This is an optimization exercise on Yosys and OpenROAD, whose aim is small area, not a production implementation.
The RTL was checked by simulation tests, not by an equivalence proof against the original design.
Not every run is shown, and edits may drop behaviour that the tests do not exercise.

[flow/run.sh]
#!/bin/bash
# synth_recipe.tcl (not shown) runs the flow's synth.tcl, then flattens the netlist and writes it again
# the make line also repeats each setting of config.mk as NAME=value (left out here)
make -C /OpenROAD-flow-scripts/flow DESIGN_CONFIG=/design/flow/config.mk WORK_HOME=/design/flow/orfs CLKGATE_MAP_FILE= SYNTH_SCRIPT=/design/flow/synth_recipe.tcl finish
[flow/config.mk]
export PLATFORM = sky130hd
export DESIGN_NAME = vision_top
export DESIGN_NICKNAME = vision_top
export VERILOG_FILES = /design/flow/design.v
export SDC_FILE = /design/flow/constraint.sdc
export NUM_CORES = 4
export LEC_CHECK = 0
export CAP_MARGIN = 20
export CORE_MARGIN = 2
export CORE_UTILIZATION = 40
export PLACE_DENSITY = 0.6
export SLEW_MARGIN = 20
[flow/constraint.sdc]
create_clock -name core_clock -period 10.0 [get_ports {clk}]
set_input_delay 2.0000 -clock core_clock [delete_from_list [all_inputs] [get_ports {clk}]]
set_output_delay 2.0000 -clock core_clock [all_outputs]
set_load 0.01 [all_outputs]
[flow/design.v]
module Core (
	input	i_clk,
	input	i_rst,
	input  [2:0] user_direction,
	input	reset,
	input  [1:0] Yes_or_no,
	output logic finish,
	output [1:0] random_direction,
	output [3:0] o_size,
	output	done,
	output logic [2:0] state_to_VGA,
	output  astigmatism_result,
	output  color_test_result,
	output logic start_to_send
);
logic [3:0] state_w, state_r;
logic [1:0] random_direction_w, random_direction_r;
logic [1:0] counter_w, counter_r;
logic [3:0] size_w, size_r;
logic done_w, done_r, astigmatism_w, astigmatism_r, color_test_w, color_test_r;
localparam s_user_id = 6;
localparam start = 0;
localparam O = 1;
localparam X = 2;
localparam OO = 3;
localparam XO = 4;
localparam XX = 5;
localparam astigmatism_test = 7;
localparam s_astigmatism_result = 8;
localparam color_test = 9;
localparam final_result = 10;
localparam up = 3'b000;
localparam down = 3'b001;
localparam left = 3'b010;
localparam right = 3'b011;
localparam No_signal = 3'b100;
assign random_direction = random_direction_r;
assign o_size = size_r;
assign done = done_r;
assign astigmatism_result = astigmatism_r;
assign color_test_result = color_test_r;
always_comb begin
	state_w = state_r;
	random_direction_w = random_direction_r;
	size_w = size_r;
	astigmatism_w = astigmatism_r;
	color_test_w = color_test_r;
	case (state_r) 
		s_user_id : begin
			if (Yes_or_no == 2'b10) begin
				state_w = start;
			end
			else begin
				state_w = state_r;
			end
		end
		start : begin
			if (reset == 1) begin
				state_w = state_r;
			end
			else if (user_direction == No_signal) begin
				state_w = state_r;
				random_direction_w = random_direction_r;
			end
			else if (user_direction[1:0] == random_direction_r) begin
				state_w = O;
				random_direction_w = counter_r;
			end	
			else begin
				state_w = X;
				random_direction_w = counter_r;
			end
		end
		O : begin
			if (reset == 1) begin
				state_w = start;
			end
			else if (user_direction == No_signal) begin
				state_w = state_r;
				random_direction_w = random_direction_r;
			end
			else if (user_direction[1:0] == random_direction_r) begin
				state_w = OO;
				size_w = size_r + 1;
				random_direction_w = counter_r;
			end
			else begin
				state_w = X;
				random_direction_w = counter_r;
			end
		end
		X : begin
			if (reset == 1) begin
				state_w = start;
			end
			else if (user_direction == No_signal) begin
				state_w = state_r;
				random_direction_w = random_direction_r;
			end
			else if (user_direction[1:0] == random_direction_r) begin
				state_w = XO;
				random_direction_w = counter_r;
			end
			else begin
				state_w = XX;
				if (size_r != 4'b0000)
					size_w = size_r - 1;
				else
					size_w = size_r;
				random_direction_w = counter_r;
			end
		end
		OO : begin
			if (reset == 1) begin
				state_w = start;
			end
			else if (size_r == 4'b1100) begin
				state_w = XX;
			end
			else if (user_direction == No_signal) begin
				state_w = state_r;
				random_direction_w = random_direction_r;
			end
			else if (user_direction[1:0] == random_direction_r) begin
				state_w = O;
				random_direction_w = counter_r;
			end
			else begin
				state_w = X;
				random_direction_w = counter_r;
			end
		end
		XO : begin
			if (reset == 1) begin
				state_w = start;
			end
			else if (user_direction == No_signal) begin
				state_w = state_r;
				random_direction_w = random_direction_r;
			end
			else if (user_direction[1:0] == random_direction_r) begin
				state_w = OO;
				size_w = size_r + 1;
				random_direction_w = counter_r;
			end
			else begin
				state_w = XX;
				random_direction_w = counter_r;
				if (size_r != 4'b0000)
					size_w = size_r - 1;
				else
					size_w = size_r;
			end
		end
		XX : begin
			if (reset == 1)
				state_w = start;
			else if (Yes_or_no == 2'b10)
				state_w = astigmatism_test;
			else
				state_w = state_r;
		end
		astigmatism_test : begin
			if (Yes_or_no != 2'b00)
				state_w = s_astigmatism_result;
			else
				state_w = state_r;
		end
		s_astigmatism_result : begin
			if (Yes_or_no != 2'b00)
				state_w = color_test;
			else
				state_w = state_r;
		end
		color_test : begin
			if (Yes_or_no != 2'b00)
				state_w = final_result;
			else
				state_w = state_r;
		end
		final_result : begin
			if (reset == 1)
				state_w = s_user_id;
			else
				state_w = state_r;
		end
	endcase
	finish = 0;
	if (counter_r == 2'b11)
		counter_w = 0;
	else
		counter_w = counter_r + 1;
	if (state_r == s_user_id) begin
		done_w = done_r;
		state_to_VGA = 3'b000;
		astigmatism_w = 0;
		start_to_send = 0;
		color_test_w = 0;
	end
	else if (state_r == start) begin
		size_w = 4'b0000;
		done_w = 0;
		state_to_VGA = 3'b001;
		start_to_send = 0;
	end
	else if (state_r == O) begin
		done_w = done_r;
		state_to_VGA = 3'b001;
		start_to_send = 0;
	end
	else if (state_r == X) begin
		done_w = done_r;
		state_to_VGA = 3'b001;
		start_to_send = 0;
	end
	else if (state_r == OO) begin
		start_to_send = 0;
		state_to_VGA = 3'b001;
		if (size_r == 4'b1100) begin
			done_w = 1;
		end
		else begin
			done_w = done_r;
		end
	end
	else if (state_r == XO) begin
		start_to_send = 0;
		done_w = done_r;
		state_to_VGA = 3'b001;
	end
	else if (state_r == XX) begin
		start_to_send = 0;
		state_to_VGA = 3'b001;
		done_w = 1;
	end
	else if (state_r == astigmatism_test) begin
		state_to_VGA = 3'b010;
		start_to_send = 0;
		done_w = done_r;
		if (Yes_or_no == 2'b10) 
			astigmatism_w = 1;
		else
			astigmatism_w = 0;
	end
	else if (state_r == s_astigmatism_result)begin
		state_to_VGA = 3'b011;
		start_to_send = 0;
		done_w = done_r;
	end
	else if (state_r == color_test)begin
		state_to_VGA = 3'b100;
		start_to_send = 0;
		done_w = done_r;
		if (Yes_or_no == 2'b10)
			color_test_w = 1;
		else
			color_test_w = 0;
	end
	else begin
		state_to_VGA = 3'b101;
		finish = 1;
		start_to_send = 1;
		done_w = done_r;
	end
end
always_ff @(posedge i_clk or negedge i_rst) begin
	if (!i_rst) begin
		state_r <= s_user_id;
		random_direction_r <= 2'b00;
		size_r <= 4'b0000;
		counter_r <= 2'b00;
		done_r <= 0;
		astigmatism_r <= 0;
		color_test_r <= 0;
	end
	else begin
		state_r <= state_w;
		random_direction_r <= random_direction_w;
		size_r <= size_w;
		counter_r <= counter_w;
		done_r <= done_w;
		astigmatism_r <= astigmatism_w;
		color_test_r <= color_test_w;
	end
end
endmodule
module Virtual_IR (
	input i_clk,
	input i_rst,
	input i_1,
	input i_2,
	input i_3,
	input i_4,
	input i_5,
	input i_6,
	input i_7,
	input i_8,
	input i_9,
	input i_0,
	input i_A,
	input i_B,
	input i_reset_sw,
	input i_finish,
	output o_rst,
	output [2:0] o_direction,
	output [1:0] YesOrNo_to_core,
	output [3:0] o_ID1,
	output [3:0] o_ID2,
	output [3:0] o_ID3,
	output [3:0] o_ID4
);
logic [3:0] state_r, state_w;
logic [2:0] o_direction_r, o_direction_w;
logic       o_rst_r, o_rst_w;
logic [1:0] o_yesno_r, o_yesno_w;
logic [3:0] num1_r, num1_w, num2_r, num2_w, num3_r, num3_w, num4_r, num4_w;
localparam INPUT_ID1   = 0;
localparam INPUT_ID2   = 1;
localparam INPUT_ID3   = 2;
localparam INPUT_ID4   = 3;
localparam WAIT_YES    = 4;
localparam NO_SIGNAL   = 5;
localparam UP          = 6;
localparam DOWN        = 7;
localparam LEFT        = 8;
localparam RIGHT       = 9;
localparam YES         = 10;
localparam NO          = 11;
assign o_direction = o_direction_r;
assign o_rst = o_rst_r;
assign YesOrNo_to_core = o_yesno_r;
assign o_ID1 = num1_r;
assign o_ID2 = num2_r;
assign o_ID3 = num3_r;
assign o_ID4 = num4_r;
always_comb begin
	case(state_r)
		INPUT_ID1: begin
			if(i_1 == 1) begin
				state_w = INPUT_ID2;
				o_direction_w = 3'b100;
				o_rst_w = 0;
				o_yesno_w = 2'b00;
				num1_w = 4'b0001;
				num2_w = 4'b0000;
				num3_w = 4'b0000;
				num4_w = 4'b0000;
			end
			else if(i_2 == 1) begin
				state_w = INPUT_ID2;
				o_direction_w = 3'b100;
				o_rst_w = 0;
				o_yesno_w = 2'b00;
				num1_w = 4'b0010;
				num2_w = 4'b0000;
				num3_w = 4'b0000;
				num4_w = 4'b0000;
			end
			else if(i_3 == 1) begin
				state_w = INPUT_ID2;
				o_direction_w = 3'b100;
				o_rst_w = 0;
				o_yesno_w = 2'b00;
				num1_w = 4'b0011;
				num2_w = 4'b0000;
				num3_w = 4'b0000;
				num4_w = 4'b0000;
			end
			else if(i_4 == 1) begin
				state_w = INPUT_ID2;
				o_direction_w = 3'b100;
				o_rst_w = 0;
				o_yesno_w = 2'b00;
				num1_w = 4'b0100;
				num2_w = 4'b0000;
				num3_w = 4'b0000;
				num4_w = 4'b0000;
			end
			else if(i_5 == 1) begin
				state_w = INPUT_ID2;
				o_direction_w = 3'b100;
				o_rst_w = 0;
				o_yesno_w = 2'b00;
				num1_w = 4'b0101;
				num2_w = 4'b0000;
				num3_w = 4'b0000;
				num4_w = 4'b0000;
			end
			else if(i_6 == 1) begin
				state_w = INPUT_ID2;
				o_direction_w = 3'b100;
				o_rst_w = 0;
				o_yesno_w = 2'b00;
				num1_w = 4'b0110;
				num2_w = 4'b0000;
				num3_w = 4'b0000;
				num4_w = 4'b0000;
			end
			else if(i_7 == 1) begin
				state_w = INPUT_ID2;
				o_direction_w = 3'b100;
				o_rst_w = 0;
				o_yesno_w = 2'b00;
				num1_w = 4'b0111;
				num2_w = 4'b0000;
				num3_w = 4'b0000;
				num4_w = 4'b0000;
			end
			else if(i_8 == 1) begin
				state_w = INPUT_ID2;
				o_direction_w = 3'b100;
				o_rst_w = 0;
				o_yesno_w = 2'b00;
				num1_w = 4'b1000;
				num2_w = 4'b0000;
				num3_w = 4'b0000;
				num4_w = 4'b0000;
			end
			else if(i_9 == 1) begin
				state_w = INPUT_ID2;
				o_direction_w = 3'b100;
				o_rst_w = 0;
				o_yesno_w = 2'b00;
				num1_w = 4'b1001;
				num2_w = 4'b0000;
				num3_w = 4'b0000;
				num4_w = 4'b0000;
			end
			else if(i_0 == 1) begin
				state_w = INPUT_ID2;
				o_direction_w = 3'b100;
				o_rst_w = 0;
				o_yesno_w = 2'b00;
				num1_w = 4'b1010;
				num2_w = 4'b0000;
				num3_w = 4'b0000;
				num4_w = 4'b0000;
			end
			else if(i_reset_sw == 1) begin
				state_w = INPUT_ID1;
				o_direction_w = 3'b100;
				o_rst_w = 1;
				o_yesno_w = 2'b00;
				num1_w = 4'b0000;
				num2_w = 4'b0000;
				num3_w = 4'b0000;
				num4_w = 4'b0000;
			end
			else begin
				state_w = state_r;
				o_direction_w = o_direction_r;
				o_rst_w = 0;
				o_yesno_w = 2'b00;
				num1_w = num1_r;
				num2_w = num2_r;
				num3_w = num3_r;
				num4_w = num4_r;
			end
		end
		INPUT_ID2: begin
			if(i_1 == 1) begin
				state_w = INPUT_ID3;
				o_direction_w = 3'b100;
				o_rst_w = 0;
				o_yesno_w = 2'b00;
				num1_w = num1_r;
				num2_w = 4'b0001;
				num3_w = 4'b0000;
				num4_w = 4'b0000;
			end
			else if(i_2 == 1) begin
				state_w = INPUT_ID3;
				o_direction_w = 3'b100;
				o_rst_w = 0;
				o_yesno_w = 2'b00;
				num1_w = num1_r;
				num2_w = 4'b0010;
				num3_w = 4'b0000;
				num4_w = 4'b0000;
			end
			else if(i_3 == 1) begin
				state_w = INPUT_ID3;
				o_direction_w = 3'b100;
				o_rst_w = 0;
				o_yesno_w = 2'b00;
				num1_w = num1_r;
				num2_w = 4'b0011;
				num3_w = 4'b0000;
				num4_w = 4'b0000;
			end
			else if(i_4 == 1) begin
				state_w = INPUT_ID3;
				o_direction_w = 3'b100;
				o_rst_w = 0;
				o_yesno_w = 2'b00;
				num1_w = num1_r;
				num2_w = 4'b0100;
				num3_w = 4'b0000;
				num4_w = 4'b0000;
			end
			else if(i_5 == 1) begin
				state_w = INPUT_ID3;
				o_direction_w = 3'b100;
				o_rst_w = 0;
				o_yesno_w = 2'b00;
				num1_w = num1_r;
				num2_w = 4'b0101;
				num3_w = 4'b0000;
				num4_w = 4'b0000;
			end
			else if(i_6 == 1) begin
				state_w = INPUT_ID3;
				o_direction_w = 3'b100;
				o_rst_w = 0;
				o_yesno_w = 2'b00;
				num1_w = num1_r;
				num2_w = 4'b0110;
				num3_w = 4'b0000;
				num4_w = 4'b0000;
			end
			else if(i_7 == 1) begin
				state_w = INPUT_ID3;
				o_direction_w = 3'b100;
				o_rst_w = 0;
				o_yesno_w = 2'b00;
				num1_w = num1_r;
				num2_w = 4'b0111;
				num3_w = 4'b0000;
				num4_w = 4'b0000;
			end
			else if(i_8 == 1) begin
				state_w = INPUT_ID3;
				o_direction_w = 3'b100;
				o_rst_w = 0;
				o_yesno_w = 2'b00;
				num1_w = num1_r;
				num2_w = 4'b1000;
				num3_w = 4'b0000;
				num4_w = 4'b0000;
			end
			else if(i_9 == 1) begin
				state_w = INPUT_ID3;
				o_direction_w = 3'b100;
				o_rst_w = 0;
				o_yesno_w = 2'b00;
				num1_w = num1_r;
				num2_w = 4'b1001;
				num3_w = 4'b0000;
				num4_w = 4'b0000;
			end
			else if(i_0 == 1) begin
				state_w = INPUT_ID3;
				o_direction_w = 3'b100;
				o_rst_w = 0;
				o_yesno_w = 2'b00;
				num1_w = num1_r;
				num2_w = 4'b1010;
				num3_w = 4'b0000;
				num4_w = 4'b0000;
			end
			else if(i_reset_sw == 1) begin
				state_w = INPUT_ID1;
				o_direction_w = 3'b100;
				o_rst_w = 1;
				o_yesno_w = 2'b00;
				num1_w = 4'b0000;
				num2_w = 4'b0000;
				num3_w = 4'b0000;
				num4_w = 4'b0000;
			end
			else begin
				state_w = state_r;
				o_direction_w = o_direction_r;
				o_rst_w = 0;
				o_yesno_w = 2'b00;
				num1_w = num1_r;
				num2_w = num2_r;
				num3_w = num3_r;
				num4_w = num4_r;
			end
		end
		INPUT_ID3: begin
			if(i_1 == 1) begin
				state_w = INPUT_ID4;
				o_direction_w = 3'b100;
				o_rst_w = 0;
				o_yesno_w = 2'b00;
				num1_w = num1_r;
				num2_w = num2_r;
				num3_w = 4'b0001;
				num4_w = 4'b0000;
			end
			else if(i_2 == 1) begin
				state_w = INPUT_ID4;
				o_direction_w = 3'b100;
				o_rst_w = 0;
				o_yesno_w = 2'b00;
				num1_w = num1_r;
				num2_w = num2_r;
				num3_w = 4'b0010;
				num4_w = 4'b0000;
			end
			else if(i_3 == 1) begin
				state_w = INPUT_ID4;
				o_direction_w = 3'b100;
				o_rst_w = 0;
				o_yesno_w = 2'b00;
				num1_w = num1_r;
				num2_w = num2_r;
				num3_w = 4'b0011;
				num4_w = 4'b0000;
			end
			else if(i_4 == 1) begin
				state_w = INPUT_ID4;
				o_direction_w = 3'b100;
				o_rst_w = 0;
				o_yesno_w = 2'b00;
				num1_w = num1_r;
				num2_w = num2_r;
				num3_w = 4'b0100;
				num4_w = 4'b0000;
			end
			else if(i_5 == 1) begin
				state_w = INPUT_ID4;
				o_direction_w = 3'b100;
				o_rst_w = 0;
				o_yesno_w = 2'b00;
				num1_w = num1_r;
				num2_w = num2_r;
				num3_w = 4'b0101;
				num4_w = 4'b0000;
			end
			else if(i_6 == 1) begin
				state_w = INPUT_ID4;
				o_direction_w = 3'b100;
				o_rst_w = 0;
				o_yesno_w = 2'b00;
				num1_w = num1_r;
				num2_w = num2_r;
				num3_w = 4'b0110;
				num4_w = 4'b0000;
			end
			else if(i_7 == 1) begin
				state_w = INPUT_ID4;
				o_direction_w = 3'b100;
				o_rst_w = 0;
				o_yesno_w = 2'b00;
				num1_w = num1_r;
				num2_w = num2_r;
				num3_w = 4'b0111;
				num4_w = 4'b0000;
			end
			else if(i_8 == 1) begin
				state_w = INPUT_ID4;
				o_direction_w = 3'b100;
				o_rst_w = 0;
				o_yesno_w = 2'b00;
				num1_w = num1_r;
				num2_w = num2_r;
				num3_w = 4'b1000;
				num4_w = 4'b0000;
			end
			else if(i_9 == 1) begin
				state_w = INPUT_ID4;
				o_direction_w = 3'b100;
				o_rst_w = 0;
				o_yesno_w = 2'b00;
				num1_w = num1_r;
				num2_w = num2_r;
				num3_w = 4'b1001;
				num4_w = 4'b0000;
			end
			else if(i_0 == 1) begin
				state_w = INPUT_ID4;
				o_direction_w = 3'b100;
				o_rst_w = 0;
				o_yesno_w = 2'b00;
				num1_w = num1_r;
				num2_w = num2_r;
				num3_w = 4'b1010;
				num4_w = 4'b0000;
			end
			else if(i_reset_sw == 1) begin
				state_w = INPUT_ID1;
				o_direction_w = 3'b100;
				o_rst_w = 1;
				o_yesno_w = 2'b00;
				num1_w = 4'b0000;
				num2_w = 4'b0000;
				num3_w = 4'b0000;
				num4_w = 4'b0000;
			end
			else begin
				state_w = state_r;
				o_direction_w = o_direction_r;
				o_rst_w = 0;
				o_yesno_w = 2'b00;
				num1_w = num1_r;
				num2_w = num2_r;
				num3_w = num3_r;
				num4_w = num4_r;
			end		
		end
		INPUT_ID4: begin
			if(i_1 == 1) begin
				state_w = WAIT_YES;
				o_direction_w = 3'b100;
				o_rst_w = 0;
				o_yesno_w = 2'b00;
				num1_w = num1_r;
				num2_w = num2_r;
				num3_w = num3_r;
				num4_w = 4'b0001;
			end
			else if(i_2 == 1) begin
				state_w = WAIT_YES;
				o_direction_w = 3'b100;
				o_rst_w = 0;
				o_yesno_w = 2'b00;
				num1_w = num1_r;
				num2_w = num2_r;
				num3_w = num3_r;
				num4_w = 4'b0010;
			end
			else if(i_3 == 1) begin
				state_w = WAIT_YES;
				o_direction_w = 3'b100;
				o_rst_w = 0;
				o_yesno_w = 2'b00;
				num1_w = num1_r;
				num2_w = num2_r;
				num3_w = num3_r;
				num4_w = 4'b0011;
			end
			else if(i_4 == 1) begin
				state_w = WAIT_YES;
				o_direction_w = 3'b100;
				o_rst_w = 0;
				o_yesno_w = 2'b00;
				num1_w = num1_r;
				num2_w = num2_r;
				num3_w = num3_r;
				num4_w = 4'b0100;
			end
			else if(i_5 == 1) begin
				state_w = WAIT_YES;
				o_direction_w = 3'b100;
				o_rst_w = 0;
				o_yesno_w = 2'b00;
				num1_w = num1_r;
				num2_w = num2_r;
				num3_w = num3_r;
				num4_w = 4'b0101;
			end
			else if(i_6 == 1) begin
				state_w = WAIT_YES;
				o_direction_w = 3'b100;
				o_rst_w = 0;
				o_yesno_w = 2'b00;
				num1_w = num1_r;
				num2_w = num2_r;
				num3_w = num3_r;
				num4_w = 4'b0110;
			end
			else if(i_7 == 1) begin
				state_w = WAIT_YES;
				o_direction_w = 3'b100;
				o_rst_w = 0;
				o_yesno_w = 2'b00;
				num1_w = num1_r;
				num2_w = num2_r;
				num3_w = num3_r;
				num4_w = 4'b0111;
			end
			else if(i_8 == 1) begin
				state_w = WAIT_YES;
				o_direction_w = 3'b100;
				o_rst_w = 0;
				o_yesno_w = 2'b00;
				num1_w = num1_r;
				num2_w = num2_r;
				num3_w = num3_r;
				num4_w = 4'b1000;
			end
			else if(i_9 == 1) begin
				state_w = WAIT_YES;
				o_direction_w = 3'b100;
				o_rst_w = 0;
				o_yesno_w = 2'b00;
				num1_w = num1_r;
				num2_w = num2_r;
				num3_w = num3_r;
				num4_w = 4'b1001;
			end
			else if(i_0 == 1) begin
				state_w = WAIT_YES;
				o_direction_w = 3'b100;
				o_rst_w = 0;
				o_yesno_w = 2'b00;
				num1_w = num1_r;
				num2_w = num2_r;
				num3_w = num3_r;
				num4_w = 4'b1010;
			end
			else if(i_reset_sw == 1) begin
				state_w = INPUT_ID1;
				o_direction_w = 3'b100;;
				o_rst_w = 1;
				o_yesno_w = 2'b00;
				num1_w = 4'b0000;
				num2_w = 4'b0000;
				num3_w = 4'b0000;
				num4_w = 4'b0000;
			end
			else begin
				state_w = state_r;
				o_direction_w = o_direction_r;
				o_rst_w = 0;
				o_yesno_w = 2'b00;
				num1_w = num1_r;
				num2_w = num2_r;
				num3_w = num3_r;
				num4_w = num4_r;
			end
		end
		WAIT_YES: begin
			if(i_A == 1) begin
				state_w = NO_SIGNAL;
				o_direction_w = o_direction_r;
				o_rst_w = 0;
				o_yesno_w = 2'b10;
				num1_w = num1_r;
				num2_w = num2_r;
				num3_w = num3_r;
				num4_w = num4_r;
			end
			else if(i_reset_sw == 1) begin
				state_w = INPUT_ID1;
				o_direction_w = o_direction_r;
				o_rst_w = 1;
				o_yesno_w = 2'b00;
				num1_w = 4'b0000;
				num2_w = 4'b0000;
				num3_w = 4'b0000;
				num4_w = 4'b0000;
			end
			else begin
				state_w = state_r;
				o_direction_w = o_direction_r;
				o_rst_w = 0;
				o_yesno_w = 2'b00;
				num1_w = num1_r;
				num2_w = num2_r;
				num3_w = num3_r;
				num4_w = num4_r;
			end
		end
		NO_SIGNAL: begin
			if(i_2 == 1 && i_finish == 0) begin
				state_w = UP;
				o_direction_w = 3'b000;
				o_rst_w = 0;
				o_yesno_w = 2'b00;
				num1_w = num1_r;
				num2_w = num2_r;
				num3_w = num3_r;
				num4_w = num4_r;
			end
			else if(i_8 == 1 && i_finish == 0) begin
				state_w = DOWN;
				o_direction_w = 3'b001;
				o_rst_w = 0;
				o_yesno_w = 2'b00;
				num1_w = num1_r;
				num2_w = num2_r;
				num3_w = num3_r;
				num4_w = num4_r;
			end
			else if(i_4 == 1 && i_finish == 0) begin
				state_w = LEFT;
				o_direction_w = 3'b010;
				o_rst_w = 0;
				o_yesno_w = 2'b00;
				num1_w = num1_r;
				num2_w = num2_r;
				num3_w = num3_r;
				num4_w = num4_r;
			end
			else if(i_6 == 1 && i_finish == 0) begin
				state_w = RIGHT;
				o_direction_w = 3'b011;
				o_rst_w = 0;
				o_yesno_w = 2'b00;
				num1_w = num1_r;
				num2_w = num2_r;
				num3_w = num3_r;
				num4_w = num4_r;
			end
			else if(i_A == 1 && i_finish == 0) begin
				state_w = YES;
				o_direction_w = o_direction_r;
				o_rst_w = 0;
				o_yesno_w = 2'b10;
				num1_w = num1_r;
				num2_w = num2_r;
				num3_w = num3_r;
				num4_w = num4_r;
			end
			else if(i_B == 1 && i_finish == 0) begin
				state_w = NO;
				o_direction_w = o_direction_r;
				o_rst_w = 0;
				o_yesno_w = 2'b01;
				num1_w = num1_r;
				num2_w = num2_r;
				num3_w = num3_r;
				num4_w = num4_r;
			end
			else if(i_reset_sw == 1 && i_finish == 0) begin
				state_w = NO_SIGNAL;
				o_direction_w = 3'b100;
				o_rst_w = 1;
				o_yesno_w = 2'b00;
				num1_w = num1_r;
				num2_w = num2_r;
				num3_w = num3_r;
				num4_w = num4_r;
			end
			else if(i_reset_sw == 1 && i_finish == 1) begin
				state_w = INPUT_ID1;
				o_direction_w = 3'b100;
				o_rst_w = 1;
				o_yesno_w = 2'b00;
				num1_w = 4'b0000;
				num2_w = 4'b0000;
				num3_w = 4'b0000;
				num4_w = 4'b0000;
			end
			else begin
				state_w = state_r;
				o_direction_w = o_direction_r;
				o_rst_w = 0;
				o_yesno_w = 2'b00;
				num1_w = num1_r;
				num2_w = num2_r;
				num3_w = num3_r;
				num4_w = num4_r;
			end
		end
		UP: begin
			state_w = NO_SIGNAL;
			o_direction_w = 3'b100;
			o_rst_w = 0;
			o_yesno_w = 2'b00;
			num1_w = num1_r;
			num2_w = num2_r;
			num3_w = num3_r;
			num4_w = num4_r;
		end
		DOWN:  begin
			state_w = NO_SIGNAL;
			o_direction_w = 3'b100;
			o_rst_w = 0;
			o_yesno_w = 2'b00;
			num1_w = num1_r;
			num2_w = num2_r;
			num3_w = num3_r;
			num4_w = num4_r;
		end
		LEFT:  begin
			state_w = NO_SIGNAL;
			o_direction_w = 3'b100;
			o_rst_w = 0;
			o_yesno_w = 2'b00;
			num1_w = num1_r;
			num2_w = num2_r;
			num3_w = num3_r;
			num4_w = num4_r;
		end
		RIGHT:  begin
			state_w = NO_SIGNAL;
			o_direction_w = 3'b100;
			o_rst_w = 0;
			o_yesno_w = 2'b00;
			num1_w = num1_r;
			num2_w = num2_r;
			num3_w = num3_r;
			num4_w = num4_r;
		end
		YES: begin
			state_w = NO_SIGNAL;
			o_direction_w = 3'b100;
			o_rst_w = 0;
			o_yesno_w = 2'b00;
			num1_w = num1_r;
			num2_w = num2_r;
			num3_w = num3_r;
			num4_w = num4_r;
		end
		NO: begin
			state_w = NO_SIGNAL;
			o_direction_w = 3'b100;
			o_rst_w = 0;
			o_yesno_w = 2'b00;
			num1_w = num1_r;
			num2_w = num2_r;
			num3_w = num3_r;
			num4_w = num4_r;
		end
		default: begin
			state_w = state_r;
			o_direction_w = o_direction_r;
			o_rst_w = o_rst_r;
			o_yesno_w = o_yesno_r;
			num1_w = num1_r;
			num2_w = num2_r;
			num3_w = num3_r;
			num4_w = num4_r;
		end
	endcase
end
always_ff @(posedge i_clk or negedge i_rst) begin
	if (!i_rst) begin
		state_r <= INPUT_ID1;
		o_direction_r <= 3'b100;
		o_rst_r <= 0;
		o_yesno_r <= 1'b00;
		num1_r <= 4'b0000;
		num2_r <= 4'b0000;
		num3_r <= 4'b0000;
		num4_r <= 4'b0000;
	end
	else begin
		state_r <= state_w;
		o_direction_r <= o_direction_w;
		o_rst_r <= o_rst_w;
		o_yesno_r <= o_yesno_w;
		num1_r <= num1_w;
		num2_r <= num2_w;
		num3_r <= num3_w;
		num4_r <= num4_w;
	end
end
endmodule
module vga_time_generator(
input       pixel_clk,
input       i_rst,
input [11:0]h_disp,
input [11:0]h_fporch,
input [11:0]h_sync,   
input [11:0]h_bporch,
input [11:0]v_disp,
input [11:0]v_fporch,
input [11:0]v_sync,   
input [11:0]v_bporch,
output     vga_hs,
output     vga_vs,
output     vga_blank,
output  reg[11:0]CounterY,
output  reg[11:0]CounterX
);
wire [11:0]h_total;
assign h_total = h_disp+h_fporch+h_sync+h_bporch;	
reg [11:0]h_counter;
reg VGA_HS_o;
reg VGA_BLANK_HS_o;
reg VGA_HS_n;
reg VGA_BLANK_HS_n;
always @(posedge pixel_clk or negedge i_rst)begin
if (!i_rst) h_counter <= 0;
else if (h_counter  < (h_total-1) ) h_counter <= h_counter+1;
else h_counter <= 0;
end
always @(*)begin
{VGA_BLANK_HS_n,VGA_HS_n}={VGA_BLANK_HS_o,VGA_HS_o};
case(h_counter)
                        0:{VGA_BLANK_HS_n,VGA_HS_n}=2'b01;
                 h_fporch:{VGA_BLANK_HS_n,VGA_HS_n}=2'b00;
          h_fporch+h_sync:{VGA_BLANK_HS_n,VGA_HS_n}=2'b01;
 h_fporch+h_sync+h_bporch:{VGA_BLANK_HS_n,VGA_HS_n}=2'b11;
endcase
end
always @(posedge pixel_clk or negedge i_rst)begin
if (!i_rst) {VGA_BLANK_HS_o,VGA_HS_o} <= 2'b01;
else {VGA_BLANK_HS_o,VGA_HS_o} <= {VGA_BLANK_HS_n,VGA_HS_n};
end
wire hs_rise;
assign hs_rise = ~VGA_HS_o & VGA_HS_n;
wire [11:0]v_total;
assign v_total = v_disp+v_fporch+v_sync+v_bporch;
reg [11:0]v_counter;
reg VGA_VS_o;
reg VGA_BLANK_VS_o;
always @(posedge pixel_clk or negedge i_rst)begin
if (!i_rst) v_counter <= 0;
else if (hs_rise) begin
if (v_counter < (v_total-1)) v_counter <= v_counter+1; 
else v_counter <= 0;
end
end
always @(posedge pixel_clk or negedge i_rst)begin
if (!i_rst) {VGA_BLANK_VS_o,VGA_VS_o} <= 2'b01;
else if (hs_rise) begin
case(v_counter)
                        0:{VGA_BLANK_VS_o,VGA_VS_o} <= 2'b01;
                 v_fporch:{VGA_BLANK_VS_o,VGA_VS_o} <= 2'b00;
          v_fporch+v_sync:{VGA_BLANK_VS_o,VGA_VS_o} <= 2'b01;
 v_fporch+v_sync+v_bporch:{VGA_BLANK_VS_o,VGA_VS_o} <= 2'b11;
endcase
end
end
assign vga_hs=VGA_HS_o;
assign vga_vs=VGA_VS_o;
assign vga_blank=VGA_BLANK_VS_o & VGA_BLANK_HS_o;
always @(posedge pixel_clk or negedge i_rst)begin
if (!i_rst) CounterX <= 0;
else if(!VGA_BLANK_HS_o)CounterX <= 0;
else CounterX <= CounterX+1;
end
always @(posedge pixel_clk or negedge i_rst)begin
if (!i_rst) CounterY <= 0;
else if (hs_rise) begin
if(!VGA_BLANK_VS_o)CounterY <= 0;
else CounterY <= CounterY+1;
end
end
endmodule
module VGA_SHOW_E (
	input i_clk,
	input i_rst,
	input [11:0] x,
	input [11:0] y,
	input [3:0] i_size,
	input [1:0] i_direction,
	input i_done,
	input [2:0] i_state,
	input astigmatism_or_not,
	input color_test_result,
	input [3:0] i_ID_0,
	input [3:0] i_ID_1,
	input [3:0] i_ID_2,
	input [3:0] i_ID_3,
	output o_e_chart_color
);
localparam ZERO_ONE = 0;
localparam ZERO_TWO = 1;
localparam ZERO_THREE = 2;
localparam ZERO_FOUR = 3;
localparam ZERO_FIVE = 4;
localparam ZERO_SIX = 5;
localparam ZERO_SEVEN = 6;
localparam ZERO_EIGHT = 7;
localparam ZERO_NINE = 8;
localparam ONE_ZERO = 9;
localparam ONE_TWO = 10;
localparam ONE_FIVE = 11;
localparam TWO_ZERO = 12;
localparam UP = 0;
localparam DOWN = 1;
localparam LEFT = 2;
localparam RIGHT = 3;
localparam USER_ID = 0;
localparam VISION = 1;
localparam ASTIGMATISM = 2;
localparam ASTIG_DETECT = 3;
localparam COLOR_BLIND_DETECT = 5;
localparam ZERO = 10;
localparam ONE = 1;
localparam TWO = 2;
localparam THREE = 3;
localparam FOUR = 4;
localparam FIVE = 5;
localparam SIX = 6;
localparam SEVEN = 7;
localparam EIGHT = 8;
localparam NINE = 9;
logic  o_e_chart_color_r, o_e_chart_color_w;
assign o_e_chart_color = o_e_chart_color_r;
task point_up;
	input [6:0] weight;
	input [4:0] string_up;
	input [4:0] string_middle;
	input [4:0] string_down;
	input [4:0] interval;
	input [11:0] translator_x;
	input [11:0] translator_y;
	if(x >= translator_x && x <= (translator_x + weight) &&  y>= translator_y && y <= (translator_y + weight)) begin
		if(((x >= (translator_x + string_up) && x <= (translator_x + string_up + interval)) || (x >= (translator_x + weight - string_down - interval) && x <= (translator_x + weight - string_down))) && y <= (translator_y + weight - string_up))
			o_e_chart_color_w = 1;
		else 
			o_e_chart_color_w = 0;		
	end
	else 
		o_e_chart_color_w = 1;	 
endtask
task point_down;
	input [6:0] weight;
	input [4:0] string_up;
	input [4:0] string_middle;
	input [4:0] string_down;
	input [4:0] interval;
	input [11:0] translator_x;
	input [11:0] translator_y;
	if(x >= translator_x && x <= (translator_x + weight) &&  y>= translator_y && y <= (translator_y + weight)) begin
		if(((x >= (translator_x + string_up) && x <= (translator_x + string_up + interval)) || (x >= (translator_x + weight - string_down - interval) && x <= (translator_x + weight - string_down))) && y >= (translator_y + string_up))
			o_e_chart_color_w = 1;
		else
			o_e_chart_color_w = 0;
	end
	else 
		o_e_chart_color_w = 1;	
endtask
task point_left;
	input [6:0] weight;
	input [4:0] string_up;
	input [4:0] string_middle;
	input [4:0] string_down;
	input [4:0] interval;
	input [11:0] translator_x;
	input [11:0] translator_y;
	if(x >= translator_x && x <= (translator_x + weight) &&  y>= translator_y && y <= (translator_y + weight)) begin
		if(((y >= (translator_y + string_up) && y <= (translator_y + string_up + interval)) || (y >= (translator_y + weight - string_down - interval) && y <= (translator_y + weight - string_down))) && x <= (translator_x + weight - string_up))
			o_e_chart_color_w = 1;
		else
			o_e_chart_color_w = 0;	
	end
	else 
		o_e_chart_color_w = 1;	
endtask
task point_right;
	input [6:0] weight;
	input [4:0] string_up;
	input [4:0] string_middle;
	input [4:0] string_down;
	input [4:0] interval;
	input [11:0] translator_x;
	input [11:0] translator_y;
	if(x >= translator_x && x <= (translator_x + weight) &&  y>= translator_y && y <= (translator_y + weight)) begin
		if(((y >= (translator_y + string_up) && y <= (translator_y + string_up + interval)) || (y >= (translator_y + weight - string_down - interval) && y <= (translator_y + weight - string_down))) && x >= (translator_x + string_up))
			o_e_chart_color_w = 1;
		else
			o_e_chart_color_w = 0;	
	end
	else 
		o_e_chart_color_w = 1;	
endtask							 
task user_id_number;
	input [3:0] id;
	input [11:0] translator_x;
	case(id)
		ZERO: begin	
			if(x >= (translator_x + 6) && x <= (translator_x + 33) && y >= 207 && y <= 274)
				o_e_chart_color_w = 1;
			else
				o_e_chart_color_w = 0;
		end
		ONE: begin
			if(x >= (translator_x + 17) && x <= (translator_x + 22))
				o_e_chart_color_w = 0;
			else
				o_e_chart_color_w = 1;
		end
		TWO: begin
			if((y >= 207 && y <= 237 && x <= (translator_x + 33)) || (y >= 244 && y <= 274 && x >= (translator_x + 6)))
				o_e_chart_color_w = 1;
			else 
				o_e_chart_color_w = 0;
		end
		THREE: begin
			if(((y >= 207 && y <= 237) || (y >= 244 && y <= 274)) && x <= (translator_x + 33))
				o_e_chart_color_w = 1;
			else 
				o_e_chart_color_w = 0;
		end
		FOUR: begin
			if(y >= 221 && x >= (translator_x + 17) && x <= (translator_x + 22))
				o_e_chart_color_w = 0;
			else if( y <= 243 && x <= (translator_x + 5))
				o_e_chart_color_w = 0;
			else if(((x >= (translator_x + 6) && x <= (translator_x + 21)) || (x >= (translator_x + 23))) && y <= 243 && y >= 238)
				o_e_chart_color_w = 0;
			else 
				o_e_chart_color_w = 1;
		end
		FIVE: begin 
			if((y >= 207 && y <= 237 && x >= (translator_x + 6)) || (y >= 244 && y <= 274 && x <= (translator_x + 33)))
				o_e_chart_color_w = 1;
			else 
				o_e_chart_color_w = 0;
		end
		SIX: begin
			if(y >= 207 && y <= 237 && x >= (translator_x + 6))
				o_e_chart_color_w = 1;
			else if (x >= (translator_x + 6) && x <= (translator_x + 33) && y >= 244 && y <= 274)
				o_e_chart_color_w = 1;
			else
				o_e_chart_color_w = 0;
		end
		SEVEN: begin 
			if(y <= 206 || (y >= 207 && x >= (translator_x + 34)))
				o_e_chart_color_w = 0;
			else
				o_e_chart_color_w = 1;
		end
		EIGHT: begin
			if (x >= (translator_x + 6) && x <= (translator_x + 33) && ((y >= 244 && y <= 274) || (y >= 207 && y <= 237)))
				o_e_chart_color_w = 1;
			else
				o_e_chart_color_w = 0; 
		end
		NINE: begin
			if(y >= 244 && y <= 274 && x <= (translator_x + 33))
				o_e_chart_color_w = 1;
			else if(y >= 207 && y <= 237 && x >= (translator_x + 6) && x <= (translator_x + 33))
				o_e_chart_color_w = 1;
			else 
				o_e_chart_color_w = 0;
		end
	endcase 
endtask
task show_0_1;
	if(x > 200 && x <= 300 && y > 140 && y <= 146)      
		o_e_chart_color_w = 0;
	else if(x > 200 && x <= 206 && y > 146 && y <= 237) 
		o_e_chart_color_w = 0;
	else if(x > 294 && x <= 300 && y > 146 && y <= 237) 
		o_e_chart_color_w = 0;
	else if(x > 200 && x <= 206 && y > 243 && y <= 334) 
		o_e_chart_color_w = 0;
	else if(x > 294 && x <= 300 && y > 243 && y <= 334) 
		o_e_chart_color_w = 0;
	else if(x > 200 && x <= 300 && y > 334 && y <= 340) 
		o_e_chart_color_w = 0;
	else if(x > 384 && x <= 390 && y > 146 && y <= 237) 
		o_e_chart_color_w = 0;
	else if(x > 384 && x <= 390 && y > 243 && y <= 334) 
		o_e_chart_color_w = 0;
	else if(x >= 317 && x <=322 && y > 334 && y <= 340) 
		o_e_chart_color_w = 0;
	else 
		o_e_chart_color_w = 1;
endtask
task show_0_2;
	if(x > 200 && x <= 300 && y > 140 && y <= 146)      
		o_e_chart_color_w = 0;
	else if(x > 200 && x <= 206 && y > 146 && y <= 237) 
		o_e_chart_color_w = 0;
	else if(x > 294 && x <= 300 && y > 146 && y <= 237) 
		o_e_chart_color_w = 0;
	else if(x > 200 && x <= 206 && y > 243 && y <= 334) 
		o_e_chart_color_w = 0;
	else if(x > 294 && x <= 300 && y > 243 && y <= 334) 
		o_e_chart_color_w = 0;
	else if(x > 200 && x <= 300 && y > 334 && y <= 340) 
		o_e_chart_color_w = 0;
	else if(x > 340 && x <= 440 && y > 140 && y <= 146) 
		o_e_chart_color_w = 0;
	else if(x > 434 && x <= 440 && y > 146 && y <= 237) 
		o_e_chart_color_w = 0;
	else if(x > 340 && x <= 440 && y > 237 && y <= 243) 
		o_e_chart_color_w = 0;
	else if(x > 340 && x <= 346 && y > 243 && y <= 334) 
		o_e_chart_color_w = 0;
	else if(x > 340 && x <= 440 && y > 334 && y <= 340) 
		o_e_chart_color_w = 0;
	else if(x >= 317 && x <=322 && y > 334 && y <= 340) 
		o_e_chart_color_w = 0;
	else 
		o_e_chart_color_w = 1;
endtask
task show_0_3;
	if(x > 200 && x <= 300 && y > 140 && y <= 146)      
		o_e_chart_color_w = 0;
	else if(x > 200 && x <= 206 && y > 146 && y <= 237) 
		o_e_chart_color_w = 0;
	else if(x > 294 && x <= 300 && y > 146 && y <= 237) 
		o_e_chart_color_w = 0;
	else if(x > 200 && x <= 206 && y > 243 && y <= 334) 
		o_e_chart_color_w = 0;
	else if(x > 294 && x <= 300 && y > 243 && y <= 334) 
		o_e_chart_color_w = 0;
	else if(x > 200 && x <= 300 && y > 334 && y <= 340) 
		o_e_chart_color_w = 0;
	else if(x > 340 && x <= 440 && y > 140 && y <= 146) 
		o_e_chart_color_w = 0;
	else if(x > 434 && x <= 440 && y > 146 && y <= 237) 
		o_e_chart_color_w = 0;
	else if(x > 340 && x <= 440 && y > 237 && y <= 243) 
		o_e_chart_color_w = 0;
	else if(x > 434 && x <= 440 && y > 243 && y <= 334) 
		o_e_chart_color_w = 0;
	else if(x > 340 && x <= 440 && y > 334 && y <= 340) 
		o_e_chart_color_w = 0;
	else if(x >= 317 && x <=322 && y > 334 && y <= 340) 
		o_e_chart_color_w = 0;
	else 
		o_e_chart_color_w = 1;
endtask
task show_0_4;
	if(x > 200 && x <= 300 && y > 140 && y <= 146)      
		o_e_chart_color_w = 0;
	else if(x > 200 && x <= 206 && y > 146 && y <= 237) 
		o_e_chart_color_w = 0;
	else if(x > 294 && x <= 300 && y > 146 && y <= 237) 
		o_e_chart_color_w = 0;
	else if(x > 200 && x <= 206 && y > 243 && y <= 334) 
		o_e_chart_color_w = 0;
	else if(x > 294 && x <= 300 && y > 243 && y <= 334) 
		o_e_chart_color_w = 0;
	else if(x > 200 && x <= 300 && y > 334 && y <= 340) 
		o_e_chart_color_w = 0;
	else if(x > 340 && x <= 346 && y > 146 && y <= 237) 
		o_e_chart_color_w = 0;
	else if(x > 434 && x <= 440 && y > 146 && y <= 237) 
		o_e_chart_color_w = 0;
	else if(x > 340 && x <= 440 && y > 237 && y <= 243) 
		o_e_chart_color_w = 0;
	else if(x > 434 && x <= 440 && y > 243 && y <= 334) 
		o_e_chart_color_w = 0;
	else if(x >= 317 && x <=322 && y > 334 && y <= 340) 
		o_e_chart_color_w = 0;
	else 
		o_e_chart_color_w = 1;
endtask
task show_0_5;
	if(x > 200 && x <= 300 && y > 140 && y <= 146)      
		o_e_chart_color_w = 0;
	else if(x > 200 && x <= 206 && y > 146 && y <= 237) 
		o_e_chart_color_w = 0;
	else if(x > 294 && x <= 300 && y > 146 && y <= 237) 
		o_e_chart_color_w = 0;
	else if(x > 200 && x <= 206 && y > 243 && y <= 334) 
		o_e_chart_color_w = 0;
	else if(x > 294 && x <= 300 && y > 243 && y <= 334) 
		o_e_chart_color_w = 0;
	else if(x > 200 && x <= 300 && y > 334 && y <= 340) 
		o_e_chart_color_w = 0;
	else if(x > 340 && x <= 440 && y > 140 && y <= 146) 
		o_e_chart_color_w = 0;
	else if(x > 340 && x <= 346 && y > 146 && y <= 237) 
		o_e_chart_color_w = 0;
	else if(x > 340 && x <= 440 && y > 237 && y <= 243) 
		o_e_chart_color_w = 0;
	else if(x > 434 && x <= 440 && y > 243 && y <= 334) 
		o_e_chart_color_w = 0;
	else if(x > 340 && x <= 440 && y > 334 && y <= 340) 
		o_e_chart_color_w = 0;
	else if(x >= 317 && x <=322 && y > 334 && y <= 340) 
		o_e_chart_color_w = 0;
	else 
		o_e_chart_color_w = 1;
endtask
task show_0_6;
	if(x > 200 && x <= 300 && y > 140 && y <= 146)      
		o_e_chart_color_w = 0;
	else if(x > 200 && x <= 206 && y > 146 && y <= 237) 
		o_e_chart_color_w = 0;
	else if(x > 294 && x <= 300 && y > 146 && y <= 237) 
		o_e_chart_color_w = 0;
	else if(x > 200 && x <= 206 && y > 243 && y <= 334) 
		o_e_chart_color_w = 0;
	else if(x > 294 && x <= 300 && y > 243 && y <= 334) 
		o_e_chart_color_w = 0;
	else if(x > 200 && x <= 300 && y > 334 && y <= 340) 
		o_e_chart_color_w = 0;
	else if(x > 340 && x <= 440 && y > 140 && y <= 146) 
		o_e_chart_color_w = 0;
	else if(x > 340 && x <= 346 && y > 146 && y <= 237) 
		o_e_chart_color_w = 0;
	else if(x > 340 && x <= 440 && y > 237 && y <= 243) 
		o_e_chart_color_w = 0;
	else if(x > 340 && x <= 346 && y > 243 && y <= 334) 
		o_e_chart_color_w = 0;
	else if(x > 434 && x <= 440 && y > 243 && y <= 334) 
		o_e_chart_color_w = 0;
	else if(x > 340 && x <= 440 && y > 334 && y <= 340) 
		o_e_chart_color_w = 0;
	else if(x >= 317 && x <=322 && y > 334 && y <= 340) 
		o_e_chart_color_w = 0;
	else 
		o_e_chart_color_w = 1;
endtask
task show_0_7;
	if(x > 200 && x <= 300 && y > 140 && y <= 146)      
		o_e_chart_color_w = 0;
	else if(x > 200 && x <= 206 && y > 146 && y <= 237) 
		o_e_chart_color_w = 0;
	else if(x > 294 && x <= 300 && y > 146 && y <= 237) 
		o_e_chart_color_w = 0;
	else if(x > 200 && x <= 206 && y > 243 && y <= 334) 
		o_e_chart_color_w = 0;
	else if(x > 294 && x <= 300 && y > 243 && y <= 334) 
		o_e_chart_color_w = 0;
	else if(x > 200 && x <= 300 && y > 334 && y <= 340) 
		o_e_chart_color_w = 0;
	else if(x > 340 && x <= 440 && y > 140 && y <= 146) 
		o_e_chart_color_w = 0;
	else if(x > 434 && x <= 440 && y > 146 && y <= 237) 
		o_e_chart_color_w = 0;
	else if(x > 434 && x <= 440 && y > 243 && y <= 334) 
		o_e_chart_color_w = 0;
	else if(x >= 317 && x <=322 && y > 334 && y <= 340) 
		o_e_chart_color_w = 0;
	else 
		o_e_chart_color_w = 1;
endtask
task show_0_8;
	if(x > 200 && x <= 300 && y > 140 && y <= 146)      
		o_e_chart_color_w = 0;
	else if(x > 200 && x <= 206 && y > 146 && y <= 237) 
		o_e_chart_color_w = 0;
	else if(x > 294 && x <= 300 && y > 146 && y <= 237) 
		o_e_chart_color_w = 0;
	else if(x > 200 && x <= 206 && y > 243 && y <= 334) 
		o_e_chart_color_w = 0;
	else if(x > 294 && x <= 300 && y > 243 && y <= 334) 
		o_e_chart_color_w = 0;
	else if(x > 200 && x <= 300 && y > 334 && y <= 340) 
		o_e_chart_color_w = 0;
	else if(x > 340 && x <= 440 && y > 140 && y <= 146) 
		o_e_chart_color_w = 0;
	else if(x > 340 && x <= 346 && y > 146 && y <= 237) 
		o_e_chart_color_w = 0;
	else if(x > 434 && x <= 440 && y > 146 && y <= 237) 
		o_e_chart_color_w = 0;
	else if(x > 340 && x <= 440 && y > 237 && y <= 243) 
		o_e_chart_color_w = 0;
	else if(x > 340 && x <= 346 && y > 243 && y <= 334) 
		o_e_chart_color_w = 0;
	else if(x > 434 && x <= 440 && y > 243 && y <= 334) 
		o_e_chart_color_w = 0;
	else if(x > 340 && x <= 440 && y > 334 && y <= 340) 
		o_e_chart_color_w = 0;
	else if(x >= 317 && x <=322 && y > 334 && y <= 340) 
		o_e_chart_color_w = 0;
	else 
		o_e_chart_color_w = 1;
endtask
task show_0_9;
	if(x > 200 && x <= 300 && y > 140 && y <= 146)      
		o_e_chart_color_w = 0;
	else if(x > 200 && x <= 206 && y > 146 && y <= 237) 
		o_e_chart_color_w = 0;
	else if(x > 294 && x <= 300 && y > 146 && y <= 237) 
		o_e_chart_color_w = 0;
	else if(x > 200 && x <= 206 && y > 243 && y <= 334) 
		o_e_chart_color_w = 0;
	else if(x > 294 && x <= 300 && y > 243 && y <= 334) 
		o_e_chart_color_w = 0;
	else if(x > 200 && x <= 300 && y > 334 && y <= 340) 
		o_e_chart_color_w = 0;
	else if(x > 340 && x <= 440 && y > 140 && y <= 146) 
		o_e_chart_color_w = 0;
	else if(x > 340 && x <= 346 && y > 146 && y <= 237) 
		o_e_chart_color_w = 0;
	else if(x > 434 && x <= 440 && y > 146 && y <= 237) 
		o_e_chart_color_w = 0;
	else if(x > 340 && x <= 440 && y > 237 && y <= 243) 
		o_e_chart_color_w = 0;
	else if(x > 434 && x <= 440 && y > 243 && y <= 334) 
		o_e_chart_color_w = 0;
	else if(x > 340 && x <= 440 && y > 334 && y <= 340) 
		o_e_chart_color_w = 0;
	else if(x >= 317 && x <=322 && y > 334 && y <= 340) 
		o_e_chart_color_w = 0;
	else 
		o_e_chart_color_w = 1;
endtask
task show_1_0;
	if(x > 244 && x <= 250 && y > 146 && y <= 237)      
		o_e_chart_color_w = 0;
	else if(x > 244 && x <= 250 && y > 243 && y <= 334) 
		o_e_chart_color_w = 0;
	else if(x > 340 && x <= 440 && y > 140 && y <= 146) 
		o_e_chart_color_w = 0;
	else if(x > 340 && x <= 346 && y > 146 && y <= 237) 
		o_e_chart_color_w = 0;
	else if(x > 434 && x <= 440 && y > 146 && y <= 237) 
		o_e_chart_color_w = 0;
	else if(x > 340 && x <= 346 && y > 243 && y <= 334) 
		o_e_chart_color_w = 0;
	else if(x > 434 && x <= 440 && y > 243 && y <= 334) 
		o_e_chart_color_w = 0;
	else if(x > 340 && x <= 440 && y > 334 && y <= 340) 
		o_e_chart_color_w = 0;
	else if(x >= 317 && x <=322 && y > 334 && y <= 340) 
		o_e_chart_color_w = 0;
	else 
		o_e_chart_color_w = 1;
endtask
task show_1_2;
	if(x > 244 && x <= 250 && y > 146 && y <= 237)      
		o_e_chart_color_w = 0;
	else if(x > 244 && x <= 250 && y > 243 && y <= 334) 
		o_e_chart_color_w = 0;
	else if(x > 340 && x <= 440 && y > 140 && y <= 146) 
		o_e_chart_color_w = 0;
	else if(x > 434 && x <= 440 && y > 146 && y <= 237) 
		o_e_chart_color_w = 0;
	else if(x > 340 && x <= 440 && y > 237 && y <= 243) 
		o_e_chart_color_w = 0;
	else if(x > 340 && x <= 346 && y > 243 && y <= 334) 
		o_e_chart_color_w = 0;
	else if(x > 340 && x <= 440 && y > 334 && y <= 340) 
		o_e_chart_color_w = 0;
	else if(x >= 317 && x <=322 && y > 334 && y <= 340) 
		o_e_chart_color_w = 0;
	else 
		o_e_chart_color_w = 1;
endtask
task show_1_5;
	if(x > 244 && x <= 250 && y > 146 && y <= 237)      
		o_e_chart_color_w = 0;
	else if(x > 244 && x <= 250 && y > 243 && y <= 334) 
		o_e_chart_color_w = 0;
	else if(x > 340 && x <= 440 && y > 140 && y <= 146) 
		o_e_chart_color_w = 0;
	else if(x > 340 && x <= 346 && y > 146 && y <= 237) 
		o_e_chart_color_w = 0;
	else if(x > 340 && x <= 440 && y > 237 && y <= 243) 
		o_e_chart_color_w = 0;
	else if(x > 434 && x <= 440 && y > 243 && y <= 334) 
		o_e_chart_color_w = 0;
	else if(x > 340 && x <= 440 && y > 334 && y <= 340) 
		o_e_chart_color_w = 0;
	else if(x >= 317 && x <=322 && y > 334 && y <= 340) 
		o_e_chart_color_w = 0;
	else 
		o_e_chart_color_w = 1;
endtask
task show_2_0;
	if(x > 200 && x <= 300 && y > 140 && y <= 146)      
		o_e_chart_color_w = 0;
	else if(x > 294 && x <= 300 && y > 146 && y <= 237) 
		o_e_chart_color_w = 0;
	else if(x > 200 && x <= 300 && y > 237 && y <= 243) 
		o_e_chart_color_w = 0;
	else if(x > 200 && x <= 206 && y > 243 && y <= 334) 
		o_e_chart_color_w = 0;
	else if(x > 200 && x <= 300 && y > 334 && y <= 340) 
		o_e_chart_color_w = 0;
	else if(x > 340 && x <= 440 && y > 140 && y <= 146) 
		o_e_chart_color_w = 0;
	else if(x > 340 && x <= 346 && y > 146 && y <= 237) 
		o_e_chart_color_w = 0;
	else if(x > 434 && x <= 440 && y > 146 && y <= 237) 
		o_e_chart_color_w = 0;
	else if(x > 340 && x <= 346 && y > 243 && y <= 334) 
		o_e_chart_color_w = 0;
	else if(x > 434 && x <= 440 && y > 243 && y <= 334) 
		o_e_chart_color_w = 0;
	else if(x > 340 && x <= 440 && y > 334 && y <= 340) 
		o_e_chart_color_w = 0;
	else if(x >= 317 && x <=322 && y > 334 && y <= 340) 
		o_e_chart_color_w = 0;
	else 
		o_e_chart_color_w = 1;
endtask
always_comb begin
	o_e_chart_color_w = o_e_chart_color_r;
	case (i_state)
		USER_ID: begin
			if(((x >= 51 && x <= 56) || (x >= 85 && x <= 90)) && (y >= 201 && y <=274))
				o_e_chart_color_w = 0;
			else if ((y >= 274 && y <=280) && (x >= 51 && x <= 90))
				o_e_chart_color_w = 0;
			else if((x >= 101 && x <= 140) && (y >= 201 && y <=280)) begin
				if ((x >= 106 && y >= 207 && y <= 237) || (x <= 134 && y >= 244 && y <= 273))
					o_e_chart_color_w = 1;
				else
					o_e_chart_color_w = 0;
			end
			else if((x >= 151 && x <= 190) && (y >= 201 && y <=280)) begin 
				if (x >= 156 && ((y >= 207 && y <=237) ||(y >= 244 && y <= 273) ))
					o_e_chart_color_w = 1;
				else
					o_e_chart_color_w = 0;
			end
			else if((x >= 201 && x <= 206) && (y >= 201 && y <=280))
				o_e_chart_color_w = 0;
			else if((x >= 207 && x <= 240) && (y >= 201 && y <=243)) begin
				if(x <= 234 && y >= 207 && y <=237)
					o_e_chart_color_w = 1;
				else
					o_e_chart_color_w = 0;
			end
			else if((x >= 207 && x <= 240) && (y-x >= 35) && (y-x <= 43)) begin
				if(y <= 280)
					o_e_chart_color_w = 0;
				else 
					o_e_chart_color_w = 1;
			end
			else if((x >= 261 && x <= 300) && ((y >= 201 && y <=207) || (y >= 274 && y <=280)))
				o_e_chart_color_w = 0;
			else if((x >= 277 && x <= 283) && (y >= 208 && y <=273))
				o_e_chart_color_w = 0;
			else if((x >= 344 && x <= 350) && (y >= 201 && y <=280))
				o_e_chart_color_w = 0;	
			else if(y >= 237 && y <=280 && x >=311 && x<=344) begin
				if(y >= 243 && y <=274 && x >= 317)
					o_e_chart_color_w = 1;
				else
					o_e_chart_color_w = 0;
			end
			else if(x >= 372 && x <= 378 && ((y >= 218 && y <= 224) || (y >= 256 && y <= 262)))
				o_e_chart_color_w = 0;
			else if ( y>=201 && y <= 280 && x >= 401 && x <= 590) begin
				if((i_ID_0 >= 1 && i_ID_0 <= 10) && (i_ID_1 == 0 || i_ID_1 >= 11) && (i_ID_2 == 0 || i_ID_2 >= 11) && (i_ID_3 == 0 || i_ID_3 >= 11)) begin
					if(y>=276 && y <= 280 && ((x >= 551 && x <= 590)|| ( x >= 501 && x <= 540 ) || ( x >= 451 && x <= 490 )))
						o_e_chart_color_w = 0;
					else if(y >= 201 && y <= 280 && x >= 401 && x <= 440) 
						user_id_number(i_ID_0, 401);
					else
						o_e_chart_color_w = 1;
				end
				else if((i_ID_0 >= 1 && i_ID_0 <= 10) && (i_ID_1 >= 1 && i_ID_1 <= 10) && (i_ID_2 == 0 || i_ID_2 >= 11) && (i_ID_3 == 0 || i_ID_3 >= 11)) begin
					if(y>=276 && y <= 280 && ((x >= 551 && x <= 590) || ( x >= 501 && x <= 540 )))
						o_e_chart_color_w = 0;	
					else if(y >= 201 && y <= 280 && x >= 401 && x <= 440) begin
						user_id_number(i_ID_0, 401);
					end
					else if(y >= 201 && y <= 280 && x >= 451 && x <= 490) begin
						user_id_number(i_ID_1, 451);
					end					
					else 
						o_e_chart_color_w = 1;
				end
				else if((i_ID_0 >= 1 && i_ID_0 <= 10) && (i_ID_1 >= 1 && i_ID_1 <= 10) && (i_ID_2 >= 1 && i_ID_2 <= 10) && (i_ID_3 == 0 || i_ID_3 >= 11)) begin
					if(y>=276 && y <= 280 && (x >= 551 && x <= 590))
						o_e_chart_color_w = 0;	
					else if(y >= 201 && y <= 280 && x >= 401 && x <= 440) begin
						user_id_number(i_ID_0, 401);
					end
					else if(y >= 201 && y <= 280 && x >= 451 && x <= 490) begin
						user_id_number(i_ID_1, 451);
					end						
					else if(y >= 201 && y <= 280 && x >= 501 && x <= 540) begin
						user_id_number(i_ID_2, 501);									
					end
					else 
						o_e_chart_color_w = 1;
				end
				else if((i_ID_0 >= 1 && i_ID_0 <= 10) && (i_ID_1 >= 1 && i_ID_1 <= 10) && (i_ID_2 >= 1 && i_ID_2 <= 10) && (i_ID_3 >= 1 && i_ID_3 <= 10)) begin
					if(y >= 201 && y <= 280 && x >= 401 && x <= 440) begin
						user_id_number(i_ID_0, 401);
					end
					else if(y >= 201 && y <= 280 && x >= 451 && x <= 490) begin
						user_id_number(i_ID_1, 451);
					end						
					else if(y >= 201 && y <= 280 && x >= 501 && x <= 540) begin
						user_id_number(i_ID_2, 501);									
					end
					else if(y >= 201 && y <= 280 && x >= 551 && x <= 590) begin
						user_id_number(i_ID_3, 551);
					end
					else
						o_e_chart_color_w = 1;
				end
				else begin
					if(y>=276 && y <= 280 && ((x >= 551 && x <= 590)|| ( x >= 501 && x <= 540 ) || (x >= 451 && x <= 490) || (x >= 401 && x <= 440)))
						o_e_chart_color_w = 0;
					else
						o_e_chart_color_w = 1;
				end
			end
			else 
				o_e_chart_color_w = 1;
		end
		VISION: begin
			case(i_size)
				ZERO_ONE: begin
					if(i_done == 1) begin
						show_0_1;
					end
					else begin
						case(i_direction)
							UP: 
								point_up(120,24,24,24,24,40,180);
							DOWN:
								point_down(120,24,24,24,24,40,180);
							LEFT:
								point_left(120,24,24,24,24,40,180);
							RIGHT:
								point_right(120,24,24,24,24,40,180);
						endcase
					end
					end
				ZERO_TWO: begin
					if(i_done == 1) begin
						show_0_2();
					end
					else begin
						case(i_direction)
							UP: 
								point_up(60,12,12,12,12,40,180);
							DOWN:
								point_down(60,12,12,12,12,40,180);
							LEFT:
								point_left(60,12,12,12,12,40,180);
							RIGHT:
								point_right(60,12,12,12,12,40,180);
						endcase
					end
					end
				ZERO_THREE: begin
					if(i_done == 1) begin
						show_0_3();
					end
					else begin		
						case(i_direction)
							UP: 
								point_up(40,8,8,8,8,40,180);
							DOWN:
								point_down(40,8,8,8,8,40,180);
							LEFT:
								point_left(40,8,8,8,8,40,180);
							RIGHT:
								point_right(40,8,8,8,8,40,180);
						endcase
					end
					end
				ZERO_FOUR: begin
					if(i_done == 1) begin
						show_0_4();
					end
					else begin	
					case(i_direction)
						UP: 
							point_up(30,6,6,6,6,40,180);
						DOWN:
							point_down(30,6,6,6,6,40,180);
						LEFT:
							point_left(30,6,6,6,6,40,180);
						RIGHT:
							point_right(30,6,6,6,6,40,180);
					endcase
					end
					end
				ZERO_FIVE: begin
					if(i_done == 1) begin
						show_0_5();
					end
					else begin
					case(i_direction)
						UP: 
							point_up(24,5,4,5,5,40,180);
						DOWN:
							point_down(24,5,4,5,5,40,180);
						LEFT:
							point_left(24,5,4,5,5,40,180);
						RIGHT:
							point_right(24,5,4,5,5,40,180);
					endcase
					end
					end
				ZERO_SIX: begin
					if(i_done == 1) begin
						show_0_6();
					end
					else begin
					case(i_direction)
						UP: 
							point_up(20,4,4,4,4,40,180);
						DOWN:
							point_down(20,4,4,4,4,40,180);
						LEFT:
							point_left(20,4,4,4,4,40,180);
						RIGHT:
							point_right(20,4,4,4,4,40,180);
					endcase
					end
					end
				ZERO_SEVEN: begin
					if(i_done == 1) begin
						show_0_7();
					end
					else begin
					case(i_direction)
						UP: 
							point_up(17,3,3,3,4,40,180);
						DOWN:
							point_down(17,3,3,3,4,40,180);
						LEFT:
							point_left(17,3,3,3,4,40,180);
						RIGHT:
							point_right(17,3,3,3,4,40,180);
					endcase
					end
					end
				ZERO_EIGHT: begin
					if(i_done == 1) begin
						show_0_8();
					end
					else begin
					case(i_direction)
						UP: 
							point_up(15,3,3,3,3,40,180);
						DOWN:
							point_down(15,3,3,3,3,40,180);
						LEFT:
							point_left(15,3,3,3,3,40,180);
						RIGHT:
							point_right(15,3,3,3,3,40,180);
					endcase
					end
					end
				ZERO_NINE:begin
					if(i_done == 1) begin
						show_0_9();
					end
					else begin
					case(i_direction)
						UP: 
							point_up(13,3,3,3,2,40,180);
						DOWN:
							point_down(13,3,3,3,2,40,180);
						LEFT:
							point_left(13,3,3,3,2,40,180);
						RIGHT:
							point_right(13,3,3,3,2,40,180);
					endcase
					end
					end
				ONE_ZERO: begin
					if(i_done == 1) begin
						show_1_0();
					end
					else begin
					case(i_direction)
						UP: 
							point_up(12,2,2,2,3,40,180);
						DOWN:
							point_down(12,2,2,2,3,40,180);
						LEFT:
							point_left(12,2,2,2,3,40,180);
						RIGHT:
							point_right(12,2,2,2,3,40,180);
					endcase
					end
					end
				ONE_TWO: begin
					if(i_done == 1) begin
						show_1_2();
					end
					else begin
					case(i_direction)
						UP: 
							point_up(10,2,2,2,2,40,180);
						DOWN:
							point_down(10,2,2,2,2,40,180);
						LEFT:
							point_left(10,2,2,2,2,40,180);
						RIGHT:
							point_right(10,2,2,2,2,40,180);
					endcase
					end
					end
				ONE_FIVE: begin
					if(i_done == 1) begin
						show_1_5();
					end
					else begin
					case(i_direction)
						UP: 
							point_up(8,2,2,2,1,40,180);
						DOWN:
							point_down(8,2,2,2,1,40,180);
						LEFT:
							point_left(8,2,2,2,1,40,180);
						RIGHT:
							point_right(8,2,2,2,1,40,180);
					endcase
					end
					end
				TWO_ZERO: begin
					if(i_done == 1) begin
						show_2_0();
					end
					else begin
					case(i_direction)
						UP: 
							point_up(6,1,2,1,1,40,180);
						DOWN:
							point_down(6,1,2,1,1,40,180);
						LEFT:
							point_left(6,1,2,1,1,40,180);
						RIGHT:
							point_right(6,1,2,1,1,40,180);
					endcase
					end
					end
				default: 
					o_e_chart_color_w = 100;    
			endcase
		end
		ASTIGMATISM: begin
			if(((x >= 312 && x <=314) || (x >= 318 && x <=320) || (x >= 324 && x <=326)) && (y >= 282 || y<=198))
				o_e_chart_color_w = 0;
			else if (((y >= 232 && y <=235) || (y >= 239 && y <=242) || (y >= 246 && y <=249)) && (x >= 355 || x<=285))
				o_e_chart_color_w = 0;
			else if ((((x-y) >= 68 && (x-y) <= 72) || ((x-y) >= 78 && (x-y) <= 82) || ((x-y) >= 88 && (x-y) <= 92)) )
				o_e_chart_color_w = 0;
			else if ((((x+y) >= 548 && (x+y) <= 552) || ((x+y) >= 558 && (x+y) <= 562) || ((x+y) >= 568 && (x+y) <= 572)))
				o_e_chart_color_w = 0;
			else 
				o_e_chart_color_w = 1;
		end
		ASTIG_DETECT: begin
			if(~astigmatism_or_not) begin
				if(x >= 280 && x <=360 && y <= 295 && y >= 185) begin
					if(x >= 320 && y <= 225 && (x+y) >= 538 && (x+y) <= 548)
						o_e_chart_color_w = 0;
					else if(x <= 320 && y <= 225 && (x-y) <= 98 && (x-y) >= 88)
						o_e_chart_color_w = 0;
					else if (x <= 323 && x >= 317 && y >= 225)
						o_e_chart_color_w = 0;
					else 
						o_e_chart_color_w = 1;
				end
				else
					o_e_chart_color_w = 1;
			end
			else begin
				if(x >= 265 && x <=375 && y <= 294 && y >= 186) begin
					if(x <= 272 || x >=368)
						o_e_chart_color_w = 0;
					else if((x-y) >= 74 && (x-y) <= 86)
						o_e_chart_color_w = 0;
					else
						o_e_chart_color_w = 1;
				end
				else
					o_e_chart_color_w = 1;
			end
		end
		COLOR_BLIND_DETECT: begin
			if(~color_test_result) begin
				if(x >= 280 && x <=360 && y <= 295 && y >= 185) begin
					if(x >= 320 && y <= 225 && (x+y) >= 538 && (x+y) <= 548)
						o_e_chart_color_w = 0;
					else if(x <= 320 && y <= 225 && (x-y) <= 98 && (x-y) >= 88)
						o_e_chart_color_w = 0;
					else if (x <= 323 && x >= 317 && y >= 225)
						o_e_chart_color_w = 0;
					else 
						o_e_chart_color_w = 1;
				end
				else
					o_e_chart_color_w = 1;
			end
			else begin
				if(x >= 265 && x <=375 && y <= 294 && y >= 186) begin
					if(x <= 272 || x >=368)
						o_e_chart_color_w = 0;
					else if((x-y) >= 74 && (x-y) <= 86)
						o_e_chart_color_w = 0;
					else
						o_e_chart_color_w = 1;
				end
				else
					o_e_chart_color_w = 1;
			end
		end
		default: 
			o_e_chart_color_w = 100;
	endcase
end
always_ff @(posedge i_clk or negedge i_rst) begin
	if (~i_rst) begin
		o_e_chart_color_r <= 255;
	end else begin
		o_e_chart_color_r <= o_e_chart_color_w;
	end
end
endmodule
module vga_top(
	input i_clk,
	input i_rst,
	input [3:0] i_size,
	input [1:0]	i_direction,
	input i_done,					 
	input [3:0] ID1,
	input [3:0] ID2,
	input [3:0] ID3,
	input [3:0] ID4,
	input [2:0] state_to_vga,
	input astigmatism_or_not,
	input color_test_result,
	output vga_sync,	
	output vga_h_sync,
	output vga_v_sync,
	output inDisplayArea,	
	output [7:0] vga_R,				 
	output [7:0] vga_G, 				
	output [7:0] vga_B
);
	logic [11:0] CounterX;
	logic [11:0] CounterY;
	logic pixel_show;
	logic [7:0] vga_R_buffer_w, vga_R_buffer_r, vga_G_buffer_w, vga_G_buffer_r, vga_B_buffer_w, vga_B_buffer_r;
	assign  vga_sync=1;	
	assign	vga_R = vga_R_buffer_r;
	assign	vga_G = vga_G_buffer_r;
	assign	vga_B = vga_B_buffer_r;
always_comb begin
	vga_R_buffer_w = vga_R_buffer_r;
	vga_G_buffer_w = vga_G_buffer_r;
	vga_B_buffer_w = vga_B_buffer_r;
	if(pixel_show && inDisplayArea) begin
		vga_R_buffer_w = 255;
		vga_B_buffer_w = 255;
		vga_G_buffer_w = 255;
	end
	else begin
		vga_R_buffer_w = 0;
		vga_B_buffer_w = 0;
		vga_G_buffer_w = 0;		
	end
end
	vga_time_generator vga0(
		.pixel_clk(i_clk),
		.i_rst    (i_rst),
		.h_disp   (640),
		.h_fporch (16),
		.h_sync   (96), 
		.h_bporch (48),
		.v_disp   (480),
		.v_fporch (10),
		.v_sync   (2),
		.v_bporch (33),
		.vga_hs   (vga_h_sync),
		.vga_vs   (vga_v_sync),
		.vga_blank(inDisplayArea),
		.CounterY(CounterY),
		.CounterX(CounterX) 
	);
	VGA_SHOW_E vga_show_0(
		.i_clk(i_clk),		
		.i_rst(i_rst),   				
		.x(CounterX),
		.y(CounterY),
		.i_size(i_size),
		.i_direction(i_direction),
		.i_done(i_done),
		.i_state(state_to_vga),
		.astigmatism_or_not(astigmatism_or_not),
		.color_test_result(color_test_result),		
		.i_ID_0(ID1),
		.i_ID_1(ID2),
		.i_ID_2(ID3),
		.i_ID_3(ID4),
		.o_e_chart_color(pixel_show) 	
	);
always_ff @(posedge i_clk or negedge i_rst) begin
	if (!i_rst) begin
		vga_R_buffer_r <= 0;
		vga_B_buffer_r <= 0;
		vga_G_buffer_r <= 0;
	end
	else begin
		vga_R_buffer_r <= vga_R_buffer_w;
		vga_B_buffer_r <= vga_B_buffer_w;
		vga_G_buffer_r <= vga_G_buffer_w;
	end
end
endmodule
module vision_top (
	input        clk,
	input        rst_n,
	input        key_0,
	input        key_1,
	input        key_2,
	input        key_3,
	input        key_4,
	input        key_5,
	input        key_6,
	input        key_7,
	input        key_8,
	input        key_9,
	input        key_A,
	input        key_B,
	input        key_reset,
	output       vga_hs,
	output       vga_vs,
	output       vga_de,
	output [7:0] vga_R,
	output [7:0] vga_G,
	output [7:0] vga_B,
	output [3:0] id1,
	output [3:0] id2,
	output [3:0] id3,
	output [3:0] id4,
	output [3:0] vision_size,
	output       vision_done,
	output       astigmatism_result,
	output       color_test_result,
	output       result_ready
);
	logic       ir_rst;
	logic [2:0] ir_direction;
	logic [1:0] ir_yesno;
	logic       core_finish;
	logic [1:0] core_direction;
	logic [2:0] core_state;
	Virtual_IR virtual_ir0 (
		.i_clk           (clk),
		.i_rst           (rst_n),
		.i_1             (key_1),
		.i_2             (key_2),
		.i_3             (key_3),
		.i_4             (key_4),
		.i_5             (key_5),
		.i_6             (key_6),
		.i_7             (key_7),
		.i_8             (key_8),
		.i_9             (key_9),
		.i_0             (key_0),
		.i_A             (key_A),
		.i_B             (key_B),
		.i_reset_sw      (key_reset),
		.i_finish        (core_finish),
		.o_rst           (ir_rst),
		.o_direction     (ir_direction),
		.YesOrNo_to_core (ir_yesno),
		.o_ID1           (id1),
		.o_ID2           (id2),
		.o_ID3           (id3),
		.o_ID4           (id4)
	);
	Core core0 (
		.i_clk              (clk),
		.i_rst              (rst_n),
		.user_direction     (ir_direction),
		.reset              (ir_rst),
		.Yes_or_no          (ir_yesno),
		.finish             (core_finish),
		.random_direction   (core_direction),
		.o_size             (vision_size),
		.done               (vision_done),
		.state_to_VGA       (core_state),
		.astigmatism_result (astigmatism_result),
		.color_test_result  (color_test_result),
		.start_to_send      (result_ready)
	);
	vga_top vga0 (
		.i_clk              (clk),
		.i_rst              (rst_n),
		.i_size             (vision_size),
		.i_direction        (core_direction),
		.i_done             (vision_done),
		.ID1                (id1),
		.ID2                (id2),
		.ID3                (id3),
		.ID4                (id4),
		.state_to_vga       (core_state),
		.astigmatism_or_not (astigmatism_result),
		.color_test_result  (color_test_result),
		.vga_sync           (),
		.vga_h_sync         (vga_hs),
		.vga_v_sync         (vga_vs),
		.inDisplayArea      (vga_de),
		.vga_R              (vga_R),
		.vga_G              (vga_G),
		.vga_B              (vga_B)
	);
endmodule
run_1/io_fan.png
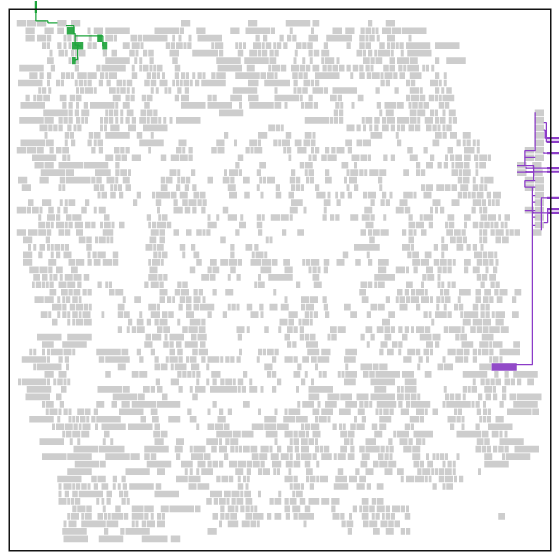
Key: purple = `vga_R` [bits 8, direction output, edge right, end cells 1, buffers 8, wire 193 microns]; green = `key_6` [bits 1, direction input, edge top, end cells 6, buffers 1, wire 45.3 microns]
Ports: 66
buffers added on ports: 65

run_1/clocks.png
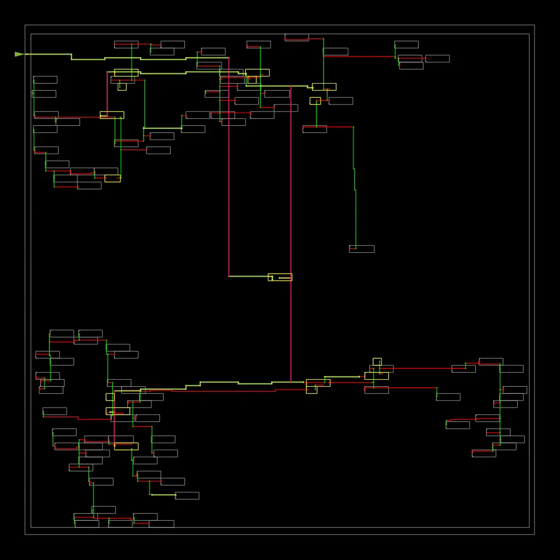
clock skew: 0.0125 ns
FF+latch count: 95

==> out/qor.yml, run 1 <==
placement:
  dp.cells: 2554
  place_area_sq_um: 15400
  place_hpwl_mm: 51.3
  gp_congestion: 1.10
clock_tree:
  postCtsSetupBuffers: 0
  clkTransAtPathRegs_ns: 0.08
  cts_resized: 0
  root_buffer: "clkbuf_16"
  cts_tree: "yes"
  ctsHoldBuffers: 0
  clockBufferDepth: 2
  clock-sinks: 95
  insertion_delay_ns: 0.39
  htreeDepth: 3
  cts_buffers: 9
die:
  start_util_pct: 40.5
  fp-row-count: 70
  die_area_sq_um: 38600
  core_area_sq_um: 36600
  die_w_microns: 197
  die_y_microns: 197
route:
  routed_wl_mm: 68.6
  ant_nets: 0
  wire_per_inst_microns: 26.7
  dr.pass1.iters: 9
  drtIter0Drc: 2935
  via_per_inst: 7.00
  drc: 0
  vias: 18000
run:
  drv_cap: 0
synth:
  synth_area_leaders: "dfrtp_1 15%, o21ai_0 6.3%, nor2_1 6.0%"
  yosys_warnings: 13
  synth_edf_count: 0
  ys_ff_latch: 95
  synth-async-reset-ratio_pct: 100
  synth_area_per_cell_sq_um: 6.82
  netlist_area_sq_um: 14800
  synth_top_area_share_pct: 15.0
  ys.flop_type: "dfrtp_1"
  ys_seq_area_share_pct: 16.1
  synthTopCellsByCount: "238 x nor2_1, 198 x nand2_1, 187 x o21ai_0, 174 x a21oi_1, 110 x clkbuf_1"
  synth_top_area_cell: "dfrtp_1"
  synth.most_common_cell: "nor2_1"
  netlist_instances: 2177
  synth_cell_type_count: 110
layout:
  stdcell_count: 2570
  n_fill_cell: 3820
  final_common_cell: "nor2_1"
  antenna_cells: 0
  final_cell_area_sq_um: 15700
  final_cell_mix: "238 x nor2_1, 198 x nand2_1, 187 x o21ai_0"
  fin_nets: 2171
  drive_above_1_share_pct: 4.85
timing:
  hold_viol_final: 0
  min_period_ns: 4.83
  tns_ns: 0
  setup_viol: 0
  max_freq_mhz: 207
  timing.final.crit_share_pct: 48.3
  maxSlewHeadroom_pct: 20.8
  slew_violations: 0
  tightest_slew_ns: 1.16
  fin_hold_ws_ns: 0.457
  rsz0062_at_grt: "no"
critical_path:
  regToRegSetupSlack_ns: 5.17
  start_kind: "flop"
  r2r-end: "vga0.vga_show_0.o_e_chart_color_r$_DFFE_PN1P_"
  startpoint: "vga0.vga0.CounterY[1]$_DFFE_PN0P_"
  path_depth: 14
  worstPathRequired_ns: 10.31
  path_buf_inv: 2
  worst_ep_arrival_time_ns: 5.13
  reg2reg_depth: 14
  cpPeakStageDelay_ns: 0.71
  r2r_start: "vga0.vga0.CounterY[1]$_DFFE_PN0P_"
  end_kind: "flop"
  path_cells: "buf_4 -> clkinv_1 -> ha_1 -> and3b_1 -> o2111ai_1 -> a2bb2oi_2 -> nor2_1 -> and3_1 -> o31a_1 -> nor4_1 -> a211o_1 -> a211oi_1 -> o211ai_1 -> nand4_1"
  critPathSlowestCell: "a2bb2oi_2"
  crit_family: "compound AO/OA/AOI/OAI gates"
  endpoint: "vga0.vga_show_0.o_e_chart_color_r$_DFFE_PN1P_"
  critPathMaxFanout: 24
  critPathKind: "flop to flop"
hold_path:
  worstHoldStart: "core0.counter_r[0]$_DFF_PN0_"
  hold_depth: 1
  min_to: "core0.counter_r[0]$_DFF_PN0_"
  hold_path.class: "flop to flop"
grt:
  first_global_vias: 16300
  grt_pass1_wl_mm: 103
  grt_usage_pct: 34.7
  grt_max_degree: 58
  grt-ovfl-total: 0
  antenna_found_initial: 1
status:
  status: "complete, no violations"
run_1/sizes.png
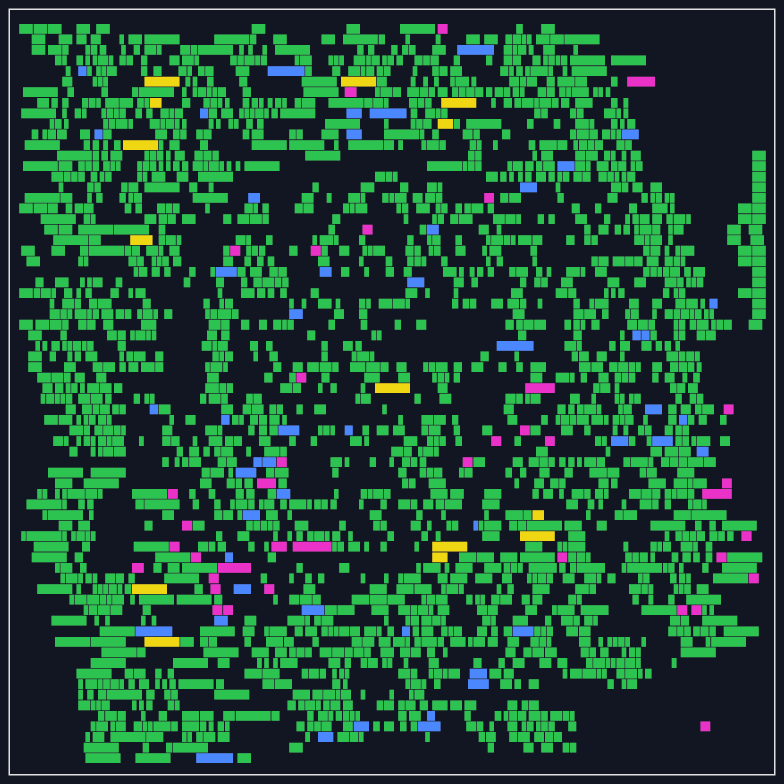
Key: magenta = _3 and _4 cells [cells 38, share 1.8%, most used buf_4]; green = _0 and _1 cells [cells 2000, share 95%, most used nor2_1]; blue = _2 cells [cells 50, share 2.4%, most used or2_2]; yellow = _6 and larger [cells 14, share 0.67%, most used clkbuf_16]
Signal buffers: 93
Area Growth Syn to Fin: 6.00%

## run 1: final cells by class
| class | count | area [sq um] | area share (%) |
|---|---|---|---|
| well taps | 468 | 586 | 3.72 |
| inverters | 76 | 285 | 1.81 |
| multi-input cells | 1822 | 11300 | 71.9 |
| clock inverters | 7 | 73.8 | 0.469 |
| flip-flops and latches | 95 | 2380 | 15.2 |
| clock buffers | 9 | 225 | 1.43 |
| repair buffers | 93 | 858 | 5.46 |
## run 1: sequential cells by signal, indices dropped and copies added, names as in the netlist, 2 cells and up
register                   cells
core0.random_direction_r       2
virtual_ir0.state_r            4
core0.size_r                   4
core0.counter_r                2
vga0.vga0.CounterX            12
vga0.vga0.h_counter           12
virtual_ir0.num4_r             4
vga0.vga0.CounterY            12
virtual_ir0.o_direction_r      3
virtual_ir0.num2_r             4
virtual_ir0.o_yesno_r          2
vga0.vga0.v_counter           12
virtual_ir0.num1_r             4
core0.state_r                  4
virtual_ir0.num3_r             4
## run 1: per-layer routing
metal  GRT usage [%]  vias up  wire length (microns)  share of wire [%]
met3            9.34      236                   8340                 12
li1                -     8000                      -                  -
met4            14.4        2                   3200                4.7
met2            48.9     1295                  27700                 40
met1            49.7     8451                  29400                 43
met5               0        -                     11              0.016
## run 1: kinds of logic after synthesis
| logic type | after synthesis | share of synthesized area, % |
|---|---|---|
| other | 1 | 0.0253 |
| AOI/OAI and AO/OA | 773 | 34.8 |
| buffers and inverters | 261 | 7.74 |
| xor gates and xnor gates | 51 | 3.01 |
| DFF | 95 | 16.1 |
| and+or+nand+nor | 924 | 32.3 |
| muxes | 13 | 0.911 |
| adders and majority gates | 59 | 5.13 |
## run 1: through the flow
stage	setup slack, ns	utilization (%)
2_1_floorplan	6.06	-
3_3_place_gp	5.35	42.1
3_5_place_dp	5.30	42.1
4_1_cts	5.33	42.9
5_1_grt	5.03	43.0
6_report	5.17	43.0
run_1/placement_by_type.png
Bar = 50 microns.
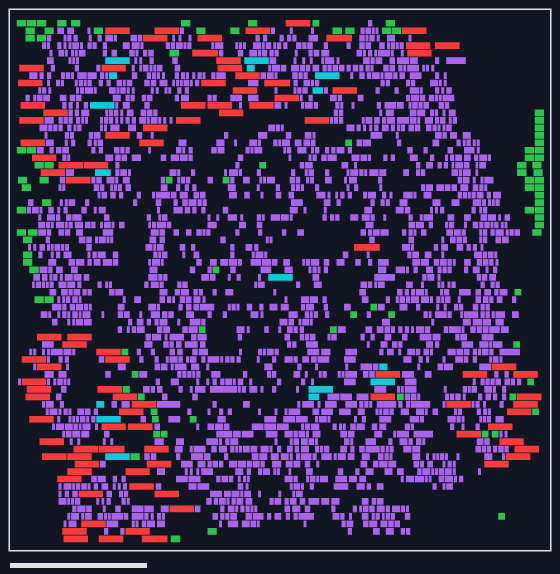

==> run 2: too many edits to list; what changed since run 1 <==
flow/design.v: 2266 -> 1427 lines; modules unchanged: 1
  Core: edited, 286 -> 282 lines
  vga_time_generator: edited, 83 -> 34 lines
  VGA_SHOW_E: edited, 948 -> 193 lines
  vga_top: edited, 91 -> 58 lines
  vision_top: edited, 100 -> 102 lines
==> module Core as of run 2 <==
module Core (
	input	i_clk,
	input	i_rst,
	input  [2:0] user_direction,
	input	reset,
	input  [1:0] Yes_or_no,
	input  [1:0] i_phase,
	output logic finish,
	output [1:0] random_direction,
	output [3:0] o_size,
	output	done,
	output logic [2:0] state_to_VGA,
	output  astigmatism_result,
	output  color_test_result,
	output logic start_to_send
);
logic [3:0] state_w, state_r;
logic [1:0] random_direction_w, random_direction_r;
logic [1:0] counter_r;
assign counter_r = i_phase;
logic [3:0] size_w, size_r;
logic done_w, done_r, astigmatism_w, astigmatism_r, color_test_w, color_test_r;
localparam s_user_id = 6;
localparam start = 0;
localparam O = 1;
localparam X = 2;
localparam OO = 3;
localparam XO = 4;
localparam XX = 5;
localparam astigmatism_test = 7;
localparam s_astigmatism_result = 8;
localparam color_test = 9;
localparam final_result = 10;
localparam up = 3'b000;
localparam down = 3'b001;
localparam left = 3'b010;
localparam right = 3'b011;
localparam No_signal = 3'b100;
assign random_direction = random_direction_r;
assign o_size = size_r;
assign done = done_r;
assign astigmatism_result = astigmatism_r;
assign color_test_result = color_test_r;
always_comb begin
	state_w = state_r;
	random_direction_w = random_direction_r;
	size_w = size_r;
	astigmatism_w = astigmatism_r;
	color_test_w = color_test_r;
	case (state_r) 
		s_user_id : begin
			if (Yes_or_no == 2'b10) begin
				state_w = start;
			end
			else begin
				state_w = state_r;
			end
		end
		start : begin
			if (reset == 1) begin
				state_w = state_r;
			end
			else if (user_direction == No_signal) begin
				state_w = state_r;
				random_direction_w = random_direction_r;
			end
			else if (user_direction[1:0] == random_direction_r) begin
				state_w = O;
				random_direction_w = counter_r;
			end	
			else begin
				state_w = X;
				random_direction_w = counter_r;
			end
		end
		O : begin
			if (reset == 1) begin
				state_w = start;
			end
			else if (user_direction == No_signal) begin
				state_w = state_r;
				random_direction_w = random_direction_r;
			end
			else if (user_direction[1:0] == random_direction_r) begin
				state_w = OO;
				size_w = size_r + 1;
				random_direction_w = counter_r;
			end
			else begin
				state_w = X;
				random_direction_w = counter_r;
			end
		end
		X : begin
			if (reset == 1) begin
				state_w = start;
			end
			else if (user_direction == No_signal) begin
				state_w = state_r;
				random_direction_w = random_direction_r;
			end
			else if (user_direction[1:0] == random_direction_r) begin
				state_w = XO;
				random_direction_w = counter_r;
			end
			else begin
				state_w = XX;
				if (size_r != 4'b0000)
					size_w = size_r - 1;
				else
					size_w = size_r;
				random_direction_w = counter_r;
			end
		end
		OO : begin
			if (reset == 1) begin
				state_w = start;
			end
			else if (size_r == 4'b1100) begin
				state_w = XX;
			end
			else if (user_direction == No_signal) begin
				state_w = state_r;
				random_direction_w = random_direction_r;
			end
			else if (user_direction[1:0] == random_direction_r) begin
				state_w = O;
				random_direction_w = counter_r;
			end
			else begin
				state_w = X;
				random_direction_w = counter_r;
			end
		end
		XO : begin
			if (reset == 1) begin
				state_w = start;
			end
			else if (user_direction == No_signal) begin
				state_w = state_r;
				random_direction_w = random_direction_r;
			end
			else if (user_direction[1:0] == random_direction_r) begin
				state_w = OO;
				size_w = size_r + 1;
				random_direction_w = counter_r;
			end
			else begin
				state_w = XX;
				random_direction_w = counter_r;
				if (size_r != 4'b0000)
					size_w = size_r - 1;
				else
					size_w = size_r;
			end
		end
		XX : begin
			if (reset == 1)
				state_w = start;
			else if (Yes_or_no == 2'b10)
				state_w = astigmatism_test;
			else
				state_w = state_r;
		end
		astigmatism_test : begin
			if (Yes_or_no != 2'b00)
				state_w = s_astigmatism_result;
			else
				state_w = state_r;
		end
		s_astigmatism_result : begin
			if (Yes_or_no != 2'b00)
				state_w = color_test;
			else
				state_w = state_r;
		end
		color_test : begin
			if (Yes_or_no != 2'b00)
				state_w = final_result;
			else
				state_w = state_r;
		end
		final_result : begin
			if (reset == 1)
				state_w = s_user_id;
			else
				state_w = state_r;
		end
	endcase
	finish = 0;
	if (state_r == s_user_id) begin
		done_w = done_r;
		state_to_VGA = 3'b000;
		astigmatism_w = 0;
		start_to_send = 0;
		color_test_w = 0;
	end
	else if (state_r == start) begin
		size_w = 4'b0000;
		done_w = 0;
		state_to_VGA = 3'b001;
		start_to_send = 0;
	end
	else if (state_r == O) begin
		done_w = done_r;
		state_to_VGA = 3'b001;
		start_to_send = 0;
	end
	else if (state_r == X) begin
		done_w = done_r;
		state_to_VGA = 3'b001;
		start_to_send = 0;
	end
	else if (state_r == OO) begin
		start_to_send = 0;
		state_to_VGA = 3'b001;
		if (size_r == 4'b1100) begin
			done_w = 1;
		end
		else begin
			done_w = done_r;
		end
	end
	else if (state_r == XO) begin
		start_to_send = 0;
		done_w = done_r;
		state_to_VGA = 3'b001;
	end
	else if (state_r == XX) begin
		start_to_send = 0;
		state_to_VGA = 3'b001;
		done_w = 1;
	end
	else if (state_r == astigmatism_test) begin
		state_to_VGA = 3'b010;
		start_to_send = 0;
		done_w = done_r;
		if (Yes_or_no == 2'b10) 
			astigmatism_w = 1;
		else
			astigmatism_w = 0;
	end
	else if (state_r == s_astigmatism_result)begin
		state_to_VGA = 3'b011;
		start_to_send = 0;
		done_w = done_r;
	end
	else if (state_r == color_test)begin
		state_to_VGA = 3'b100;
		start_to_send = 0;
		done_w = done_r;
		if (Yes_or_no == 2'b10)
			color_test_w = 1;
		else
			color_test_w = 0;
	end
	else begin
		state_to_VGA = 3'b101;
		finish = 1;
		start_to_send = 1;
		done_w = done_r;
	end
end
always_ff @(posedge i_clk or negedge i_rst) begin
	if (!i_rst) begin
		state_r <= s_user_id;
		random_direction_r <= 2'b00;
		size_r <= 4'b0000;
		done_r <= 0;
		astigmatism_r <= 0;
		color_test_r <= 0;
	end
	else begin
		state_r <= state_w;
		random_direction_r <= random_direction_w;
		size_r <= size_w;
		done_r <= done_w;
		astigmatism_r <= astigmatism_w;
		color_test_r <= color_test_w;
	end
end
endmodule
==> module vision_top as of run 2 <==
module vision_top (
	input        clk,
	input        rst_n,
	input        key_0,
	input        key_1,
	input        key_2,
	input        key_3,
	input        key_4,
	input        key_5,
	input        key_6,
	input        key_7,
	input        key_8,
	input        key_9,
	input        key_A,
	input        key_B,
	input        key_reset,
	output       vga_hs,
	output       vga_vs,
	output       vga_de,
	output [7:0] vga_R,
	output [7:0] vga_G,
	output [7:0] vga_B,
	output [3:0] id1,
	output [3:0] id2,
	output [3:0] id3,
	output [3:0] id4,
	output [3:0] vision_size,
	output       vision_done,
	output       astigmatism_result,
	output       color_test_result,
	output       result_ready
);
	logic       ir_rst;
	logic [2:0] ir_direction;
	logic [1:0] ir_yesno;
	logic       core_finish;
	logic [1:0] core_direction;
	logic [2:0] core_state;
	logic [1:0] phase;
	Virtual_IR virtual_ir0 (
		.i_clk           (clk),
		.i_rst           (rst_n),
		.i_1             (key_1),
		.i_2             (key_2),
		.i_3             (key_3),
		.i_4             (key_4),
		.i_5             (key_5),
		.i_6             (key_6),
		.i_7             (key_7),
		.i_8             (key_8),
		.i_9             (key_9),
		.i_0             (key_0),
		.i_A             (key_A),
		.i_B             (key_B),
		.i_reset_sw      (key_reset),
		.i_finish        (core_finish),
		.o_rst           (ir_rst),
		.o_direction     (ir_direction),
		.YesOrNo_to_core (ir_yesno),
		.o_ID1           (id1),
		.o_ID2           (id2),
		.o_ID3           (id3),
		.o_ID4           (id4)
	);
	Core core0 (
		.i_clk              (clk),
		.i_rst              (rst_n),
		.user_direction     (ir_direction),
		.reset              (ir_rst),
		.Yes_or_no          (ir_yesno),
		.i_phase            (phase),
		.finish             (core_finish),
		.random_direction   (core_direction),
		.o_size             (vision_size),
		.done               (vision_done),
		.state_to_VGA       (core_state),
		.astigmatism_result (astigmatism_result),
		.color_test_result  (color_test_result),
		.start_to_send      (result_ready)
	);
	vga_top vga0 (
		.i_clk              (clk),
		.i_rst              (rst_n),
		.i_size             (vision_size),
		.i_direction        (core_direction),
		.i_done             (vision_done),
		.ID1                (id1),
		.ID2                (id2),
		.ID3                (id3),
		.ID4                (id4),
		.state_to_vga       (core_state),
		.astigmatism_or_not (astigmatism_result),
		.color_test_result  (color_test_result),
		.phase              (phase),
		.vga_h_sync         (vga_hs),
		.vga_v_sync         (vga_vs),
		.inDisplayArea      (vga_de),
		.vga_R              (vga_R),
		.vga_G              (vga_G),
		.vga_B              (vga_B)
	);
endmodule
==> module vga_top as of run 2 <==
module vga_top (
	input        i_clk,
	input        i_rst,
	input  [3:0] i_size,
	input  [1:0] i_direction,
	input        i_done,
	input  [3:0] ID1,
	input  [3:0] ID2,
	input  [3:0] ID3,
	input  [3:0] ID4,
	input  [2:0] state_to_vga,
	input        astigmatism_or_not,
	input        color_test_result,
	output [1:0] phase,
	output       vga_h_sync,
	output       vga_v_sync,
	output       inDisplayArea,
	output [7:0] vga_R,
	output [7:0] vga_G,
	output [7:0] vga_B
);
	logic [9:0] hx, vy;
	logic pixel_show, pix_q;
	assign phase = {hx[1] ^ hx[0], ~hx[0]};
	vga_time_generator vga0 (
		.pixel_clk (i_clk),
		.i_rst     (i_rst),
		.vga_hs    (vga_h_sync),
		.vga_vs    (vga_v_sync),
		.vga_blank (inDisplayArea),
		.hx        (hx),
		.vy        (vy)
	);
	VGA_SHOW_E vga_show_0 (
		.i_clk              (i_clk),
		.i_rst              (i_rst),
		.hx                 (hx),
		.vy                 (vy),
		.i_size             (i_size),
		.i_direction        (i_direction),
		.i_done             (i_done),
		.i_state            (state_to_vga),
		.astigmatism_or_not (astigmatism_or_not),
		.color_test_result  (color_test_result),
		.i_ID_0             (ID1),
		.i_ID_1             (ID2),
		.i_ID_2             (ID3),
		.i_ID_3             (ID4),
		.o_e_chart_color    (pixel_show)
	);
	always_ff @(posedge i_clk or negedge i_rst) begin
		if (!i_rst) pix_q <= 1'b0;
		else pix_q <= pixel_show & inDisplayArea;
	end
	assign vga_R = {8{pix_q}};
	assign vga_G = {8{pix_q}};
	assign vga_B = {8{pix_q}};
endmodule
==> module vga_time_generator as of run 2 <==
module vga_time_generator (
	input              pixel_clk,
	input              i_rst,
	output             vga_hs,
	output             vga_vs,
	output             vga_blank,
	output logic [9:0] hx,
	output logic [9:0] vy
);
logic de_v;
wire h_end = hx[9] & hx[8] & (&hx[4:0]);             
wire h_sync = (hx == 10'd39);                        
wire v_end = vy[9] & vy[6] & vy[4] & vy[3];          
wire v_zero = (vy == 10'd555);                       
always_ff @(posedge pixel_clk or negedge i_rst) begin
	if (!i_rst) hx <= 10'd727;
	else if (h_end) hx <= 10'd0;
	else hx <= hx + 10'd1;
end
always_ff @(posedge pixel_clk or negedge i_rst) begin
	if (!i_rst) begin
		vy <= 10'd555;
		de_v <= 1'b0;
	end
	else if (h_sync) begin
		vy <= v_end ? 10'd76 : vy + 10'd1;
		if (v_end) de_v <= 1'b1;
		else if (v_zero) de_v <= 1'b0;
	end
end
assign vga_hs = ~(hx >= 10'd744 || hx <= 10'd39);
assign vga_vs = ~(vy[9] & vy[5] & vy[4] & ~vy[3] & vy[2] & vy[1]);    
assign vga_blank = de_v & (hx >= 10'd88) & (hx <= 10'd727);
endmodule
run_2/placement_by_type.png
Bar = 50 microns.
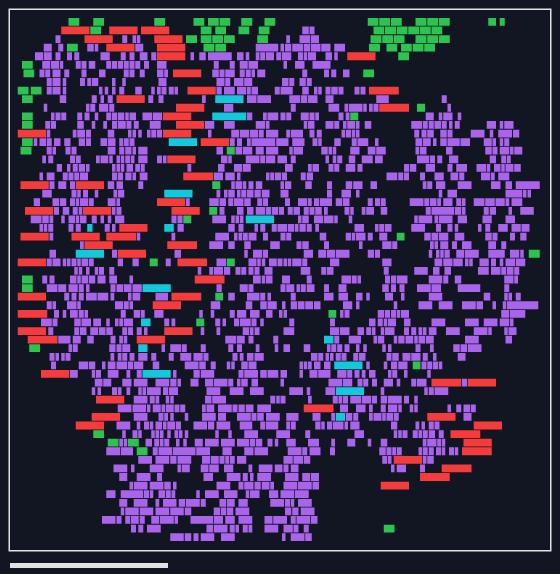
Key: red = flops [cells 62, share of their area 14%]; purple = combinational and other logic [cells 1406, share of their area 77%]; cyan = clock drivers and dummy loads [cells 16, share of their area 2.6%]; green = other buffers and delay cells [cells 79, share of their area 6.5%]
CORE AREA: 27600 sq um
Core Util, Final: 43.8%
final design area excluding fillers: 12100 sq um
sequential portion of the cell area: 13.0%

run_2/clocks.png
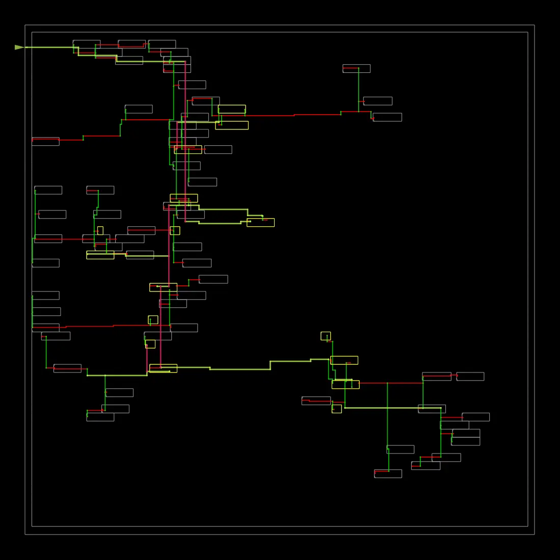
clkbuf count: 9
clock skew: 0.0179 ns
Clock Latency Late Sink: 0.35 ns

==> out/qor.yml, run 2 <==
status:
  status: "complete, no violations"
placement:
  dp.cells: 1925  # -25%
  io_buffers: 65  # unchanged
  place_area_sq_um: 11800  # -24%
  place_hpwl_mm: 31.1  # -39%
  gp_congestion: 1.05  # -4.5%
grt:
  first_global_vias: 11800  # -28%
  grt_use_met3_pct: 4.23  # -5.1 points
  antenna_found_initial: 0  # -1
  met1_usage_pct: 38.2  # -12 points
  grt_pass1_wl_mm: 65.7  # -36%
  grt-ovfl-total: 0  # unchanged
  busiest_layer: "met2"
  grt_usage_pct: 28.3  # -6.4 points
  grt.met2_usage_pct: 44.7  # -4.2 points
  grt_max_degree: 63  # +8.6%
critical_path:
  startpoint: "core0.size_r[2]$_DFF_PN0_"
  start_kind: "flop"
  worst_ep_arrival_time_ns: 5.34  # +0.21 ns
  reg2reg_depth: 21  # +7
  end_kind: "flop"
  critPathMaxFanout: 23  # -4.2%
  critPathSlowestCell: "dfrtp_1"
  endpoint: "vga0.vga_show_0.pix_r$_DFF_PN1_"
  path_buf_inv: 2  # unchanged
  r2r_start: "core0.size_r[2]$_DFF_PN0_"
  critPathKind: "flop to flop"
  worstPathRequired_ns: 10.26  # -0.05 ns
  regToRegSetupSlack_ns: 4.93  # -0.25 ns
  r2r-end: "vga0.vga_show_0.pix_r$_DFF_PN1_"
  path_cells: "inv_1 -> ha_1 -> o22ai_1 -> ha_1 -> inv_1 -> fa_1 -> xor2_1 -> ha_1 -> nor2b_1 -> o21ai_0 -> nand2b_1 -> a21oi_1 -> nand2_1 -> xnor2_1 -> ha_1 -> a21o_1 -> a31oi_1 -> o32ai_1 -> o211ai_1 -> a21oi_1 -> or4_1"
  crit_family: "adder cells"
  cpPeakStageDelay_ns: 0.73  # +0.02 ns
layout:
  final_cell_mix: "162 x nand2_1, 146 x o21ai_0, 140 x nor2_1"
  drive_above_1_share_pct: 6.40  # +1.5 points
  stdcell_count: 1941  # -24%
  antenna_cells: 0  # unchanged
  fin_nets: 1680  # -23%
  final_common_cell: "nand2_1"
  top_regs: "vga0.vga0.hx (10), vga0.vga0.vy (10)"
  area_growth_pct: 8.39
synth:
  synth-async-reset-ratio_pct: 100  # unchanged
  ys.flop_type: "dfrtp_1"
  synth_top_area_share_pct: 11.4  # -3.6 points
  synth_cell_type_count: 106  # -3.6%
  synthTopCellsByCount: "162 x nand2_1, 146 x o21ai_0, 140 x nor2_1, 134 x a21oi_1, 102 x ha_1"
  synth.most_common_cell: "nand2_1"
  yosys_warnings: 5  # -8
  netlist_instances: 1587  # -27%
  ys_seq_area_share_pct: 14.1  # -2.0 points
  synth_edf_count: 0  # unchanged
  ys_ff_latch: 62  # -35%
  synth_top_area_cell: "ha_1"
  synth_area_per_cell_sq_um: 7.03  # +3.2%
  synth_area_leaders: "ha_1 11%, dfrtp_1 10%, o21ai_0 6.5%"
  netlist_area_sq_um: 11200  # -25%
route:
  dr.pass1.iters: 8  # -1
  wire_per_inst_microns: 21.5  # -19%
  drtIter0Drc: 1591  # -46%
  ant_nets: 0  # unchanged
  vias: 12500  # -30%
  drc: 0  # unchanged
  via_per_inst: 6.45  # -7.8%
  routed_wl_mm: 41.8  # -39%
die:
  fp-row-count: 61  # -13%
  die_w_microns: 171  # -13%
  die_y_microns: 171  # -13%
  die_area_sq_um: 29300  # -24%
  ios: 66  # unchanged
  start_util_pct: 40.4  # -0.13 points
clock_tree:
  cts_resized: 0  # unchanged
  clock-sinks: 62  # -35%
  root_buffer: "clkbuf_16"
  clockBufferDepth: 2  # unchanged
  postCtsSetupBuffers: 0  # unchanged
  cts_tree: "yes"
  ctsHoldBuffers: 0  # unchanged
  cts_buffers: 9  # unchanged
  htreeDepth: 3  # unchanged
  clkTransAtPathRegs_ns: 0.06  # -0.02 ns
timing:
  hold_viol_final: 0  # unchanged
  setup_viol: 0  # unchanged
  rsz0062_at_grt: "no"
  max_freq_mhz: 197  # -4.9%
  maxSlewHeadroom_pct: 38.7  # +18 points
  min_period_ns: 5.07  # +0.248 ns
  tns_ns: 0  # unchanged
  slew_violations: 0  # unchanged
  tightest_slew_ns: 0.920  # -0.235 ns
  timing.final.crit_share_pct: 50.7  # +2.5 points
hold_path:
  hold_depth: 2  # +1
  hold_path.class: "flop to flop"
  min_to: "virtual_ir0.o_direction_r[2]$_DFFE_PN1P_"
  worstHoldStart: "virtual_ir0.o_direction_r[2]$_DFFE_PN1P_"
run_2/io_fan.png
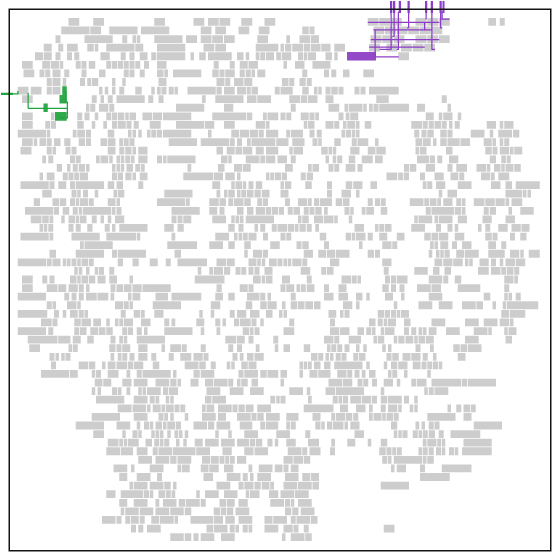
Key: purple = `vga_R` [bits 8, direction output, edge top, end cells 1, buffers 8, wire 169 microns]; green = `key_6` [bits 1, direction input, edge left, end cells 5, buffers 1, wire 32.8 microns]

run 2: cell types whose count changed after synthesis, sizes merged, moves of 15 or more:
| cell | before | now |
|---|---|---|
| and3 | 22 | 7 |
| nand3 | 92 | 54 |
| nor3 | 72 | 41 |
| dfrtp | 89 | 46 |
| ha | 56 | 102 |
| a211oi | 34 | 13 |
| o21ai | 199 | 157 |
| nand4 | 41 | 17 |
| nor4 | 45 | 24 |
| nor2 | 239 | 141 |
| nand2 | 198 | 162 |
| clkbuf | 111 | 46 |
| a21oi | 174 | 134 |
run 2: cell type report:
class / instances / area [sq um]
clock buffer: 9 / 225
fill: 2869 / 15500
sequential: 62 / 1570
tap: 378 / 473
clock inverter: 7 / 78.8
timing repair buffer: 79 / 751
multi-input combinational: 1339 / 8750
inverter: 67 / 251
run 2: cell families after synthesis:
kind of cell	count (synthesis)	synth area share, %
AND/OR/NAND/NOR	607	28.0
AO/OA/AOI/OAI	577	34.1
buffers and inverters	186	7.56
adder cells (fa/ha/maj)	107	12.3
flip-flops	62	14.1
XOR/XNOR	34	2.67
multiplexers	14	1.33
run 2: metal layers:
metal  up-vias  routed length (microns)
li1       5862                        -
met1      5845                    17900
met2       685                    18600
met3       131                     3440
met4         0                     1860
met5         -                        0
run 2: worst reg2reg max path, delay by kind of cell (launching register included):
kind	cells	cell delay (ns)
AND/OR/NAND/NOR	4	0.74
adder cells (fa/ha/maj)	5	1.51
AO/OA/AOI/OAI	8	1.29
buffers and inverters	2	0.35
XOR/XNOR	2	0.37
flip-flops	1	0.73
run 2: per-stage QoR:
step                      hold WS (ns)  utilization, %  setup WS, ns
after floorplan                  0.451               -          5.57
after global placement           0.481            42.7          5.18
after detailed placement         0.487            42.7          5.01
after CTS                        0.495            43.8          4.98
after global routing             0.517            43.8          4.56
final                            0.490            43.8          4.93

-- static timing again, ports no longer ideal --
The results above use ideal ports. As a check the final layouts listed here were re-extracted and re-timed, cells and wires unchanged.
Step 1, drivers: a clkbuf_16 drives clk and a buf_2 each remaining input, both assumed.
Step 2 moves the port delays by t, midway between the first and last clock arrival at a register: inputs arrive t later, outputs are due t later. That takes back most of the time a late clock gives input paths.
Slacks: ideal / step 1 / step 2; pairs: ideal / step 1.
| run | t (ns) | setup WS [ns] | latest minus earliest clock arrival (ns) | cell pins on the clock port's net |
|---|---|---|---|---|
| run 1 | 0.439 | 5.174 / 5.174 / 5.174 | 0.013 / 0.012 | 1 |
| run 2 | 0.392 | 4.926 / 4.926 / 4.926 | 0.020 / 0.020 | 1 |
After both steps setup and hold are still met in every run listed.
